Source: an optimization exercise on an open RTL-to-GDS flow (aim: a short achievable clock period and few clock cycles). Production flows keep margins and buffers that such runs may drop.
Only simulation tests tie the RTL to the original design; equivalence was not proved.
The series may have gaps, and a smaller design here may also do less where the tests do not look.
Power figures rest on the tool's default switching activity, not on a simulated workload.

==> run_1/met3.png <==
(1.5 px per um)
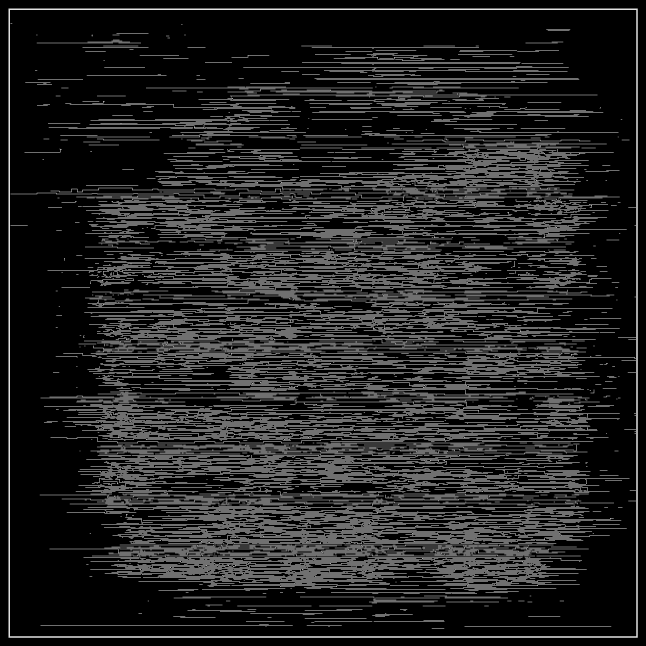
==> run_1/final_clocks.png <==
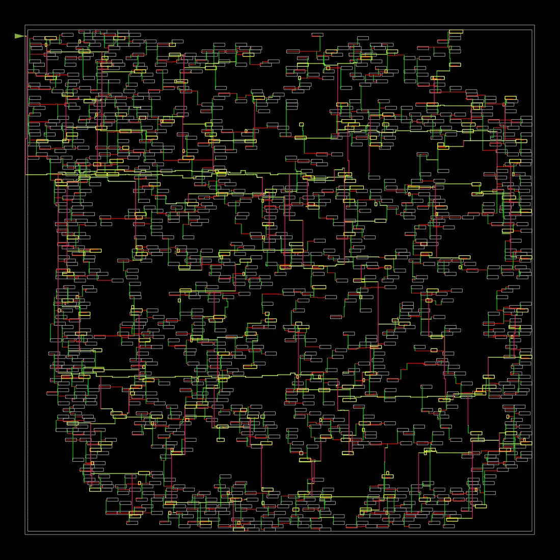
==> run_1/registers.png <==
(1 px per um)
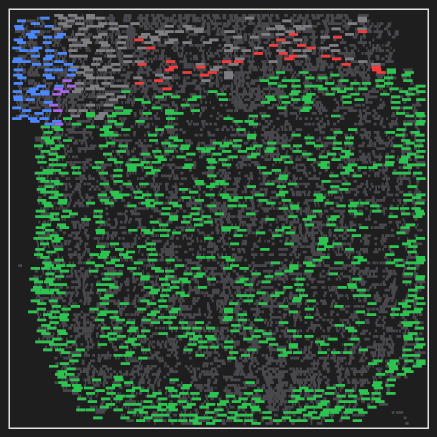
==> run_1/met2.png <==
(1 px per um)
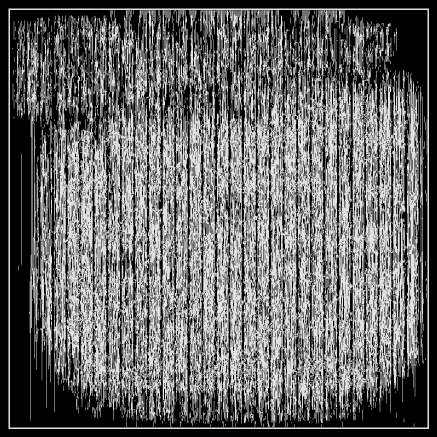
### design.v
`timescale 1ns/1ps
module CPU (
  input clk,
  input rst,
  output [7:0] imem_addr,      
  input [31:0] imem_data,
  output [7:0] dmem_addr,      
  output [31:0] dmem_wdata,
  output dmem_we,
  input [31:0] dmem_rdata,
  output [7:0] io_addr,
  output [31:0] io_dout,
  output io_we,
  input [31:0] io_din,
  input [7:0] m_rf_addr,
  output [31:0] rf_data
);
localparam [6:0] OP_R = 7'b0110011, OP_I = 7'b0010011, OP_L = 7'b0000011,
                 OP_S = 7'b0100011, OP_B = 7'b1100011, OP_J = 7'b1101111;
localparam NFOLD = 8;
reg  [7:0]  pc;
reg         prev_seq;           
reg         e_wr;               
reg  [4:0]  e_rd;
reg         e_ld, e_st;
reg  [31:0] e_a, e_b, e_sd;
reg  [31:0] rf [1:31];
reg  [NFOLD-1:0] f_v;
reg  [7:0]  f_key [0:NFOLD-1];
reg  [7:0]  f_tgt [0:NFOLD-1];
reg  [2:0]  f_ptr;
wire [31:0] sum    = e_a + e_b;
wire        is_io  = sum[10];
wire [31:0] ld_data = is_io ? io_din : dmem_rdata;
wire [31:0] e_res  = e_ld ? ld_data : sum;
assign dmem_addr  = sum[9:2];
assign io_addr    = sum[7:0];
assign dmem_wdata = e_sd;
assign io_dout    = e_sd;
assign dmem_we    = e_st & ~is_io;
assign io_we      = e_st & is_io;
wire [31:0] ins = imem_data;
wire [6:0]  op  = ins[6:0];
wire [4:0]  rd  = ins[11:7];
wire [4:0]  rs1 = ins[19:15];
wire [4:0]  rs2 = ins[24:20];
wire is_r = (op == OP_R);
wire is_i = (op == OP_I);
wire is_l = (op == OP_L);
wire is_s = (op == OP_S);
wire is_b = (op == OP_B);
wire is_j = (op == OP_J);
wire [31:0] imm_i = {{20{ins[31]}}, ins[31:20]};
wire [31:0] imm_s = {{20{ins[31]}}, ins[31:25], ins[11:7]};
wire [7:0]  off_b = {ins[29:25], ins[11:9]};          
wire [7:0]  off_j = ins[29:22];                       
wire [31:0] rf1 = (rs1 == 5'd0) ? 32'd0 : rf[rs1];
wire [31:0] rf2 = (rs2 == 5'd0) ? 32'd0 : rf[rs2];
wire [31:0] r1  = (e_wr && e_rd == rs1) ? e_res : rf1;
wire [31:0] r2  = (e_wr && e_rd == rs2) ? e_res : rf2;
wire        taken  = is_j | (is_b & (r1 == r2));
wire [7:0]  target = pc + (is_j ? off_j : off_b);
reg         f_hit;
reg  [7:0]  f_hit_tgt;
integer k;
always @* begin
  f_hit = 1'b0;
  f_hit_tgt = 8'd0;
  for (k = 0; k < NFOLD; k = k + 1)
    if (f_v[k] && f_key[k] == pc) begin
      f_hit = 1'b1;
      f_hit_tgt = f_hit_tgt | f_tgt[k];
    end
end
wire [7:0] pc_seq  = pc + 8'd1;
wire [7:0] next_pc = taken ? target : (f_hit ? f_hit_tgt : pc_seq);
wire fixed = is_j | (is_b & (rs1 == rs2));
wire f_ins = fixed & prev_seq;
assign imem_addr = pc;
always @(posedge clk or posedge rst) begin
  if (rst) begin
    pc       <= 8'd0;
    prev_seq <= 1'b0;
    e_wr     <= 1'b0;
    e_rd     <= 5'd0;
    e_ld     <= 1'b0;
    e_st     <= 1'b0;
    e_a      <= 32'd0;
    e_b      <= 32'd0;
    e_sd     <= 32'd0;
  end else begin
    pc       <= next_pc;
    prev_seq <= ~taken & ~f_hit;
    e_wr     <= (is_r | is_i | is_l) & (rd != 5'd0);
    e_rd     <= rd;
    e_ld     <= is_l;
    e_st     <= is_s;
    e_a      <= r1;
    e_b      <= is_r ? r2 : (is_s ? imm_s : imm_i);
    e_sd     <= r2;
  end
end
integer i;
always @(posedge clk or posedge rst) begin
  if (rst) begin
    for (i = 1; i < 32; i = i + 1) rf[i] <= 32'd0;
  end else if (e_wr) begin
    rf[e_rd] <= e_res;
  end
end
always @(posedge clk or posedge rst) begin
  if (rst) begin
    f_v   <= {NFOLD{1'b0}};
    f_ptr <= 3'd0;
    for (i = 0; i < NFOLD; i = i + 1) begin
      f_key[i] <= 8'd0;
      f_tgt[i] <= 8'd0;
    end
  end else if (f_ins) begin
    f_v[f_ptr]   <= 1'b1;
    f_key[f_ptr] <= pc - 8'd1;
    f_tgt[f_ptr] <= target;
    f_ptr        <= f_ptr + 3'd1;
  end
end
wire [4:0] dbg = m_rf_addr[4:0];
assign rf_data = (dbg == 5'd0) ? 32'd0 : rf[dbg];
endmodule  
### run.sh
#!/bin/bash
# synth_recipe.tcl (not shown) runs the flow's synth.tcl, then flattens the netlist and writes it again
# the make line also repeats each setting of config.mk as NAME=value (left out here)
make -C /OpenROAD-flow-scripts/flow DESIGN_CONFIG=/design/flow/config.mk WORK_HOME=/design/flow/orfs CLKGATE_MAP_FILE= SYNTH_SCRIPT=/design/flow/synth_recipe.tcl finish
### config.mk
export PLATFORM = sky130hd
export DESIGN_NAME = CPU
export DESIGN_NICKNAME = CPU
export VERILOG_FILES = /design/flow/design.v
export SDC_FILE = /design/flow/constraint.sdc
export NUM_CORES = 8
export LEC_CHECK = 0
export CAP_MARGIN = 40
export CORE_MARGIN = 2
export CORE_UTILIZATION = 40
export SLEW_MARGIN = 40
### constraint.sdc
create_clock -name core_clock -period 11.0 [get_ports {clk}]
set_input_delay 2.2000 -clock core_clock [delete_from_list [all_inputs] [get_ports {clk}]]
set_output_delay 2.2000 -clock core_clock [all_outputs]
set_load 0.01 [all_outputs]
==> summary.txt, run 1 <==
Initial Util between 40 and 50%; WP data required 8.80 ns; Yosys Warn Count 4; Non-clock buffering overhead around 7.5%; CP Buf/Inv Count 3; Synth top area share a little under half; full die area 174000 um^2; Tapcells approximately 2200; inverters 47; multi-input gate share of total cell area 43.8%; CTS buffer count 146; most common library cells after synthesis nand2_1, dfrtp_1, o21ai_0, a22oi_1, clkbuf_1; Post-CTS Setup Inserts 0; Distinct cells, synth 94; Worst-Margin Slew around 1.0 ns; Hold Path Sink f_v[3]$_DFFE_PP0P_; GRT Total Usage 53.4%; Synth Register Bits roughly 1200; status complete, no violations; area growth from synthesis to layout 18.0%; CP Class in -> out; Critical Path Max Stage Delay about 0.90 ns; met3 wire len 80100 um; cell area after synthesis roughly 70000 um^2; CTS tree built; Crit Path Max Fanout 16; vias in the first global route ~70000; setup TNS 0 ns; worst setup margin about 2.4 ns; critical path depth in cells 9; Avg WL per Cell roughly 47 um; DP Area 74900 um^2; Area-dominant class multi-input combinational cells; Post-Syn Instances ~7700; clock share of power a little under two fifths; Metal-1 WL 165000 um; Comb group approximately 3.6 mW; sw frac a little under two fifths; core footprint 170000 um^2; count leader, synth nand2_1; Design Power 14.0 mW; Reg clk slew, reported paths about 0.05 ns; power share of the combinational group a little over a quarter; Setup crit end kind primary output; leading cell types in the layout, fill and taps excluded nand2_1, dfrtp_1, o21ai_0; register area about 31000 um^2; Util after Layout between 40 and 50%; met1 GRT Util between 60% and 70%; final hold violation count 0; post-synthesis compound-gate area fraction about 28%; gr ovfl total 0; peak supply drop roughly 0.17 mV; cell row count roughly 150; Fin Hold WS 0.460 ns; share of power burned in registers between 30% and 40%; adder-cell share of the synthesized area less than 1%; combinational family with the most area after synthesis compound AO/OA/AOI/OAI gates; Finished Cell Area 80700 um^2; Buffers, non-clock 601; initial antenna violation count a little under 70; footprint of the multi-input gates around 35000 um^2; RSZ-0062 raised after global routing no; hold buffer count at CTS 0; beginning of the critical path m_rf_addr[1]; GRT met2 Usage between 60% and 70%; number of port buffers about 220; most frequent CP cell clkdlybuf4s50_1; first-pass GRT wire length between 600000 and 700000 um; xor/xnor share of the synthesized area between 1.5 and 2%; # IOs roughly 230; largest net degree at the start of global routing 158; nets just under 8000; FILL cells about 16000; fraction of registers with async set or reset after synthesis 100%; largest area contributor in the netlist dfrtp_1; CP Launch Type input pin; CTS Root Cell clkbuf_16; EDFF count, synth 0; die height between 400 and 500 um; dpl ws roughly 2.6 ns; mean post-synth cell area 8.91 um^2; post-route ant nets 0; synth top area cells dfrtp_1, o21ai_0, a22oi_1; Seq power slightly above 5 mW; routability cong. roughly 1.1; cts repair resizes 0; placed instance count roughly 9700; ClkCell Share around 6.2%; Iter 0 DRT Violations between 15000 and 20000; Longest Clk Path Bufs 3; Max-slew headroom 30.9%; Psw 5.19 mW; setup slack, reg-to-reg around 5 ns; fraction of area in registers between 30% and 40%; non-filler cells, final 10100; MaxCap Viol Count 0; most common cell after layout, fill and taps aside nand2_1; Post-DP HPWL ~300000 um; CP max-delay cell nor2_4; Max power group the clock network; Top Family by Delay on Critical Path simple AND/OR/NAND/NOR gates
Testbench counts for the RTL of run 1, summed over its fixed seeds: cycles 38,522.
Notes on met3.png above:
longest straight run: 217 um
main direction: horizontal
nets with wire on the layer: 1524

Notes on final_clocks.png above:
FF+latch count: 1244
worst skew pair latency: 0.91 ns
skew final: 0.0529 ns
Num Clock Sinks: 1244
clock buffers: 192

Notes on registers.png above:
legend:
  `rf`:
    color: green
    placed_flops: 992
    where: spread over the die
  `f_v`:
    color: purple
    placed_flops: 8
    where: north-west
  `f_key`:
    color: blue
    placed_flops: 64
    where: north-west
  `e_a`:
    color: red
    placed_flops: 32
not colored: 148

Notes on met2.png above:
longest straight run: 226 um
nets with wire on the layer: 6172
main direction: vertical
share of all routed wire: 37%
wire length on this layer: 176 mm

## Run 2: files that changed since run 1, shown whole
==> design.v <==
`timescale 1ns/1ps
module CPU (
  input clk,
  input rst,
  output [7:0] imem_addr,      
  input [31:0] imem_data,
  output [7:0] dmem_addr,      
  output [31:0] dmem_wdata,
  output dmem_we,
  input [31:0] dmem_rdata,
  output [7:0] io_addr,
  output [31:0] io_dout,
  output io_we,
  input [31:0] io_din,
  input [7:0] m_rf_addr,
  output [31:0] rf_data
);
localparam [6:0] OP_R = 7'b0110011, OP_I = 7'b0010011, OP_L = 7'b0000011,
                 OP_S = 7'b0100011, OP_B = 7'b1100011, OP_J = 7'b1101111;
localparam NFOLD = 8;
localparam NIC   = 32;         
reg  [7:0]  pc;
reg         prev_seq;           
reg         e0_wr, e1_wr;       
reg  [4:0]  e0_rd, e1_rd;
reg         e0_ld, e0_st, e1_ld, e1_st;
reg  [31:0] e0_a, e0_b, e0_sd;
reg  [31:0] e1_a, e1_b, e1_sd;
reg         e1_ca, e1_cb;       
reg  [31:0] rf [1:31];
reg  [NIC-1:0] ic_v;
reg  [2:0]  ic_tag [0:NIC-1];
reg  [31:0] ic_d   [0:NIC-1];
reg  [NFOLD-1:0] f_v;
reg  [7:0]  f_key [0:NFOLD-1];
reg  [7:0]  f_tgt [0:NFOLD-1];
reg  [2:0]  f_ptr;
wire [31:0] sum0 = e0_a + e0_b;
wire [31:0] x1a  = e1_ca ? sum0 : e1_a;
wire [31:0] x1b  = e1_cb ? sum0 : e1_b;
wire [31:0] sum1 = x1a + x1b;
wire        m0     = e0_ld | e0_st;
wire [31:0] maddr  = m0 ? sum0 : sum1;
wire [31:0] msd    = m0 ? e0_sd : e1_sd;
wire        mst    = e0_st | e1_st;
wire        is_io  = maddr[10];
wire [31:0] ld_data = is_io ? io_din : dmem_rdata;
wire [31:0] res0   = e0_ld ? ld_data : sum0;
wire [31:0] res1   = e1_ld ? ld_data : sum1;
assign dmem_addr  = maddr[9:2];
assign io_addr    = maddr[7:0];
assign dmem_wdata = msd;
assign io_dout    = msd;
assign dmem_we    = mst & ~is_io;
assign io_we      = mst & is_io;
function [8:0] fold;             
  input [7:0] a;
  integer k;
  begin
    fold = 9'd0;
    for (k = 0; k < NFOLD; k = k + 1)
      if (f_v[k] && f_key[k] == a)
        fold = fold | {1'b1, f_tgt[k]};
  end
endfunction
wire [8:0]  fo0 = fold(pc);
wire [7:0]  a1  = fo0[8] ? fo0[7:0] : pc + 8'd1;      
wire [31:0] i0 = imem_data;
wire [4:0]  ic_ix = a1[4:0];
wire        hit1 = ic_v[ic_ix] && (ic_tag[ic_ix] == a1[7:5]);
wire [31:0] i1 = ic_d[ic_ix];
wire [8:0]  fo1 = fold(a1);
wire [7:0]  a2  = fo1[8] ? fo1[7:0] : a1 + 8'd1;      
wire [6:0] op0 = i0[6:0], op1 = i1[6:0];
wire [4:0] rd0 = i0[11:7], rd1 = i1[11:7];
wire [4:0] s0a = i0[19:15], s0b = i0[24:20];
wire [4:0] s1a = i1[19:15], s1b = i1[24:20];
wire r0 = op0 == OP_R, ii0 = op0 == OP_I, l0 = op0 == OP_L, st0 = op0 == OP_S, b0 = op0 == OP_B, j0 = op0 == OP_J;
wire r1 = op1 == OP_R, ii1 = op1 == OP_I, l1 = op1 == OP_L, st1 = op1 == OP_S, b1 = op1 == OP_B, j1 = op1 == OP_J;
wire w0 = (r0 | ii0 | l0) & (rd0 != 5'd0);
wire w1 = (r1 | ii1 | l1) & (rd1 != 5'd0);
wire [31:0] immi0 = {{20{i0[31]}}, i0[31:20]};
wire [31:0] imms0 = {{20{i0[31]}}, i0[31:25], i0[11:7]};
wire [31:0] immi1 = {{20{i1[31]}}, i1[31:20]};
wire [31:0] imms1 = {{20{i1[31]}}, i1[31:25], i1[11:7]};
wire [7:0]  off0  = j0 ? i0[29:22] : {i0[29:25], i0[11:9]};    
wire [7:0]  off1  = j1 ? i1[29:22] : {i1[29:25], i1[11:9]};
function [31:0] rdreg;
  input [4:0] r;
  begin
    if (r == 5'd0)                rdreg = 32'd0;
    else if (e1_wr && e1_rd == r) rdreg = res1;
    else if (e0_wr && e0_rd == r) rdreg = res0;
    else                          rdreg = rf[r];
  end
endfunction
wire [31:0] v0a = rdreg(s0a), v0b = rdreg(s0b);
wire [31:0] v1a = rdreg(s1a), v1b = rdreg(s1b);
wire [31:0] b0v = r0 ? v0b : (st0 ? imms0 : immi0);    
wire d1a = w0 && (rd0 == s1a);
wire d1b = w0 && (rd0 == s1b) && (r1 | st1 | b1);
function eqsum;
  input [31:0] x, y, z;
  reg [31:0] c;
  begin
    c = {((x[30:0] & y[30:0]) | ((x[30:0] | y[30:0]) & ~z[30:0])), 1'b0};
    eqsum = ((x ^ y ^ z) == c);
  end
endfunction
wire taken0 = j0 | (b0 & (v0a == v0b));
wire eq1 = (d1a & d1b) ? 1'b1 :
           d1a ? eqsum(v0a, b0v, v1b) :
           d1b ? eqsum(v0a, b0v, v1a) :
           (v1a == v1b);
wire taken1 = j1 | (b1 & eq1);
wire mem0 = l0 | st0, mem1 = l1 | st1;
wire can1 = hit1 & ~(mem0 & mem1) & ~((d1a | d1b) & (l0 | mem1));
wire iss1 = can1 & ~taken0;
wire [7:0] t0 = pc + off0;
wire [7:0] t1 = a1 + off1;
wire [7:0] next_pc = taken0 ? t0 : (can1 ? (taken1 ? t1 : a2) : a1);
wire       next_seq = ~taken0 & (can1 ? (~taken1 & ~fo1[8]) : ~fo0[8]);
wire fx0 = j0 | (b0 & (s0a == s0b));
wire fx1 = j1 | (b1 & (s1a == s1b));
wire ins0 = fx0 & prev_seq;
wire ins1 = fx1 & iss1 & ~fo0[8];
wire [7:0] ins_key = ins0 ? pc - 8'd1 : pc;
wire [7:0] ins_tgt = ins0 ? t0 : t1;
assign imem_addr = pc;
always @(posedge clk or posedge rst) begin
  if (rst) begin
    pc       <= 8'd0;
    prev_seq <= 1'b0;
    e0_wr <= 1'b0; e0_rd <= 5'd0; e0_ld <= 1'b0; e0_st <= 1'b0;
    e0_a  <= 32'd0; e0_b <= 32'd0; e0_sd <= 32'd0;
    e1_wr <= 1'b0; e1_rd <= 5'd0; e1_ld <= 1'b0; e1_st <= 1'b0;
    e1_a  <= 32'd0; e1_b <= 32'd0; e1_sd <= 32'd0;
    e1_ca <= 1'b0; e1_cb <= 1'b0;
  end else begin
    pc       <= next_pc;
    prev_seq <= next_seq;
    e0_wr <= w0;
    e0_rd <= rd0;
    e0_ld <= l0;
    e0_st <= st0;
    e0_a  <= v0a;
    e0_b  <= b0v;
    e0_sd <= v0b;
    e1_wr <= w1 & iss1;
    e1_rd <= rd1;
    e1_ld <= l1 & iss1;
    e1_st <= st1 & iss1;
    e1_a  <= v1a;
    e1_b  <= r1 ? v1b : (st1 ? imms1 : immi1);
    e1_sd <= v1b;
    e1_ca <= d1a;
    e1_cb <= d1b & r1;
  end
end
integer i;
always @(posedge clk or posedge rst) begin
  if (rst) begin
    for (i = 1; i < 32; i = i + 1) rf[i] <= 32'd0;
  end else begin
    for (i = 1; i < 32; i = i + 1) begin
      if (e1_wr && e1_rd == i)      rf[i] <= res1;
      else if (e0_wr && e0_rd == i) rf[i] <= res0;
    end
  end
end
always @(posedge clk or posedge rst) begin
  if (rst) begin
    ic_v <= {NIC{1'b0}};
  end else begin
    ic_v[pc[4:0]] <= 1'b1;
  end
end
always @(posedge clk) begin
  ic_tag[pc[4:0]] <= pc[7:5];
  ic_d[pc[4:0]]   <= i0;
end
always @(posedge clk or posedge rst) begin
  if (rst) begin
    f_v   <= {NFOLD{1'b0}};
    f_ptr <= 3'd0;
    for (i = 0; i < NFOLD; i = i + 1) begin
      f_key[i] <= 8'd0;
      f_tgt[i] <= 8'd0;
    end
  end else if (ins0 | ins1) begin
    f_v[f_ptr]   <= 1'b1;
    f_key[f_ptr] <= ins_key;
    f_tgt[f_ptr] <= ins_tgt;
    f_ptr        <= f_ptr + 3'd1;
  end
end
wire [4:0] dbg = m_rf_addr[4:0];
assign rf_data = (dbg == 5'd0) ? 32'd0 : rf[dbg];
endmodule  
==> config.mk <==
export PLATFORM = sky130hd
export DESIGN_NAME = CPU
export DESIGN_NICKNAME = CPU
export VERILOG_FILES = /design/flow/design.v
export SDC_FILE = /design/flow/constraint.sdc
export NUM_CORES = 8
export LEC_CHECK = 0
export CAP_MARGIN = 40
export CORE_MARGIN = 2
export CORE_UTILIZATION = 40
export SETUP_SLACK_MARGIN = 5
export SLEW_MARGIN = 40
==> run 2 against run 1 <==
The run now fails in global routing (5_1_grt). Area after synthesis up 110%. Synthesized cell count grew 100%.
==> summary.txt, run 2 <==
cell row count 220 (+46%); Distinct cells, synth 107 (+14%); EDFF count, synth 1024 (+1024); Synth top area share 24.0% (-22 points); routability cong. 1.17 (+5.8%); dpl ws 0.482 ns (-2.12 ns); synth top area cells dfrtp_1, edfxtp_1, nand2_1; GRT met2 Usage 86.3%; Post-DP HPWL 804000 um (+170%); combinational family with the most area after synthesis compound AO/OA/AOI/OAI gates; Yosys Warn Count 36 (+32); Num Clock Sinks 2406 (+93%); gr ovfl total 2; Run Error [ERROR GRT-0232] Routing congestion too high. Check the congestion heatmap in the GUI.; Post-CTS Setup Inserts 770 (+770); Initial Util 40.1% (-0.16 points); largest area contributor in the netlist dfrtp_1; cts repair resizes 2279 (+2279); largest net degree at the start of global routing 138; Synth Register Bits 2406 (+93%); # IOs 228 (unchanged); CTS Root Cell clkbuf_16; met1 GRT Util slightly below 80%; xor/xnor share of the synthesized area 2.50% (+0.56 points); placed instance count 20400 (+110%); CTS buffer count 286 (+96%); hold buffer count at CTS 0 (unchanged); Fail Step global routing (5_1_grt); most common library cells after synthesis nand2_1, dfrtp_1, clkbuf_1, nor2_1, o21ai_0; adder-cell share of the synthesized area 1.72% (+0.76 points); mean post-synth cell area 9.20 um^2 (+3.3%); Longest Clk Path Bufs 4 (+1); die height 604 um (+45%); status did not finish; count leader, synth nand2_1; cell area after synthesis 144000 um^2 (+110%); GRT Total Usage between 70% and 80%; DP Area 162000 um^2 (+120%); GR Util met3 61.8%; fraction of registers with async set or reset after synthesis 57.4% (-43 points); Post-Syn Instances 15700 (+100%); number of port buffers 221 (unchanged); post-synthesis compound-gate area fraction 27.9% (-0.13 points)
Testbench counts for the RTL of run 2, summed over its fixed seeds: cycles 24,971.
## Run 3: files that changed since run 2, shown whole
==> design.v <==
`timescale 1ns/1ps
module CPU (
  input clk,
  input rst,
  output [7:0] imem_addr,      
  input [31:0] imem_data,
  output [7:0] dmem_addr,      
  output [31:0] dmem_wdata,
  output dmem_we,
  input [31:0] dmem_rdata,
  output [7:0] io_addr,
  output [31:0] io_dout,
  output io_we,
  input [31:0] io_din,
  input [7:0] m_rf_addr,
  output [31:0] rf_data
);
localparam W     = 3;          
localparam NQB   = 3;          
localparam NQ    = 1 << NQB;
localparam NFOLD = 8;          
localparam IXB   = 5;          
localparam NIC   = 1 << IXB;   
localparam PD    = 16;         
localparam NLP   = 4;          
localparam NA    = 2 * W;      
localparam QWB   = 32 + 11 + 8 + 1 + NLP + 8;    
localparam [6:0] OP_R = 7'b0110011, OP_I = 7'b0010011, OP_L = 7'b0000011,
                 OP_S = 7'b0100011, OP_B = 7'b1100011, OP_J = 7'b1101111;
reg  [7:0]      fa;
reg  [8*W-1:0]  adr;       
reg  [W-1:0]    sqr;       
reg  [7:0]      pf;        
reg  [QWB-1:0]  q [0:NQ-1];
reg  [NQB-1:0]  qh;        
reg  [NQB*W-1:0] qhk;      
reg  [NQB:0]    qn;        
reg  [W-1:0]    e_v, e_wr, e_ld, e_br;
reg  [W*W-1:0]  e_D1, e_D2;        
reg  [5*W-1:0]  e_rd;
reg  [32*W-1:0] e_a, e_b, e_c;     
reg  [W*W-1:0]  e_fa, e_fb, e_fc;  
reg  [32*W-1:0] lr;                
reg  [8*W-1:0]  e_tgt;             
reg  [W-1:0]    e_pt;              
reg  [W*NLP-1:0] e_lph;            
reg  [8*W-1:0]  e_pc;
reg             m_ld, m_st;        
reg  [W-1:0]    m_slot;
reg  [10:0]     m_addr;
reg  [31:0]     m_sd;
reg  [W-1:0]    m_fsd;             
reg  [31:0]     rf [1:31];
reg  [NIC-1:0]  ic_v;
reg  [7-IXB:0]  ic_tag [0:NIC-1];
reg  [31:0]     ic_d   [0:NIC-1];
reg  [10:0]     ic_p   [0:NIC-1];    
reg  [7:0]      ic_t   [0:NIC-1];    
reg  [NLP-1:0]  lp_v, lp_tv;
reg  [7:0]      lp_pc   [0:NLP-1];
reg  [3:0]      lp_cc   [0:NLP-1];
reg  [3:0]      lp_cs   [0:NLP-1];
reg  [3:0]      lp_trip [0:NLP-1];
reg  [1:0]      lp_ptr;
reg  [NFOLD-1:0] f_v;
reg  [7:0]      f_key [0:NFOLD-1];
reg  [7:0]      f_tgt [0:NFOLD-1];
reg  [8*W-1:0]  f_sc  [0:NFOLD-1];    
reg  [W-1:0]    f_sq  [0:NFOLD-1];    
reg  [2:0]      f_ptr;
reg             fi_en;                
reg  [7:0]      fi_key, fi_tgt;
wire [10:0] maddr   = m_addr;
wire        is_io   = maddr[10];
wire [31:0] ld_data = is_io ? io_din : dmem_rdata;
function [31:0] fwd;
  input [31:0] v;
  input [W-1:0] sel;
  integer q;
  begin
    fwd = v;
    for (q = 0; q < W; q = q + 1)
      if (sel[q]) fwd = lr[32*q +: 32];
  end
endfunction
reg [32*W-1:0] oa, ob, oc;
integer q3;
always @*
  for (q3 = 0; q3 < W; q3 = q3 + 1) begin
    oa[32*q3 +: 32] = fwd(e_a[32*q3 +: 32], e_fa[W*q3 +: W]);
    ob[32*q3 +: 32] = fwd(e_b[32*q3 +: 32], e_fb[W*q3 +: W]);
    oc[32*q3 +: 32] = fwd(e_c[32*q3 +: 32], e_fc[W*q3 +: W]);
  end
reg [32*W-1:0] res;
reg [31:0] ea, eb, ec, cs, cc;
integer q0;
always @* begin
  for (q0 = 0; q0 < W; q0 = q0 + 1) begin
    ea = oa[32*q0 +: 32];
    eb = ob[32*q0 +: 32];
    ec = oc[32*q0 +: 32];
    cs = ea ^ eb ^ ec;
    cc = {(ea[30:0] & eb[30:0]) | (ea[30:0] & ec[30:0]) | (eb[30:0] & ec[30:0]), 1'b0};
    res[32*q0 +: 32] = e_ld[q0] ? ld_data : (cs + cc);
  end
end
function eqsum;
  input [31:0] x, y, z;
  reg [31:0] c;
  begin
    c = {((x[30:0] & y[30:0]) | ((x[30:0] | y[30:0]) & ~z[30:0])), 1'b0};
    eqsum = ~|((x ^ y ^ z) ^ c);
  end
endfunction
reg [W-1:0] e_eq;
integer k20, j20;
always @* begin
  for (k20 = 0; k20 < W; k20 = k20 + 1) begin
    e_eq[k20] = ~|(oa[32*k20 +: 32] ^ ob[32*k20 +: 32]);
    for (j20 = 0; j20 < k20; j20 = j20 + 1) begin
      if (e_D1[k20*W+j20] && e_D2[k20*W+j20])
        e_eq[k20] = 1'b1;
      else if (e_D1[k20*W+j20])
        e_eq[k20] = eqsum(oa[32*j20 +: 32], ob[32*j20 +: 32], ob[32*k20 +: 32]);
      else if (e_D2[k20*W+j20])
        e_eq[k20] = eqsum(oa[32*j20 +: 32], ob[32*j20 +: 32], oa[32*k20 +: 32]);
    end
  end
end
reg [W-1:0] e_tk, e_kill;
reg         rdir;
reg [7:0]   rtgt, rpf, dq;
integer q1;
always @* begin
  rdir = 1'b0;
  rtgt = 8'd0;
  rpf  = 8'd0;
  for (q1 = 0; q1 < W; q1 = q1 + 1) begin
    e_kill[q1] = rdir;
    e_tk[q1]   = e_v[q1] & e_br[q1] & (e_eq[q1] ^ e_pt[q1]) & ~rdir;
    dq = pf - e_tgt[8*q1 +: 8];
    if (e_tk[q1]) begin
      rtgt = e_tgt[8*q1 +: 8];
      rpf  = (dq < PD - 1) ? pf + 8'd1 : (dq < NIC) ? pf : e_tgt[8*q1 +: 8];
    end
    rdir = rdir | e_tk[q1];
  end
end
assign dmem_addr  = maddr[9:2];
assign io_addr    = maddr[7:0];
wire [31:0] msd = fwd(m_sd, m_fsd);
assign dmem_wdata = msd;
assign io_dout    = msd;
assign dmem_we    = m_st & ~is_io;
assign io_we      = m_st & is_io;
function [8:0] nseq;             
  input [7:0] a;
  integer q;
  reg hit;
  reg [7:0] t;
  begin
    hit = 1'b0;
    t = 8'd0;
    for (q = 0; q < NFOLD; q = q + 1)
      if (f_v[q] && f_key[q] == a) begin
        hit = 1'b1;
        t = t | f_tgt[q];
      end
    nseq = hit ? {1'b0, t} : {1'b1, a + 8'd1};
  end
endfunction
reg [8*NA-1:0] A;           
reg [NA-1:0]   SQ;
reg [8*W-1:0]  PL;          
reg [W-1:0]    PH;          
reg [8*W*W-1:0] PC;         
reg [W*W-1:0]  PQ;
reg            pdone;
reg [7:0]      pkey;
integer m2, j2, q2;
always @* begin
  A[7:0] = fa;
  SQ[0]  = sqr[0];
  for (m2 = 1; m2 < W; m2 = m2 + 1) begin
    A[8*m2 +: 8] = adr[8*m2 +: 8];
    SQ[m2]       = sqr[m2];
  end
  PH = {W{1'b0}};
  PC = {8*W*W{1'b0}};
  PQ = {W*W{1'b0}};
  for (j2 = 0; j2 < W; j2 = j2 + 1) begin
    pkey = A[8*(W-1) +: 8] + j2;
    PL[8*j2 +: 8] = pkey + 8'd1;
    for (q2 = 0; q2 < NFOLD; q2 = q2 + 1)
      if (f_v[q2] && f_key[q2] == pkey) begin
        PH[j2] = 1'b1;
        PC[8*W*j2 +: 8*W] = PC[8*W*j2 +: 8*W] | f_sc[q2];
        PQ[W*j2 +: W] = PQ[W*j2 +: W] | f_sq[q2];
      end
  end
  for (m2 = 0; m2 < W; m2 = m2 + 1) begin
    A[8*(W+m2) +: 8] = PL[8*m2 +: 8];
    SQ[W+m2]         = 1'b1;
  end
  pdone = 1'b0;
  for (j2 = 0; j2 < W; j2 = j2 + 1)
    if (!pdone && PH[j2]) begin
      pdone = 1'b1;
      for (m2 = j2; m2 < W; m2 = m2 + 1) begin
        A[8*(W+m2) +: 8] = PC[8*W*j2 + 8*(m2-j2) +: 8];
        SQ[W+m2]         = (m2 == j2) ? 1'b0 : PQ[W*j2 + (m2-j2)];
      end
    end
end
function [10:0] pdec;
  input [31:0] ins;
  reg r, i, l, st, b, j;
  begin
    r  = ins[6:0] == OP_R;
    i  = ins[6:0] == OP_I;
    l  = ins[6:0] == OP_L;
    st = ins[6:0] == OP_S;
    b  = ins[6:0] == OP_B;
    j  = ins[6:0] == OP_J;
    pdec = {j | (b & (ins[19:15] == ins[24:20])),
            l | st,
            (r | st | b) & (ins[24:20] != 5'd0),
            (r | i | l | st | b) & (ins[19:15] != 5'd0),
            (r | i | l) & (ins[11:7] != 5'd0),
            j, b, st, l, i, r};
  end
endfunction
wire [10:0] imem_p = pdec(imem_data);
wire [7:0]  imem_t = pf + (imem_p[5] ? imem_data[29:22] : {imem_data[29:25], imem_data[11:9]});
reg [32*W-1:0] I;
reg [11*W-1:0] IP;
reg [8*W-1:0]  IT;
reg [W-1:0]    H, HC;
integer k3;
always @* begin
  for (k3 = 0; k3 < W; k3 = k3 + 1) begin
    HC[k3] = ic_v[A[8*k3 +: IXB]] && (ic_tag[A[8*k3 +: IXB]] == A[8*k3+IXB +: 8-IXB]);
    I[32*k3 +: 32]  = HC[k3] ? ic_d[A[8*k3 +: IXB]] : imem_data;
    IP[11*k3 +: 11] = HC[k3] ? ic_p[A[8*k3 +: IXB]] : imem_p;
    IT[8*k3 +: 8]   = HC[k3] ? ic_t[A[8*k3 +: IXB]] : imem_t;
    H[k3] = HC[k3] | (A[8*k3 +: 8] == pf);
  end
end
reg [W-1:0]    fx, fb;
reg [8*W-1:0]  T;
reg [8*W*W-1:0] TT;         
integer k4, r4;
always @* begin
  for (k4 = 0; k4 < W; k4 = k4 + 1) begin
    fx[k4] = IP[11*k4 + 10];
    fb[k4] = IP[11*k4 + 4] & ~IP[11*k4 + 10];       
    T[8*k4 +: 8] = IT[8*k4 +: 8];
    for (r4 = 0; r4 < W; r4 = r4 + 1)
      TT[8*(k4*W+r4) +: 8] = IT[8*k4 +: 8] + r4;
  end
end
reg [W*NLP-1:0] LPH;
reg [W-1:0]     pt;
integer k18, e18;
always @* begin
  for (k18 = 0; k18 < W; k18 = k18 + 1) begin
    pt[k18] = 1'b0;
    for (e18 = 0; e18 < NLP; e18 = e18 + 1) begin
      LPH[k18*NLP+e18] = fb[k18] && lp_v[e18] && (lp_pc[e18] == A[8*k18 +: 8]);
      if (LPH[k18*NLP+e18] && lp_tv[e18] && (lp_cs[e18] == lp_trip[e18])) pt[k18] = 1'b1;
    end
  end
end
wire        room = qn <= NQ - W;
reg [W-1:0] fv;
integer k6;
always @* begin
  fv[0] = H[0] & room;
  for (k6 = 1; k6 < W; k6 = k6 + 1)
    fv[k6] = fv[k6-1] & H[k6] & ~fx[k6-1] & ~pt[k6-1];
end
reg [W-1:0]   FEH;
reg [8*W*W-1:0] FES;
reg [W*W-1:0] FEQ;
reg [7:0]     fkey;
integer k23, q23;
always @* begin
  FEH = {W{1'b0}};
  FES = {8*W*W{1'b0}};
  FEQ = {W*W{1'b0}};
  for (k23 = 0; k23 < W; k23 = k23 + 1) begin
    fkey = A[8*k23 +: 8] - 8'd1;
    for (q23 = 0; q23 < NFOLD; q23 = q23 + 1)
      if (f_v[q23] && f_key[q23] == fkey) begin
        FEH[k23] = 1'b1;
        FES[8*W*k23 +: 8*W] = FES[8*W*k23 +: 8*W] | f_sc[q23];
        FEQ[W*k23 +: W] = FEQ[W*k23 +: W] | f_sq[q23];
      end
  end
end
reg [7:0]     nfa;
reg [8*W-1:0] nadr;
reg [W-1:0]   nsqr;
reg           fxgo, fxc;
reg [8*W-1:0] fxt, fxs;
reg [W-1:0]   fxq;
integer k7, m7;
always @* begin
  nfa  = A[8*W +: 8];
  nadr = {8*W{1'b0}};
  for (m7 = 1; m7 < W; m7 = m7 + 1) nadr[8*m7 +: 8] = A[8*(W+m7) +: 8];
  nsqr = SQ[W +: W];
  for (k7 = W - 1; k7 >= 0; k7 = k7 - 1)
    if (!fv[k7]) begin
      nfa = A[8*k7 +: 8];
      for (m7 = 1; m7 < W; m7 = m7 + 1) nadr[8*m7 +: 8] = A[8*(k7+m7) +: 8];
      nsqr = SQ[k7 +: W];
    end
  fxgo = 1'b0;
  fxc  = 1'b0;
  fxt  = {8*W{1'b0}};
  fxs  = {8*W{1'b0}};
  fxq  = {W{1'b0}};
  for (k7 = 0; k7 < W; k7 = k7 + 1)
    if (fv[k7] && (fx[k7] || pt[k7])) begin
      fxgo = 1'b1;
      fxt  = fxt | TT[8*k7*W +: 8*W];
      if (fx[k7] && FEH[k7]) begin
        fxc = 1'b1;
        fxs = FES[8*W*k7 +: 8*W];
        fxq = FEQ[W*k7 +: W];
      end
    end
  if (fxgo) begin
    nfa  = fxt[7:0];
    for (m7 = 1; m7 < W; m7 = m7 + 1) nadr[8*m7 +: 8] = fxc ? fxs[8*m7 +: 8] : fxt[8*m7 +: 8];
    nsqr = fxc ? {fxq[W-1:1], 1'b0} : {{(W-1){1'b1}}, 1'b0};
  end
end
reg       ins_en;
reg [7:0] ins_key, ins_tgt;
integer k8;
always @* begin
  ins_en  = 1'b0;
  ins_key = 8'd0;
  ins_tgt = 8'd0;
  for (k8 = W - 1; k8 >= 0; k8 = k8 - 1)
    if (fv[k8] && fx[k8] && SQ[k8]) begin
      ins_en  = 1'b1;
      ins_key = A[8*k8 +: 8] - 8'd1;
      ins_tgt = T[8*k8 +: 8];
    end
end
reg [8*W-1:0] fi_sc;
reg [W-1:0]   fi_sq;
reg [8:0]     fi_t9;
integer m24;
always @* begin
  fi_sc[7:0] = fi_tgt;
  fi_sq[0]   = 1'b0;
  for (m24 = 1; m24 < W; m24 = m24 + 1) begin
    fi_t9 = nseq(fi_sc[8*(m24-1) +: 8]);
    fi_sc[8*m24 +: 8] = fi_t9[7:0];
    fi_sq[m24] = fi_t9[8];
  end
end
reg fi_dup;
integer q9;
always @* begin
  fi_dup = 1'b0;
  for (q9 = 0; q9 < NFOLD; q9 = q9 + 1)
    if (f_v[q9] && f_key[q9] == fi_key) fi_dup = 1'b1;
end
reg [7:0] npf;
reg       hcw;
reg [7:0] dpf;
integer k22;
always @* begin
  hcw  = ic_v[A[8*W +: IXB]] && (ic_tag[A[8*W +: IXB]] == A[8*W+IXB +: 8-IXB]);
  dpf  = pf - A[7:0];
  npf  = (dpf < PD - 1) ? pf + 8'd1 : (dpf < PD) ? pf :
         dpf[7] ? A[8*W +: 8] : pf;
  if (!hcw && A[8*W +: 8] != pf) npf = A[8*W +: 8];
  for (k22 = W - 1; k22 >= 0; k22 = k22 - 1)
    if (!HC[k22] && A[8*k22 +: 8] != pf) npf = A[8*k22 +: 8];
  if (rdir)  npf = rpf;
end
assign imem_addr = pf;
reg [QWB*W-1:0] fq;
reg [7:0]       alt;
integer k25;
always @* begin
  for (k25 = 0; k25 < W; k25 = k25 + 1) begin
    alt = pt[k25] ? A[8*k25 +: 8] + 8'd1 : T[8*k25 +: 8];
    fq[QWB*k25 +: QWB] = {alt, LPH[k25*NLP +: NLP], pt[k25], A[8*k25 +: 8],
                          IP[11*k25 +: 11], I[32*k25 +: 32]};
  end
end
reg [QWB*W-1:0] xq;
reg [W-1:0]     xv;
reg [NQB-1:0]   xi;
integer k26;
always @* begin
  for (k26 = 0; k26 < W; k26 = k26 + 1) begin
    xi = qhk[NQB*k26 +: NQB];
    xq[QWB*k26 +: QWB] = q[xi];
    xv[k26] = qn > k26;
  end
end
reg [W-1:0]    isr, isi, isl, iss, isb, isj, wr, u1, u2, mem, xfx, xpt;
reg [5*W-1:0]  rd, s1, s2;
reg [12*W-1:0] IMMI;
reg [11*W-1:0] MIMM;
reg [8*W-1:0]  XALT, XPC;
reg [W*NLP-1:0] XLPH;
reg [31:0]     xins;
integer k27;
always @* begin
  for (k27 = 0; k27 < W; k27 = k27 + 1) begin
    xins = xq[QWB*k27 +: 32];
    {xfx[k27], mem[k27], u2[k27], u1[k27], wr[k27], isj[k27], isb[k27], iss[k27], isl[k27], isi[k27], isr[k27]}
      = xq[QWB*k27 + 32 +: 11];
    XPC[8*k27 +: 8]      = xq[QWB*k27 + 43 +: 8];
    xpt[k27]             = xq[QWB*k27 + 51];
    XLPH[NLP*k27 +: NLP] = xq[QWB*k27 + 52 +: NLP];
    XALT[8*k27 +: 8]     = xq[QWB*k27 + 52 + NLP +: 8];
    rd[5*k27 +: 5] = xins[11:7];
    s1[5*k27 +: 5] = xins[19:15];
    s2[5*k27 +: 5] = xins[24:20];
    IMMI[12*k27 +: 12] = xins[31:20];
    MIMM[11*k27 +: 11] = iss[k27] ? {xins[30:25], xins[11:7]} : xins[30:20];
  end
end
reg [W*W-1:0] D1, D2;
reg [W-1:0]   d1, d2, dep;
integer k5, j5, m5;
always @* begin
  D1 = {W*W{1'b0}};
  D2 = {W*W{1'b0}};
  for (k5 = 1; k5 < W; k5 = k5 + 1) begin
    for (j5 = 0; j5 < k5; j5 = j5 + 1) begin
      if (wr[j5] && rd[5*j5 +: 5] == s1[5*k5 +: 5] && u1[k5]) begin
        for (m5 = 0; m5 < W; m5 = m5 + 1) D1[k5*W+m5] = 1'b0;
        D1[k5*W+j5] = 1'b1;
      end
      if (wr[j5] && rd[5*j5 +: 5] == s2[5*k5 +: 5] && u2[k5]) begin
        for (m5 = 0; m5 < W; m5 = m5 + 1) D2[k5*W+m5] = 1'b0;
        D2[k5*W+j5] = 1'b1;
      end
    end
  end
  for (k5 = 0; k5 < W; k5 = k5 + 1) begin
    d1[k5]  = |D1[k5*W +: W];
    d2[k5]  = |D2[k5*W +: W];
    dep[k5] = d1[k5] | d2[k5];
  end
end
reg [W-1:0] xgo, memb4, brb4;
reg         bad;
integer k28, j28;
always @* begin
  xgo[0]   = xv[0];
  memb4[0] = 1'b0;
  brb4[0]  = 1'b0;
  for (k28 = 1; k28 < W; k28 = k28 + 1) begin
    memb4[k28] = memb4[k28-1] | mem[k28-1];
    brb4[k28]  = brb4[k28-1] | (isb[k28-1] & ~xfx[k28-1]);
    bad = ~xv[k28] | (mem[k28] & memb4[k28]) | (dep[k28] & mem[k28]) |
          (iss[k28] & brb4[k28]) |
          (d1[k28] & d2[k28] & ~isb[k28]);
    for (j28 = 0; j28 < k28; j28 = j28 + 1)
      if (D1[k28*W+j28] | D2[k28*W+j28])
        bad = bad | isl[j28] | dep[j28];
    if (isb[k28] && d1[k28] && d2[k28] && (D1[k28*W +: W] != D2[k28*W +: W]))
      bad = 1'b1;
    xgo[k28] = xgo[k28-1] & ~bad;
  end
end
function [31:0] rdreg;
  input [4:0] r;
  integer rr;
  begin
    rdreg = 32'd0;
    for (rr = 1; rr < 32; rr = rr + 1)
      rdreg = rdreg | ({32{r == rr}} & rf[rr]);
  end
endfunction
function [W-1:0] efw;
  input [4:0] r;
  integer q;
  begin
    efw = {W{1'b0}};
    for (q = 0; q < W; q = q + 1)
      if (e_wr[q] && e_rd[5*q +: 5] == r) begin
        efw = {W{1'b0}};
        efw[q] = 1'b1;
      end
  end
endfunction
reg [32*W-1:0] V1, V2, BOP;
reg [W*W-1:0]  F1, F2, FB;
integer k11;
always @* begin
  for (k11 = 0; k11 < W; k11 = k11 + 1) begin
    V1[32*k11 +: 32] = u1[k11] ? rdreg(s1[5*k11 +: 5]) : 32'd0;
    V2[32*k11 +: 32] = u2[k11] ? rdreg(s2[5*k11 +: 5]) : 32'd0;
    F1[W*k11 +: W]   = u1[k11] ? efw(s1[5*k11 +: 5]) : {W{1'b0}};
    F2[W*k11 +: W]   = u2[k11] ? efw(s2[5*k11 +: 5]) : {W{1'b0}};
    BOP[32*k11 +: 32] = isr[k11] ? V2[32*k11 +: 32] :
                        {{20{IMMI[12*k11+11]}}, IMMI[12*k11 +: 12]};
    FB[W*k11 +: W]   = isr[k11] ? F2[W*k11 +: W] : {W{1'b0}};
  end
end
reg [11*W-1:0] V1A;
integer k33, q33;
always @*
  for (k33 = 0; k33 < W; k33 = k33 + 1) begin
    V1A[11*k33 +: 11] = V1[32*k33 +: 11];
    for (q33 = 0; q33 < W; q33 = q33 + 1)
      if (F1[W*k33 + q33]) V1A[11*k33 +: 11] = res[32*q33 +: 11];
  end
reg [32*W-1:0] na, nb, nc;
reg [W*W-1:0]  nfa_, nfb, nfc;
reg [W-1:0]    xbr;
integer k13, j13;
always @* begin
  na   = V1;
  nfa_ = F1;
  nc   = {32*W{1'b0}};
  nfc  = {W*W{1'b0}};
  for (k13 = 0; k13 < W; k13 = k13 + 1) begin
    xbr[k13] = isb[k13] & ~xfx[k13];
    nb[32*k13 +: 32] = xbr[k13] ? V2[32*k13 +: 32] : BOP[32*k13 +: 32];
    nfb[W*k13 +: W]  = xbr[k13] ? F2[W*k13 +: W] : FB[W*k13 +: W];
  end
  for (k13 = 1; k13 < W; k13 = k13 + 1)
    for (j13 = 0; j13 < k13; j13 = j13 + 1) begin
      if (xbr[k13]) begin
      end else if (D1[k13*W+j13]) begin
        na[32*k13 +: 32] = V1[32*j13 +: 32];
        nb[32*k13 +: 32] = BOP[32*j13 +: 32];
        nc[32*k13 +: 32] = BOP[32*k13 +: 32];
        nfa_[W*k13 +: W] = F1[W*j13 +: W];
        nfb[W*k13 +: W]  = FB[W*j13 +: W];
        nfc[W*k13 +: W]  = FB[W*k13 +: W];
      end else if (D2[k13*W+j13] && isr[k13]) begin
        na[32*k13 +: 32] = V1[32*j13 +: 32];
        nb[32*k13 +: 32] = BOP[32*j13 +: 32];
        nc[32*k13 +: 32] = V1[32*k13 +: 32];
        nfa_[W*k13 +: W] = F1[W*j13 +: W];
        nfb[W*k13 +: W]  = FB[W*j13 +: W];
        nfc[W*k13 +: W]  = F1[W*k13 +: W];
      end
    end
end
reg [11*W-1:0] XMA;
integer k32;
always @*
  for (k32 = 0; k32 < W; k32 = k32 + 1)
    XMA[11*k32 +: 11] = V1A[11*k32 +: 11] + MIMM[11*k32 +: 11];
reg [10:0] n_maddr;
reg [31:0] n_msd;
reg        n_mld, n_mst;
reg [W-1:0] n_mslot, n_mfsd;
integer k14;
always @* begin
  n_msd = 32'd0; n_mld = 1'b0; n_mst = 1'b0; n_mfsd = {W{1'b0}};
  n_mslot = {W{1'b0}};
  n_maddr = 11'd0;
  for (k14 = W - 1; k14 >= 0; k14 = k14 - 1)
    if (xgo[k14] && mem[k14]) begin
      n_mld  = isl[k14];
      n_mst  = iss[k14];
      n_maddr = XMA[11*k14 +: 11];
      n_msd  = V2[32*k14 +: 32];
      n_mfsd = F2[W*k14 +: W];
      n_mslot = {W{1'b0}};
      n_mslot[k14] = 1'b1;
    end
end
reg [NQB:0] xn;
integer k29;
always @* begin
  xn = 0;
  for (k29 = 0; k29 < W; k29 = k29 + 1)
    if (xgo[k29]) xn = k29 + 1;
end
reg [NQB:0] fn;
integer k30;
always @* begin
  fn = 0;
  for (k30 = 0; k30 < W; k30 = k30 + 1)
    if (fv[k30]) fn = k30 + 1;
end
wire [W-1:0] x_go = xgo & {W{~rdir}};    
integer i15;
always @(posedge clk or posedge rst) begin
  if (rst) begin
    fa   <= 8'd0;
    for (i15 = 0; i15 < W; i15 = i15 + 1) adr[8*i15 +: 8] <= i15;
    sqr  <= {{(W-1){1'b1}}, 1'b0};
    qh   <= {NQB{1'b0}};
    for (i15 = 0; i15 < W; i15 = i15 + 1) qhk[NQB*i15 +: NQB] <= i15;
    qn   <= {(NQB+1){1'b0}};
    e_v  <= {W{1'b0}};
    e_wr <= {W{1'b0}};
    e_ld <= {W{1'b0}};
    e_br <= {W{1'b0}};
    e_D1 <= {W*W{1'b0}};
    e_D2 <= {W*W{1'b0}};
    e_rd <= {5*W{1'b0}};
    e_a  <= {32*W{1'b0}};
    e_b  <= {32*W{1'b0}};
    e_c  <= {32*W{1'b0}};
    e_fa <= {W*W{1'b0}};
    e_fb <= {W*W{1'b0}};
    e_fc <= {W*W{1'b0}};
    lr   <= {32*W{1'b0}};
    m_fsd <= {W{1'b0}};
    e_tgt <= {8*W{1'b0}};
    e_pt  <= {W{1'b0}};
    e_lph <= {W*NLP{1'b0}};
    e_pc  <= {8*W{1'b0}};
    m_ld <= 1'b0;
    m_st <= 1'b0;
    m_slot <= {W{1'b0}};
    m_addr <= 11'd0;
    m_sd <= 32'd0;
  end else begin
    if (rdir) begin
      fa  <= rtgt;
      for (i15 = 1; i15 < W; i15 = i15 + 1) adr[8*i15 +: 8] <= rtgt + i15;
      sqr <= {{(W-1){1'b1}}, 1'b0};
    end else begin
      fa  <= nfa;
      for (i15 = 1; i15 < W; i15 = i15 + 1) adr[8*i15 +: 8] <= nadr[8*i15 +: 8];
      sqr <= nsqr;
    end
    if (rdir) begin
      qn <= {(NQB+1){1'b0}};
    end else begin
      qh <= qh + xn[NQB-1:0];
      for (i15 = 0; i15 < W; i15 = i15 + 1) qhk[NQB*i15 +: NQB] <= qh + xn[NQB-1:0] + i15;
      qn <= qn - xn + fn;
    end
    e_v  <= x_go;
    e_wr <= x_go & wr;
    e_ld <= x_go & isl;
    e_br <= x_go & xbr;
    e_D1 <= D1;
    e_D2 <= D2;
    e_rd <= rd;
    e_a  <= na;
    e_b  <= nb;
    e_c  <= nc;
    e_fa <= nfa_;
    e_fb <= nfb;
    e_fc <= nfc;
    lr   <= res;
    m_fsd <= n_mfsd;
    e_tgt <= XALT;
    e_pt  <= xpt;
    e_lph <= XLPH;
    e_pc  <= XPC;
    m_ld <= n_mld & ~rdir;
    m_st <= n_mst & ~rdir;
    m_slot <= n_mslot;
    m_addr <= n_maddr;
    m_sd <= n_msd;
  end
end
reg [NQB-1:0] wi;
integer i31;
always @(posedge clk) begin
  for (i31 = 0; i31 < W; i31 = i31 + 1)
    if (fv[i31] && !rdir) begin
      wi = qh + qn[NQB-1:0] + i31;
      q[wi] <= fq[QWB*i31 +: QWB];
    end
end
integer i16, k16;
always @(posedge clk or posedge rst) begin
  if (rst) begin
    for (i16 = 1; i16 < 32; i16 = i16 + 1) rf[i16] <= 32'd0;
  end else begin
    for (i16 = 1; i16 < 32; i16 = i16 + 1)
      for (k16 = 0; k16 < W; k16 = k16 + 1)
        if (e_wr[k16] && !e_kill[k16] && e_rd[5*k16 +: 5] == i16) rf[i16] <= res[32*k16 +: 32];
  end
end
always @(posedge clk or posedge rst) begin
  if (rst) begin
    ic_v <= {NIC{1'b0}};
    pf   <= 8'd0;
  end else begin
    ic_v[pf[IXB-1:0]] <= 1'b1;
    pf <= npf;
  end
end
always @(posedge clk) begin
  ic_tag[pf[IXB-1:0]] <= pf[7:IXB];
  ic_d[pf[IXB-1:0]]   <= imem_data;
  ic_p[pf[IXB-1:0]]   <= imem_p;
  ic_t[pf[IXB-1:0]]   <= imem_t;
end
integer i17;
always @(posedge clk or posedge rst) begin
  if (rst) begin
    fi_en  <= 1'b0;
    fi_key <= 8'd0;
    fi_tgt <= 8'd0;
    f_v    <= {NFOLD{1'b0}};
    f_ptr  <= 3'd0;
    for (i17 = 0; i17 < NFOLD; i17 = i17 + 1) begin
      f_key[i17] <= 8'd0;
      f_tgt[i17] <= 8'd0;
      f_sc[i17]  <= {8*W{1'b0}};
      f_sq[i17]  <= {W{1'b0}};
    end
  end else begin
    fi_en  <= ins_en;
    fi_key <= ins_key;
    fi_tgt <= ins_tgt;
    if (fi_en && !fi_dup) begin
      f_v[f_ptr]   <= 1'b1;
      f_key[f_ptr] <= fi_key;
      f_tgt[f_ptr] <= fi_tgt;
      f_sc[f_ptr]  <= fi_sc;
      f_sq[f_ptr]  <= fi_sq;
      f_ptr        <= f_ptr + 3'd1;
    end
  end
end
reg [3:0] ncc [0:NLP-1];
reg [3:0] ntrip [0:NLP-1];
reg [NLP-1:0] ntv;
reg [NLP-1:0] lp_alloc;
reg [7:0] lp_apc;
integer k19, e19;
always @* begin
  for (e19 = 0; e19 < NLP; e19 = e19 + 1) begin
    ncc[e19]   = lp_cc[e19];
    ntrip[e19] = lp_trip[e19];
    ntv[e19]   = lp_tv[e19];
  end
  lp_alloc = {NLP{1'b0}};
  lp_apc   = 8'd0;
  for (k19 = 0; k19 < W; k19 = k19 + 1)
    if (e_v[k19] && e_br[k19] && !e_kill[k19]) begin
      for (e19 = 0; e19 < NLP; e19 = e19 + 1)
        if (e_lph[k19*NLP+e19]) begin
          if (e_eq[k19]) begin
            ntrip[e19] = ncc[e19];
            ntv[e19]   = 1'b1;
            ncc[e19]   = 4'd0;
          end else if (ncc[e19] != 4'd15) begin
            ncc[e19]   = ncc[e19] + 4'd1;
          end else begin
            ntv[e19]   = 1'b0;
          end
        end
      if (e_eq[k19] && !(|e_lph[k19*NLP +: NLP])) begin
        lp_alloc = {NLP{1'b0}};
        lp_alloc[lp_ptr] = 1'b1;
        lp_apc = e_pc[8*k19 +: 8];
      end
    end
end
integer e21, k21;
always @(posedge clk or posedge rst) begin
  if (rst) begin
    lp_v   <= {NLP{1'b0}};
    lp_tv  <= {NLP{1'b0}};
    lp_ptr <= 2'd0;
    for (e21 = 0; e21 < NLP; e21 = e21 + 1) begin
      lp_pc[e21]   <= 8'd0;
      lp_cc[e21]   <= 4'd0;
      lp_cs[e21]   <= 4'd0;
      lp_trip[e21] <= 4'd0;
    end
  end else begin
    for (e21 = 0; e21 < NLP; e21 = e21 + 1) begin
      if (lp_alloc[e21]) begin
        lp_v[e21]    <= 1'b1;
        lp_tv[e21]   <= 1'b0;
        lp_pc[e21]   <= lp_apc;
        lp_cc[e21]   <= 4'd0;
        lp_cs[e21]   <= 4'd0;
        lp_trip[e21] <= 4'd0;
      end else begin
        lp_cc[e21]   <= ncc[e21];
        lp_trip[e21] <= ntrip[e21];
        lp_tv[e21]   <= ntv[e21];
        if (rdir) begin
          lp_cs[e21] <= ncc[e21];
        end else begin
          for (k21 = 0; k21 < W; k21 = k21 + 1)
            if (LPH[k21*NLP+e21] && fv[k21])
              lp_cs[e21] <= pt[k21] ? 4'd0 : lp_cs[e21] + 4'd1;
        end
      end
    end
    if (|lp_alloc) lp_ptr <= lp_ptr + 2'd1;
  end
end
wire [4:0] dbg = m_rf_addr[4:0];
assign rf_data = (dbg == 5'd0) ? 32'd0 : rf[dbg];
endmodule  
==> config.mk <==
export PLATFORM = sky130hd
export DESIGN_NAME = CPU
export DESIGN_NICKNAME = CPU
export VERILOG_FILES = /design/flow/design.v
export SDC_FILE = /design/flow/constraint.sdc
export NUM_CORES = 8
export LEC_CHECK = 0
export CAP_MARGIN = 40
export CORE_MARGIN = 2
export CORE_UTILIZATION = 25
export SETUP_SLACK_MARGIN = 5
export SLEW_MARGIN = 40
==> run 3 against run 2 <==
Area after synthesis increased by 100%. Synthesized cell count increased by 88%. The run again fails in global routing (5_1_grt).
==> summary.txt, run 3 <==
status did not finish; Fail Step global routing (5_1_grt); Run Error [ERROR GRT-0232] Routing congestion too high. Check the congestion heatmap in the GUI.; dpl ws 2.04 ns (+1.56 ns); die height 1080 um (+78%); xor/xnor share of the synthesized area 3.86% (+1.4 points); Yosys Warn Count 44 (+22%); Longest Clk Path Bufs 5 (+1); post-synthesis compound-gate area fraction 23.6% (-4.3 points); GRT Total Usage 46.1%; mean post-synth cell area 9.81 um^2 (+6.6%); hold buffer count at CTS 0 (unchanged); placed instance count 42800 (+110%); Synth top area share 18.3% (-5.7 points); Initial Util 25.1% (-15 points); GR Util met3 ~40%; count leader, synth clkbuf_1; area share of and/or/nand/nor cells after synthesis approximately 11%; adder-cell share of the synthesized area 3.34% (+1.6 points); DP Area 319000 um^2 (+96%); fraction of registers with async set or reset after synthesis 52.9% (-4.5 points); CTS buffer count 434 (+52%); Seq/Total Area, Yosys 35.5%; CTS H-Tree Depth 5; GRT met2 Usage between 50 and 60%; Num Clock Sinks 3740 (+55%); Synth Register Bits 3740 (+55%); synth top area cells edfxtp_1, dfrtp_1, mux4_2; Synthesized Nets roughly 30000; largest net degree at the start of global routing 138; routability cong. 1.29 (+9.9%); GRT Max-Usage Layer met2; combinational family with the most area after synthesis compound AO/OA/AOI/OAI gates; Post-Syn Instances 29400 (+88%); cts repair resizes 2125 (-6.8%); met1 GRT Util a little under half; gr ovfl total 5; ys flop type dfrtp_1; Die Wd around 1100 um; cell row count 394 (+79%); CTS Root Cell clkbuf_16; Post-CTS Setup Inserts 947 (+23%); # IOs 228 (unchanged); largest area contributor in the netlist edfxtp_1; EDFF count, synth 1760 (+72%); number of port buffers 221 (unchanged); Post-DP HPWL 1510000 um (+88%); cell area after synthesis 288000 um^2 (+100%); mux cell area share after synthesis 16.6%; Distinct cells, synth 104 (-2.8%); most common library cells after synthesis clkbuf_1, nor2_1, a22oi_1, nand2_1, dfrtp_1
Testbench counts for the RTL of run 3, summed over its fixed seeds: cycles 19,967.
## Run 4: what changed since run 3
--- a/design.v
+++ b/design.v
@@ -19,9 +19,9 @@
 localparam NQB   = 3;          
 localparam NQ    = 1 << NQB;
 localparam NFOLD = 8;          
-localparam IXB   = 5;          
+localparam IXB   = 6;          
 localparam NIC   = 1 << IXB;   
-localparam PD    = 16;         
+localparam PD    = 32;         
 localparam NLP   = 4;          
 localparam NA    = 2 * W;      
 localparam QWB   = 32 + 11 + 8 + 1 + NLP + 8;    
@@ -42,14 +42,30 @@
 reg  [W*W-1:0]  e_fa, e_fb, e_fc;  
 reg  [32*W-1:0] lr;                
 reg  [8*W-1:0]  e_tgt;             
+reg  [8*W*W-1:0] e_tgtm;           
 reg  [W-1:0]    e_pt;              
 reg  [W*NLP-1:0] e_lph;            
 reg  [8*W-1:0]  e_pc;
-reg             m_ld, m_st;        
-reg  [W-1:0]    m_slot;
-reg  [10:0]     m_addr;
-reg  [31:0]     m_sd;
-reg  [W-1:0]    m_fsd;             
+reg             m_ld;              
+reg  [10:0]     m_a, m_imm;        
+reg  [W-1:0]    m_fa;
+reg             s_st;              
+reg  [W-1:0]    s_slot;
+reg  [10:0]     s_a, s_imm;        
+reg  [W-1:0]    s_fa;
+reg  [31:0]     s_d;
+reg  [W-1:0]    s_fd;              
+reg  [W-1:0]    s_dj;              
+localparam SBB = 2;
+localparam SB  = 1 << SBB;
+reg  [7:0]      sd_a [0:SB-1];
+reg  [31:0]     sd_d [0:SB-1];
+reg  [SBB-1:0]  sd_h;
+reg  [SBB:0]    sd_n;
+reg  [7:0]      si_a [0:SB-1];
+reg  [31:0]     si_d [0:SB-1];
+reg  [SBB-1:0]  si_h;
+reg  [SBB:0]    si_n;
 reg  [31:0]     rf [1:31];
 reg  [NIC-1:0]  ic_v;
 reg  [7-IXB:0]  ic_tag [0:NIC-1];
@@ -70,9 +86,6 @@
 reg  [2:0]      f_ptr;
 reg             fi_en;                
 reg  [7:0]      fi_key, fi_tgt;
-wire [10:0] maddr   = m_addr;
-wire        is_io   = maddr[10];
-wire [31:0] ld_data = is_io ? io_din : dmem_rdata;
 function [31:0] fwd;
   input [31:0] v;
   input [W-1:0] sel;
@@ -83,6 +96,30 @@
       if (sel[q]) fwd = lr[32*q +: 32];
   end
 endfunction
+function [10:0] eaddr;
+  input [10:0] a, imm;
+  input [W-1:0] sel;
+  integer q;
+  begin
+    eaddr = a;
+    for (q = 0; q < W; q = q + 1)
+      if (sel[q]) eaddr = lr[32*q +: 11] + imm;
+  end
+endfunction
+wire [10:0] m_addr = eaddr(m_a, m_imm, m_fa);
+wire [10:0] s_addr = eaddr(s_a, s_imm, s_fa);
+wire        is_io = m_addr[10];
+reg  [31:0] dm_data;
+reg  [SBB-1:0] sqi;
+integer q35;
+always @* begin
+  dm_data = dmem_rdata;
+  for (q35 = 0; q35 < SB; q35 = q35 + 1) begin
+    sqi = sd_h + q35;
+    if (q35 < sd_n && sd_a[sqi] == m_addr[9:2]) dm_data = sd_d[sqi];
+  end
+end
+wire [31:0] ld_data = is_io ? io_din : dm_data;
 reg [32*W-1:0] oa, ob, oc;
 integer q3;
 always @*
@@ -130,10 +167,12 @@
 reg [W-1:0] e_tk, e_kill;
 reg         rdir;
 reg [7:0]   rtgt, rpf, dq;
+reg [8*W-1:0] rtgtm;
 integer q1;
 always @* begin
   rdir = 1'b0;
   rtgt = 8'd0;
+  rtgtm = {8*W{1'b0}};
   rpf  = 8'd0;
   for (q1 = 0; q1 < W; q1 = q1 + 1) begin
     e_kill[q1] = rdir;
@@ -141,18 +180,28 @@
     dq = pf - e_tgt[8*q1 +: 8];
     if (e_tk[q1]) begin
       rtgt = e_tgt[8*q1 +: 8];
+      rtgtm = e_tgtm[8*W*q1 +: 8*W];
       rpf  = (dq < PD - 1) ? pf + 8'd1 : (dq < NIC) ? pf : e_tgt[8*q1 +: 8];
     end
     rdir = rdir | e_tk[q1];
   end
 end
-assign dmem_addr  = maddr[9:2];
-assign io_addr    = maddr[7:0];
-wire [31:0] msd = fwd(m_sd, m_fsd);
-assign dmem_wdata = msd;
-assign io_dout    = msd;
-assign dmem_we    = m_st & ~is_io;
-assign io_we      = m_st & is_io;
+reg [31:0] sdat;
+integer q36;
+always @* begin
+  sdat = fwd(s_d, s_fd);
+  for (q36 = 0; q36 < W; q36 = q36 + 1)
+    if (s_dj[q36]) sdat = res[32*q36 +: 32];
+end
+wire s_go  = s_st & ~|(s_slot & e_kill);
+wire sd_out = (sd_n != 0) & ~m_ld;      
+wire si_out = (si_n != 0) & ~m_ld;
+assign dmem_addr  = m_ld ? m_addr[9:2] : sd_a[sd_h];
+assign dmem_wdata = sd_d[sd_h];
+assign dmem_we    = sd_out;
+assign io_addr    = m_ld ? m_addr[7:0] : si_a[si_h];
+assign io_dout    = si_d[si_h];
+assign io_we      = si_out;
 function [8:0] nseq;             
   input [7:0] a;
   integer q;
@@ -455,21 +504,22 @@
     dep[k5] = d1[k5] | d2[k5];
   end
 end
-reg [W-1:0] xgo, memb4, brb4;
+wire sroom = (sd_n <= SB - 2) & (si_n <= SB - 2);
+reg [W-1:0] xgo, ldb4, stb4;
 reg         bad;
 integer k28, j28;
 always @* begin
-  xgo[0]   = xv[0];
-  memb4[0] = 1'b0;
-  brb4[0]  = 1'b0;
+  xgo[0]   = xv[0] & ~(iss[0] & ~sroom);
+  ldb4[0]  = 1'b0;
+  stb4[0]  = 1'b0;
   for (k28 = 1; k28 < W; k28 = k28 + 1) begin
-    memb4[k28] = memb4[k28-1] | mem[k28-1];
-    brb4[k28]  = brb4[k28-1] | (isb[k28-1] & ~xfx[k28-1]);
-    bad = ~xv[k28] | (mem[k28] & memb4[k28]) | (dep[k28] & mem[k28]) |
-          (iss[k28] & brb4[k28]) |
+    ldb4[k28] = ldb4[k28-1] | isl[k28-1];
+    stb4[k28] = stb4[k28-1] | iss[k28-1];
+    bad = ~xv[k28] | (isl[k28] & (ldb4[k28] | stb4[k28])) |
+          (iss[k28] & (stb4[k28] | ~sroom)) | (mem[k28] & d1[k28]) |
           (d1[k28] & d2[k28] & ~isb[k28]);
     for (j28 = 0; j28 < k28; j28 = j28 + 1)
-      if (D1[k28*W+j28] | D2[k28*W+j28])
+      if (D1[k28*W+j28] | (D2[k28*W+j28] & ~iss[k28]))
         bad = bad | isl[j28] | dep[j28];
     if (isb[k28] && d1[k28] && d2[k28] && (D1[k28*W +: W] != D2[k28*W +: W]))
       bad = 1'b1;
@@ -511,14 +561,6 @@
     FB[W*k11 +: W]   = isr[k11] ? F2[W*k11 +: W] : {W{1'b0}};
   end
 end
-reg [11*W-1:0] V1A;
-integer k33, q33;
-always @*
-  for (k33 = 0; k33 < W; k33 = k33 + 1) begin
-    V1A[11*k33 +: 11] = V1[32*k33 +: 11];
-    for (q33 = 0; q33 < W; q33 = q33 + 1)
-      if (F1[W*k33 + q33]) V1A[11*k33 +: 11] = res[32*q33 +: 11];
-  end
 reg [32*W-1:0] na, nb, nc;
 reg [W*W-1:0]  nfa_, nfb, nfc;
 reg [W-1:0]    xbr;
@@ -553,30 +595,35 @@
       end
     end
 end
-reg [11*W-1:0] XMA;
-integer k32;
-always @*
-  for (k32 = 0; k32 < W; k32 = k32 + 1)
-    XMA[11*k32 +: 11] = V1A[11*k32 +: 11] + MIMM[11*k32 +: 11];
-reg [10:0] n_maddr;
-reg [31:0] n_msd;
-reg        n_mld, n_mst;
-reg [W-1:0] n_mslot, n_mfsd;
+reg [10:0] n_ma, n_mimm, n_sa, n_simm;
+reg [W-1:0] n_mfa, n_sfa;
+reg [31:0] n_sd;
+reg        n_mld, n_sst;
+reg [W-1:0] n_sslot, n_sfd, n_sdj;
 integer k14;
 always @* begin
-  n_msd = 32'd0; n_mld = 1'b0; n_mst = 1'b0; n_mfsd = {W{1'b0}};
-  n_mslot = {W{1'b0}};
-  n_maddr = 11'd0;
-  for (k14 = W - 1; k14 >= 0; k14 = k14 - 1)
-    if (xgo[k14] && mem[k14]) begin
-      n_mld  = isl[k14];
-      n_mst  = iss[k14];
-      n_maddr = XMA[11*k14 +: 11];
-      n_msd  = V2[32*k14 +: 32];
-      n_mfsd = F2[W*k14 +: W];
-      n_mslot = {W{1'b0}};
-      n_mslot[k14] = 1'b1;
+  n_mld = 1'b0; n_ma = 11'd0; n_mimm = 11'd0; n_mfa = {W{1'b0}};
+  n_sst = 1'b0; n_sa = 11'd0; n_simm = 11'd0; n_sfa = {W{1'b0}}; n_sd = 32'd0;
+  n_sslot = {W{1'b0}}; n_sfd = {W{1'b0}}; n_sdj = {W{1'b0}};
+  for (k14 = W - 1; k14 >= 0; k14 = k14 - 1) begin
+    if (xgo[k14] && isl[k14]) begin
+      n_mld   = 1'b1;
+      n_ma    = V1[32*k14 +: 11] + MIMM[11*k14 +: 11];
+      n_mimm  = MIMM[11*k14 +: 11];
+      n_mfa   = F1[W*k14 +: W];
+    end
+    if (xgo[k14] && iss[k14]) begin
+      n_sst   = 1'b1;
+      n_sa    = V1[32*k14 +: 11] + MIMM[11*k14 +: 11];
+      n_simm  = MIMM[11*k14 +: 11];
+      n_sfa   = F1[W*k14 +: W];
+      n_sd    = V2[32*k14 +: 32];
+      n_sfd   = F2[W*k14 +: W];
+      n_sdj   = D2[k14*W +: W];
+      n_sslot = {W{1'b0}};
+      n_sslot[k14] = 1'b1;
     end
+  end
 end
 reg [NQB:0] xn;
 integer k29;
@@ -593,7 +640,7 @@
     if (fv[k30]) fn = k30 + 1;
 end
 wire [W-1:0] x_go = xgo & {W{~rdir}};    
-integer i15;
+integer i15, j15;
 always @(posedge clk or posedge rst) begin
   if (rst) begin
     fa   <= 8'd0;
@@ -616,20 +663,27 @@
     e_fb <= {W*W{1'b0}};
     e_fc <= {W*W{1'b0}};
     lr   <= {32*W{1'b0}};
-    m_fsd <= {W{1'b0}};
     e_tgt <= {8*W{1'b0}};
+    e_tgtm <= {8*W*W{1'b0}};
     e_pt  <= {W{1'b0}};
     e_lph <= {W*NLP{1'b0}};
     e_pc  <= {8*W{1'b0}};
     m_ld <= 1'b0;
-    m_st <= 1'b0;
-    m_slot <= {W{1'b0}};
-    m_addr <= 11'd0;
-    m_sd <= 32'd0;
+    m_a <= 11'd0;
+    m_imm <= 11'd0;
+    m_fa <= {W{1'b0}};
+    s_st <= 1'b0;
+    s_slot <= {W{1'b0}};
+    s_a <= 11'd0;
+    s_imm <= 11'd0;
+    s_fa <= {W{1'b0}};
+    s_d <= 32'd0;
+    s_fd <= {W{1'b0}};
+    s_dj <= {W{1'b0}};
   end else begin
     if (rdir) begin
       fa  <= rtgt;
-      for (i15 = 1; i15 < W; i15 = i15 + 1) adr[8*i15 +: 8] <= rtgt + i15;
+      for (i15 = 1; i15 < W; i15 = i15 + 1) adr[8*i15 +: 8] <= rtgtm[8*i15 +: 8];
       sqr <= {{(W-1){1'b1}}, 1'b0};
     end else begin
       fa  <= nfa;
@@ -657,27 +711,63 @@
     e_fb <= nfb;
     e_fc <= nfc;
     lr   <= res;
-    m_fsd <= n_mfsd;
     e_tgt <= XALT;
+    for (i15 = 0; i15 < W; i15 = i15 + 1)
+      for (j15 = 0; j15 < W; j15 = j15 + 1)
+        e_tgtm[8*(i15*W+j15) +: 8] <= XALT[8*i15 +: 8] + j15;
     e_pt  <= xpt;
     e_lph <= XLPH;
     e_pc  <= XPC;
     m_ld <= n_mld & ~rdir;
-    m_st <= n_mst & ~rdir;
-    m_slot <= n_mslot;
-    m_addr <= n_maddr;
-    m_sd <= n_msd;
+    m_a <= n_ma;
+    m_imm <= n_mimm;
+    m_fa <= n_mfa;
+    s_st <= n_sst & ~rdir;
+    s_slot <= n_sslot;
+    s_a <= n_sa;
+    s_imm <= n_simm;
+    s_fa <= n_sfa;
+    s_d <= n_sd;
+    s_fd <= n_sfd;
+    s_dj <= n_sdj;
   end
 end
 reg [NQB-1:0] wi;
 integer i31;
 always @(posedge clk) begin
   for (i31 = 0; i31 < W; i31 = i31 + 1)
-    if (fv[i31] && !rdir) begin
+    if (fv[i31]) begin
       wi = qh + qn[NQB-1:0] + i31;
       q[wi] <= fq[QWB*i31 +: QWB];
     end
 end
+reg [SBB-1:0] sqw;
+integer i37;
+always @(posedge clk or posedge rst) begin
+  if (rst) begin
+    sd_h <= {SBB{1'b0}};
+    sd_n <= {(SBB+1){1'b0}};
+    si_h <= {SBB{1'b0}};
+    si_n <= {(SBB+1){1'b0}};
+  end else begin
+    sd_h <= sd_h + sd_out;
+    sd_n <= sd_n - sd_out + (s_go & ~s_addr[10]);
+    si_h <= si_h + si_out;
+    si_n <= si_n - si_out + (s_go & s_addr[10]);
+  end
+end
+always @(posedge clk) begin
+  if (s_go && !s_addr[10]) begin
+    sqw = sd_h + sd_n[SBB-1:0];
+    sd_a[sqw] <= s_addr[9:2];
+    sd_d[sqw] <= sdat;
+  end
+  if (s_go && s_addr[10]) begin
+    sqw = si_h + si_n[SBB-1:0];
+    si_a[sqw] <= s_addr[7:0];
+    si_d[sqw] <= sdat;
+  end
+end
 integer i16, k16;
 always @(posedge clk or posedge rst) begin
   if (rst) begin
@@ -803,6 +893,26 @@
     if (|lp_alloc) lp_ptr <= lp_ptr + 2'd1;
   end
 end
+reg  [31:0] rfd [1:31];
+reg  [W-1:0]    dw;
+reg  [5*W-1:0]  dwr;
+reg  [32*W-1:0] dwd;
+integer i34, k34;
+always @(posedge clk or posedge rst) begin
+  if (rst) begin
+    dw  <= {W{1'b0}};
+    dwr <= {5*W{1'b0}};
+    dwd <= {32*W{1'b0}};
+    for (i34 = 1; i34 < 32; i34 = i34 + 1) rfd[i34] <= 32'd0;
+  end else begin
+    dw  <= e_wr & ~e_kill;
+    dwr <= e_rd;
+    dwd <= res;
+    for (i34 = 1; i34 < 32; i34 = i34 + 1)
+      for (k34 = 0; k34 < W; k34 = k34 + 1)
+        if (dw[k34] && dwr[5*k34 +: 5] == i34) rfd[i34] <= dwd[32*k34 +: 32];
+  end
+end
 wire [4:0] dbg = m_rf_addr[4:0];
-assign rf_data = (dbg == 5'd0) ? 32'd0 : rf[dbg];
+assign rf_data = (dbg == 5'd0) ? 32'd0 : rfd[dbg];
 endmodule  
--- a/config.mk
+++ b/config.mk
@@ -8,5 +8,6 @@
 export CAP_MARGIN = 40
 export CORE_MARGIN = 2
 export CORE_UTILIZATION = 25
+export PLACE_DENSITY = 0.4
 export SETUP_SLACK_MARGIN = 5
 export SLEW_MARGIN = 40
==> run 4 against run 3 <==
The run again fails in global routing (5_1_grt). Area after synthesis grew 49%. Synthesized cell count is 35% higher.
==> summary.txt, run 4 <==
Run Error [ERROR GRT-0232] Routing congestion too high. Check the congestion heatmap in the GUI.; number of port buffers 221 (unchanged); adder-cell share of the synthesized area 2.48% (-0.86 points); fraction of registers with async set or reset after synthesis 48.2% (-4.8 points); CTS H-Tree Depth 6 (+1); synth top area cells edfxtp_1, dfrtp_1, mux4_2; Synth Register Bits 6481 (+73%); GRT met2 Usage a little over half; DP Area 477000 um^2 (+50%); combinational family with the most area after synthesis multiplexers; post-synthesis compound-gate area fraction 18.2% (-5.4 points); xor/xnor share of the synthesized area 2.79% (-1.1 points); largest area contributor in the netlist edfxtp_1; cell row count 482 (+22%); routability cong. 1.13 (-12%); Yosys Warn Count 45 (+2.3%); Die Wd 1320 um (+22%); largest net degree at the start of global routing ~140; GRT Max-Usage Layer met2; Distinct cells, synth 114 (+9.6%); ys flop type edfxtp_1; Initial Util 25.0% (-0.026 points); gr ovfl total 4; Synthesized Nets 40600 (+35%); die height 1320 um (+22%); Post-DP HPWL 2250000 um (+49%); Num Clock Sinks 6481 (+73%); hold buffer count at CTS 0 (unchanged); Fail Step global routing (5_1_grt); GRT Total Usage between 30% and 40%; Synth top area share 23.4% (+5.1 points); met1 GRT Util 44.6%; mean post-synth cell area 10.8 um^2 (+10%); # IOs 228 (unchanged); Post-CTS Setup Inserts 1099 (+16%); Post-Syn Instances 39800 (+35%); most common library cells after synthesis nand2_1, edfxtp_1, clkbuf_1, dfrtp_1, mux4_2; status did not finish; Seq/Total Area, Yosys 41.5% (+6.0 points); mux cell area share after synthesis 20.6% (+4.0 points); CTS Root Cell clkbuf_16; placed instance count 61600 (+44%); dpl ws 1.72 ns (-0.324 ns); GR Util met3 between 20% and 30%; area share of and/or/nand/nor cells after synthesis 10.2% (-0.80 points); EDFF count, synth 3360 (+91%); Longest Clk Path Bufs 5 (unchanged); CTS buffer count 821 (+89%); cts repair resizes 3150 (+48%); count leader, synth nand2_1; cell area after synthesis 431000 um^2 (+49%)
Testbench counts for the RTL of run 4, summed over its fixed seeds: cycles 18,707.
## Run 5: what changed since run 4
--- a/design.v
+++ b/design.v
@@ -41,22 +41,30 @@
 reg  [32*W-1:0] e_a, e_b, e_c;     
 reg  [W*W-1:0]  e_fa, e_fb, e_fc;  
 reg  [32*W-1:0] lr;                
+reg  [W-1:0]    w_wr;              
+reg  [5*W-1:0]  w_rd;
+reg             w_st;              
+reg  [10:0]     w_sa;
+reg  [31:0]     w_sd;
 reg  [8*W-1:0]  e_tgt;             
 reg  [8*W*W-1:0] e_tgtm;           
 reg  [W-1:0]    e_pt;              
 reg  [W*NLP-1:0] e_lph;            
 reg  [8*W-1:0]  e_pc;
 reg             m_ld;              
-reg  [10:0]     m_a, m_imm;        
+reg             m_dm, m_io;        
+reg  [10:0]     m_a;               
+reg  [11*W-1:0] m_fs;
 reg  [W-1:0]    m_fa;
 reg             s_st;              
 reg  [W-1:0]    s_slot;
-reg  [10:0]     s_a, s_imm;        
+reg  [10:0]     s_a;               
+reg  [11*W-1:0] s_fs;
 reg  [W-1:0]    s_fa;
 reg  [31:0]     s_d;
 reg  [W-1:0]    s_fd;              
 reg  [W-1:0]    s_dj;              
-localparam SBB = 2;
+localparam SBB = 3;
 localparam SB  = 1 << SBB;
 reg  [7:0]      sd_a [0:SB-1];
 reg  [31:0]     sd_d [0:SB-1];
@@ -97,27 +105,42 @@
   end
 endfunction
 function [10:0] eaddr;
-  input [10:0] a, imm;
+  input [10:0] a;
+  input [11*W-1:0] fs;
   input [W-1:0] sel;
   integer q;
   begin
     eaddr = a;
     for (q = 0; q < W; q = q + 1)
-      if (sel[q]) eaddr = lr[32*q +: 11] + imm;
+      if (sel[q]) eaddr = fs[11*q +: 11];
   end
 endfunction
-wire [10:0] m_addr = eaddr(m_a, m_imm, m_fa);
-wire [10:0] s_addr = eaddr(s_a, s_imm, s_fa);
+wire [10:0] m_addr = eaddr(m_a, m_fs, m_fa);
+wire [10:0] s_addr = eaddr(s_a, s_fs, s_fa);
 wire        is_io = m_addr[10];
-reg  [31:0] dm_data;
+reg  [31:0] dm_data, fq_data;
+reg  [SB-1:0] smatch, snewer;
 reg  [SBB-1:0] sqi;
+reg          fq_hit;
 integer q35;
 always @* begin
-  dm_data = dmem_rdata;
   for (q35 = 0; q35 < SB; q35 = q35 + 1) begin
     sqi = sd_h + q35;
-    if (q35 < sd_n && sd_a[sqi] == m_addr[9:2]) dm_data = sd_d[sqi];
+    smatch[q35] = (q35 < sd_n) && (sd_a[sqi] == m_addr[9:2]);
   end
+  snewer[SB-1] = 1'b0;
+  for (q35 = SB - 2; q35 >= 0; q35 = q35 - 1)
+    snewer[q35] = snewer[q35+1] | smatch[q35+1];
+  fq_data = 32'd0;
+  fq_hit  = 1'b0;
+  for (q35 = 0; q35 < SB; q35 = q35 + 1) begin
+    sqi = sd_h + q35;
+    if (smatch[q35] && !snewer[q35]) fq_data = fq_data | sd_d[sqi];
+    fq_hit = fq_hit | smatch[q35];
+  end
+  if (w_st && !w_sa[10] && w_sa[9:2] == m_addr[9:2]) dm_data = w_sd;
+  else if (fq_hit)                                    dm_data = fq_data;
+  else                                                dm_data = dmem_rdata;
 end
 wire [31:0] ld_data = is_io ? io_din : dm_data;
 reg [32*W-1:0] oa, ob, oc;
@@ -194,12 +217,12 @@
     if (s_dj[q36]) sdat = res[32*q36 +: 32];
 end
 wire s_go  = s_st & ~|(s_slot & e_kill);
-wire sd_out = (sd_n != 0) & ~m_ld;      
-wire si_out = (si_n != 0) & ~m_ld;
-assign dmem_addr  = m_ld ? m_addr[9:2] : sd_a[sd_h];
+wire sd_out = (sd_n != 0) & ~m_dm;      
+wire si_out = (si_n != 0) & ~m_io;
+assign dmem_addr  = m_dm ? m_addr[9:2] : sd_a[sd_h];
 assign dmem_wdata = sd_d[sd_h];
 assign dmem_we    = sd_out;
-assign io_addr    = m_ld ? m_addr[7:0] : si_a[si_h];
+assign io_addr    = m_io ? m_addr[7:0] : si_a[si_h];
 assign io_dout    = si_d[si_h];
 assign io_we      = si_out;
 function [8:0] nseq;             
@@ -504,7 +527,7 @@
     dep[k5] = d1[k5] | d2[k5];
   end
 end
-wire sroom = (sd_n <= SB - 2) & (si_n <= SB - 2);
+wire sroom = (sd_n <= SB - 3) & (si_n <= SB - 3);
 reg [W-1:0] xgo, ldb4, stb4;
 reg         bad;
 integer k28, j28;
@@ -528,11 +551,13 @@
 end
 function [31:0] rdreg;
   input [4:0] r;
-  integer rr;
+  integer rr, q;
   begin
     rdreg = 32'd0;
     for (rr = 1; rr < 32; rr = rr + 1)
       rdreg = rdreg | ({32{r == rr}} & rf[rr]);
+    for (q = 0; q < W; q = q + 1)
+      if (w_wr[q] && w_rd[5*q +: 5] == r) rdreg = lr[32*q +: 32];
   end
 endfunction
 function [W-1:0] efw;
@@ -596,19 +621,22 @@
     end
 end
 reg [10:0] n_ma, n_mimm, n_sa, n_simm;
+reg [11*W-1:0] n_mfs, n_sfs;
 reg [W-1:0] n_mfa, n_sfa;
 reg [31:0] n_sd;
-reg        n_mld, n_sst;
+reg        n_mld, n_sst, n_mdm, n_mio;
 reg [W-1:0] n_sslot, n_sfd, n_sdj;
 integer k14;
 always @* begin
-  n_mld = 1'b0; n_ma = 11'd0; n_mimm = 11'd0; n_mfa = {W{1'b0}};
+  n_mld = 1'b0; n_mdm = 1'b0; n_mio = 1'b0; n_ma = 11'd0; n_mimm = 11'd0; n_mfa = {W{1'b0}};
   n_sst = 1'b0; n_sa = 11'd0; n_simm = 11'd0; n_sfa = {W{1'b0}}; n_sd = 32'd0;
   n_sslot = {W{1'b0}}; n_sfd = {W{1'b0}}; n_sdj = {W{1'b0}};
   for (k14 = W - 1; k14 >= 0; k14 = k14 - 1) begin
     if (xgo[k14] && isl[k14]) begin
       n_mld   = 1'b1;
       n_ma    = V1[32*k14 +: 11] + MIMM[11*k14 +: 11];
+      n_mdm   = |F1[W*k14 +: W] | ~n_ma[10];
+      n_mio   = |F1[W*k14 +: W] | n_ma[10];
       n_mimm  = MIMM[11*k14 +: 11];
       n_mfa   = F1[W*k14 +: W];
     end
@@ -624,6 +652,10 @@
       n_sslot[k14] = 1'b1;
     end
   end
+  for (k14 = 0; k14 < W; k14 = k14 + 1) begin
+    n_mfs[11*k14 +: 11] = res[32*k14 +: 11] + n_mimm;
+    n_sfs[11*k14 +: 11] = res[32*k14 +: 11] + n_simm;
+  end
 end
 reg [NQB:0] xn;
 integer k29;
@@ -663,19 +695,26 @@
     e_fb <= {W*W{1'b0}};
     e_fc <= {W*W{1'b0}};
     lr   <= {32*W{1'b0}};
+    w_wr <= {W{1'b0}};
+    w_rd <= {5*W{1'b0}};
+    w_st <= 1'b0;
+    w_sa <= 11'd0;
+    w_sd <= 32'd0;
     e_tgt <= {8*W{1'b0}};
     e_tgtm <= {8*W*W{1'b0}};
     e_pt  <= {W{1'b0}};
     e_lph <= {W*NLP{1'b0}};
     e_pc  <= {8*W{1'b0}};
     m_ld <= 1'b0;
+    m_dm <= 1'b0;
+    m_io <= 1'b0;
     m_a <= 11'd0;
-    m_imm <= 11'd0;
+    m_fs <= {11*W{1'b0}};
     m_fa <= {W{1'b0}};
     s_st <= 1'b0;
     s_slot <= {W{1'b0}};
     s_a <= 11'd0;
-    s_imm <= 11'd0;
+    s_fs <= {11*W{1'b0}};
     s_fa <= {W{1'b0}};
     s_d <= 32'd0;
     s_fd <= {W{1'b0}};
@@ -711,6 +750,11 @@
     e_fb <= nfb;
     e_fc <= nfc;
     lr   <= res;
+    w_wr <= e_wr & ~e_kill;
+    w_rd <= e_rd;
+    w_st <= s_go;
+    w_sa <= s_addr;
+    w_sd <= sdat;
     e_tgt <= XALT;
     for (i15 = 0; i15 < W; i15 = i15 + 1)
       for (j15 = 0; j15 < W; j15 = j15 + 1)
@@ -719,13 +763,15 @@
     e_lph <= XLPH;
     e_pc  <= XPC;
     m_ld <= n_mld & ~rdir;
+    m_dm <= n_mld & n_mdm;
+    m_io <= n_mld & n_mio;
     m_a <= n_ma;
-    m_imm <= n_mimm;
+    m_fs <= n_mfs;
     m_fa <= n_mfa;
     s_st <= n_sst & ~rdir;
     s_slot <= n_sslot;
     s_a <= n_sa;
-    s_imm <= n_simm;
+    s_fs <= n_sfs;
     s_fa <= n_sfa;
     s_d <= n_sd;
     s_fd <= n_sfd;
@@ -751,21 +797,21 @@
     si_n <= {(SBB+1){1'b0}};
   end else begin
     sd_h <= sd_h + sd_out;
-    sd_n <= sd_n - sd_out + (s_go & ~s_addr[10]);
+    sd_n <= sd_n - sd_out + (w_st & ~w_sa[10]);
     si_h <= si_h + si_out;
-    si_n <= si_n - si_out + (s_go & s_addr[10]);
+    si_n <= si_n - si_out + (w_st & w_sa[10]);
   end
 end
 always @(posedge clk) begin
-  if (s_go && !s_addr[10]) begin
+  if (w_st && !w_sa[10]) begin
     sqw = sd_h + sd_n[SBB-1:0];
-    sd_a[sqw] <= s_addr[9:2];
-    sd_d[sqw] <= sdat;
+    sd_a[sqw] <= w_sa[9:2];
+    sd_d[sqw] <= w_sd;
   end
-  if (s_go && s_addr[10]) begin
+  if (w_st && w_sa[10]) begin
     sqw = si_h + si_n[SBB-1:0];
-    si_a[sqw] <= s_addr[7:0];
-    si_d[sqw] <= sdat;
+    si_a[sqw] <= w_sa[7:0];
+    si_d[sqw] <= w_sd;
   end
 end
 integer i16, k16;
@@ -775,7 +821,7 @@
   end else begin
     for (i16 = 1; i16 < 32; i16 = i16 + 1)
       for (k16 = 0; k16 < W; k16 = k16 + 1)
-        if (e_wr[k16] && !e_kill[k16] && e_rd[5*k16 +: 5] == i16) rf[i16] <= res[32*k16 +: 32];
+        if (w_wr[k16] && w_rd[5*k16 +: 5] == i16) rf[i16] <= lr[32*k16 +: 32];
   end
 end
 always @(posedge clk or posedge rst) begin
@@ -905,14 +951,26 @@
     dwd <= {32*W{1'b0}};
     for (i34 = 1; i34 < 32; i34 = i34 + 1) rfd[i34] <= 32'd0;
   end else begin
-    dw  <= e_wr & ~e_kill;
-    dwr <= e_rd;
-    dwd <= res;
+    dw  <= w_wr;
+    dwr <= w_rd;
+    dwd <= lr;
     for (i34 = 1; i34 < 32; i34 = i34 + 1)
       for (k34 = 0; k34 < W; k34 = k34 + 1)
         if (dw[k34] && dwr[5*k34 +: 5] == i34) rfd[i34] <= dwd[32*k34 +: 32];
   end
 end
 wire [4:0] dbg = m_rf_addr[4:0];
-assign rf_data = (dbg == 5'd0) ? 32'd0 : rfd[dbg];
+reg  [31:0] dbu0 [0:15];
+reg  [31:0] dbu1 [0:7];
+reg  [31:0] dbu2 [0:3];
+reg  [31:0] dbu3 [0:1];
+integer r40;
+always @* begin
+  for (r40 = 0; r40 < 16; r40 = r40 + 1)
+    dbu0[r40] = dbg[4] ? rfd[r40+16] : ((r40 == 0) ? 32'd0 : rfd[r40]);
+  for (r40 = 0; r40 < 8; r40 = r40 + 1) dbu1[r40] = dbg[3] ? dbu0[r40+8] : dbu0[r40];
+  for (r40 = 0; r40 < 4; r40 = r40 + 1) dbu2[r40] = dbg[2] ? dbu1[r40+4] : dbu1[r40];
+  for (r40 = 0; r40 < 2; r40 = r40 + 1) dbu3[r40] = dbg[1] ? dbu2[r40+2] : dbu2[r40];
+end
+assign rf_data = dbg[0] ? dbu3[1] : dbu3[0];
 endmodule  
--- a/config.mk
+++ b/config.mk
@@ -6,8 +6,9 @@
 export NUM_CORES = 8
 export LEC_CHECK = 0
 export CAP_MARGIN = 40
+export CELL_PAD_IN_SITES_GLOBAL_PLACEMENT = 2
 export CORE_MARGIN = 2
 export CORE_UTILIZATION = 25
-export PLACE_DENSITY = 0.4
+export PLACE_DENSITY = 0.3
 export SETUP_SLACK_MARGIN = 5
 export SLEW_MARGIN = 40
==> run_5/met3.png <==
(0.5 px per um)
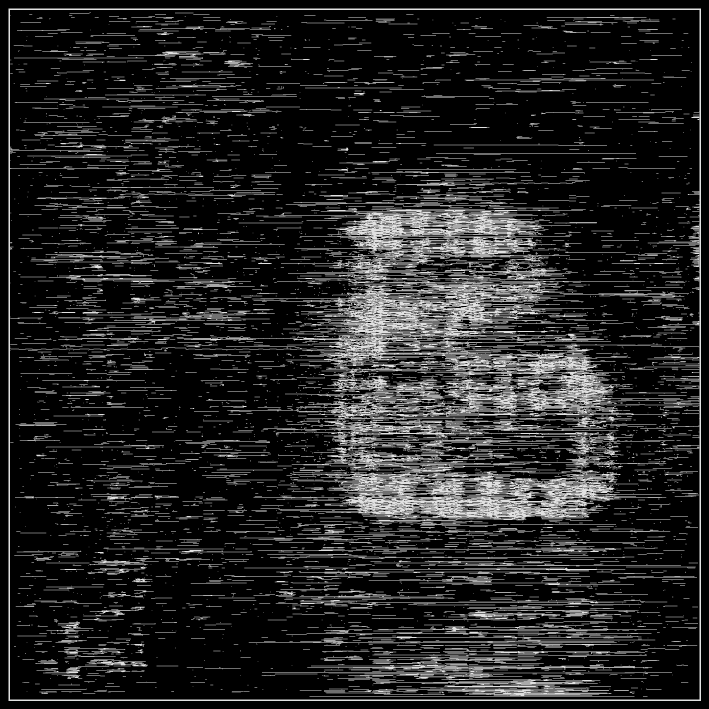
wire length on this layer: 330 mm
nets with wire on the layer: 6257

==> run 5 against run 4 <==
The layout now fails its checks (antenna violations). Area after synthesis up 9.7%. Synthesized cell count up 11%.
==> summary.txt, run 5 <==
status failed layout checks; Failed Checks antenna violations; Pint 101 mW; WHS Path Cells 2; area share of and/or/nand/nor cells after synthesis 10.4% (+0.22 points); post-route ant nets 4; Slew Limit Fails 0; Num Clock Sinks 7008 (+8.1%); GRT Max-Usage Layer met2; largest area contributor in the netlist edfxtp_1; count leader, synth nand2_1; Iter 0 DRT Violations between 60000 and 70000; DR top layer met5; post-synthesis compound-gate area fraction 15.7% (-2.6 points); GRT Total Usage between 30% and 40%; Total Wirelength roughly 3800000 um; most common cell after layout, fill and taps aside nand2_1; combinational family with the most area after synthesis multiplexers; Post-CTS Setup Inserts 1163 (+5.8%); worst r2r path cells 32; Seq/Total Area, Yosys 41.0% (-0.54 points); mean post-synth cell area 10.7 um^2 (-0.92%); placed instance count 67200 (+9.2%); Synth top area share 23.4% (-0.032 points); GR Util met3 11.5%; worst setup margin just under 4 ns; Worst R2R End m_fs[10]$_DFF_PP0_; cell area after synthesis 473000 um^2 (+9.7%); first-pass GRT wire length between 4000000 and 5000000 um; met3 wire len 330000 um; ClkCell Share roughly 5.5%; gr ovfl total 0; Area-dominant class multi-input combinational cells; power share of the combinational group ~64%; Reg clk slew, reported paths about 0.06 ns; adder-cell share of the synthesized area 2.30% (-0.18 points); Synthesized Nets 44900 (+11%); dpl ws 1.00 ns (-0.719 ns); Tapcells 25100; Initial Util 25.0% (about the same); hold path start rfd[16][4]$_DFFE_PP0P_; CTS Root Cell clkbuf_16; hold buffer count at CTS 0 (unchanged); Yosys Warn Count 17 (-62%); leading cell types in the layout, fill and taps excluded nand2_1, o21ai_0, edfxtp_1; DP Area 519000 um^2 (+8.9%); CTS tree built; Longest Clk Path Bufs 5 (unchanged); full die area between 1500000 and 2000000 um^2; number of port buffers 221 (unchanged); die height 1380 um (+4.7%); met1 GRT Util 47.4%; FF+latch count between 7000 and 8000; DRT Pass-1 Iters 14; multi-input gate share of total cell area between 40% and 50%; Post-Syn Instances 44000 (+11%); cell row count 505 (+4.8%); Die Wd 1380 um (+4.7%); Post-DP HPWL 2460000 um (+9.5%); Hold Path Sink rfd[16][4]$_DFFE_PP0P_; largest net degree at the start of global routing approximately 120; fraction of registers with async set or reset after synthesis 47.5% (-0.67 points); min-delay worst type reg -> reg; synth top area cells edfxtp_1, dfrtp_1, mux4_2; mux cell area share after synthesis 23.5% (+2.9 points); # IOs 228 (unchanged); diodes inserted between 900 and 1000; Distinct cells, synth 114 (unchanged); CTS H-Tree Depth 6 (unchanged); GRT met2 Usage roughly 58%; most common library cells after synthesis nand2_1, o21ai_0, edfxtp_1, mux4_2, clkbuf_1; xor/xnor share of the synthesized area 2.86% (+0.064 points); crit path to m_fs[10]$_DFF_PP0_; nets ~46000; CTS buffer count 952 (+16%); Synth Register Bits 7008 (+8.1%); clk pwr 33.2 mW; setup slack, reg-to-reg 3.92 ns; EDFF count, synth 3680 (+9.5%); cts repair resizes 2759 (-12%); ys flop type edfxtp_1; routability cong. 1.01 (-11%); RSZ-0062 raised after global routing yes; Max power group combinational cells; DRC 0; # setup viols final 0; CP Buf/Inv Count 8; beginning of the critical path sd_h[0]$_DFF_PP0_
Testbench counts for the RTL of run 5, summed over its fixed seeds: cycles 18,589.
==> run_5/registers.png <==
(0.5 px per um)
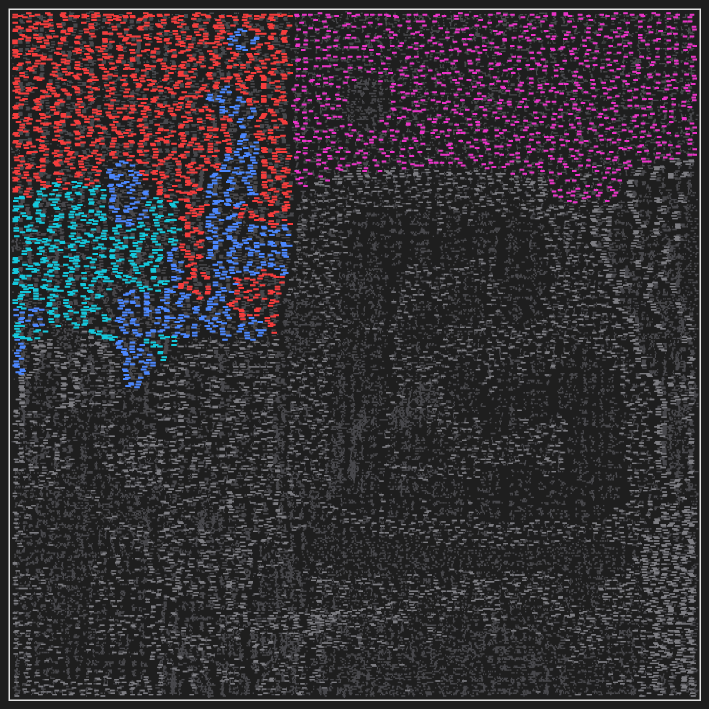
fraction of area in registers: 33.0%
register area: 194000 um^2
Util after Layout: 31.2%
Seq power: 44.5 mW

## Run 6: what changed since run 5
--- a/design.v
+++ b/design.v
@@ -15,7 +15,7 @@
   input [7:0] m_rf_addr,
   output [31:0] rf_data
 );
-localparam W     = 3;          
+localparam W     = 4;          
 localparam NQB   = 3;          
 localparam NQ    = 1 << NQB;
 localparam NFOLD = 8;          
--- a/config.mk
+++ b/config.mk
@@ -8,7 +8,7 @@
 export CAP_MARGIN = 40
 export CELL_PAD_IN_SITES_GLOBAL_PLACEMENT = 2
 export CORE_MARGIN = 2
-export CORE_UTILIZATION = 25
+export CORE_UTILIZATION = 20
 export PLACE_DENSITY = 0.3
 export SETUP_SLACK_MARGIN = 5
 export SLEW_MARGIN = 40
==> run 6 against run 5 <==
The flow now stops in global routing (5_1_grt). Area after synthesis grew 23%. Synthesized cell count grew 32%.
==> summary.txt, run 6 <==
die height 1710 um (+24%); fraction of registers with async set or reset after synthesis 50.2% (+2.7 points); DP Area 658000 um^2 (+27%); synth top area cells edfxtp_1, mux4_2, dfrtp_1; number of port buffers 221 (unchanged); area share of and/or/nand/nor cells after synthesis 10.6% (+0.20 points); Synthesized Nets 59500 (+33%); Fail Step global routing (5_1_grt); placed instance count 94400 (+40%); count leader, synth clkbuf_1; dpl ws 0.845 ns (-0.156 ns); Seq/Total Area, Yosys 34.9% (-6.1 points); mux cell area share after synthesis 23.9% (+0.34 points); Die Wd 1710 um (+24%); Yosys Warn Count 17 (unchanged); mean post-synth cell area 9.99 um^2 (-6.9%); Post-Syn Instances 58300 (+32%); EDFF count, synth 3680 (unchanged); GRT met2 Usage around three fifths; gr ovfl total 1; Post-DP HPWL 4080000 um (+66%); Post-CTS Setup Inserts 3076 (+160%); combinational family with the most area after synthesis multiplexers; GR Util met3 approximately 13%; CTS buffer count 1148 (+21%); Longest Clk Path Bufs 6 (+1); CTS Root Cell clkbuf_16; hold buffer count at CTS 0 (unchanged); Num Clock Sinks 7389 (+5.4%); Synth Register Bits 7389 (+5.4%); adder-cell share of the synthesized area 2.90% (+0.60 points); ys flop type dfrtp_1; status did not finish; Initial Util 20.0% (-5.0 points); GRT Total Usage 39.8%; cts repair resizes 8117 (+190%); largest area contributor in the netlist edfxtp_1; met1 GRT Util 48.6%; Synth top area share 19.0% (-4.4 points); cell area after synthesis 583000 um^2 (+23%); routability cong. 1.02 (+1.1%); cell row count 627 (+24%); xor/xnor share of the synthesized area 3.45% (+0.59 points); largest net degree at the start of global routing ~110; Run Error [ERROR GRT-0232] Routing congestion too high. Check the congestion heatmap in the GUI.; post-synthesis compound-gate area fraction 19.0% (+3.3 points); Distinct cells, synth 112 (-1.8%); most common library cells after synthesis clkbuf_1, nand2_1, nor2_1, mux4_2, a21oi_1; CTS H-Tree Depth 7 (+1); GRT Max-Usage Layer met2; # IOs 228 (unchanged)
Testbench counts for the RTL of run 6, summed over its fixed seeds: cycles 17,082.

port drivers added, routing unchanged:
The results above use ideal ports. As a check the final layouts listed here were re-extracted and re-timed, cells and wires unchanged.
Step 1 sets driving cells, clkbuf_16 on the clock port and buf_2 on the other inputs (assumed; they add their load-dependent delay and slew).
Step 2 times the ports against the registers' clock, not the clock port: input delays grow and output delays shrink by t, the midpoint of the rising clock arrivals with the driver on.
a / b / c = no drivers / after step 1 / after step 2; a / b = the first two.
| run | t (ns) | setup WS [ns] | worst slew at a driven data input, ns | cell pins on the clock port's net |
|---|---|---|---|---|
| run 1 | 0.982 | 2.399 / 2.372 / 2.057 | 0.12 | 1 |
| run 5 | 1.518 | 3.922 / 3.922 / 3.640 | 0.33 | 1 |
For run 1, which loses most, drivers alone change the setup slack by -0.027 ns; drivers and shift together by -0.342 ns.
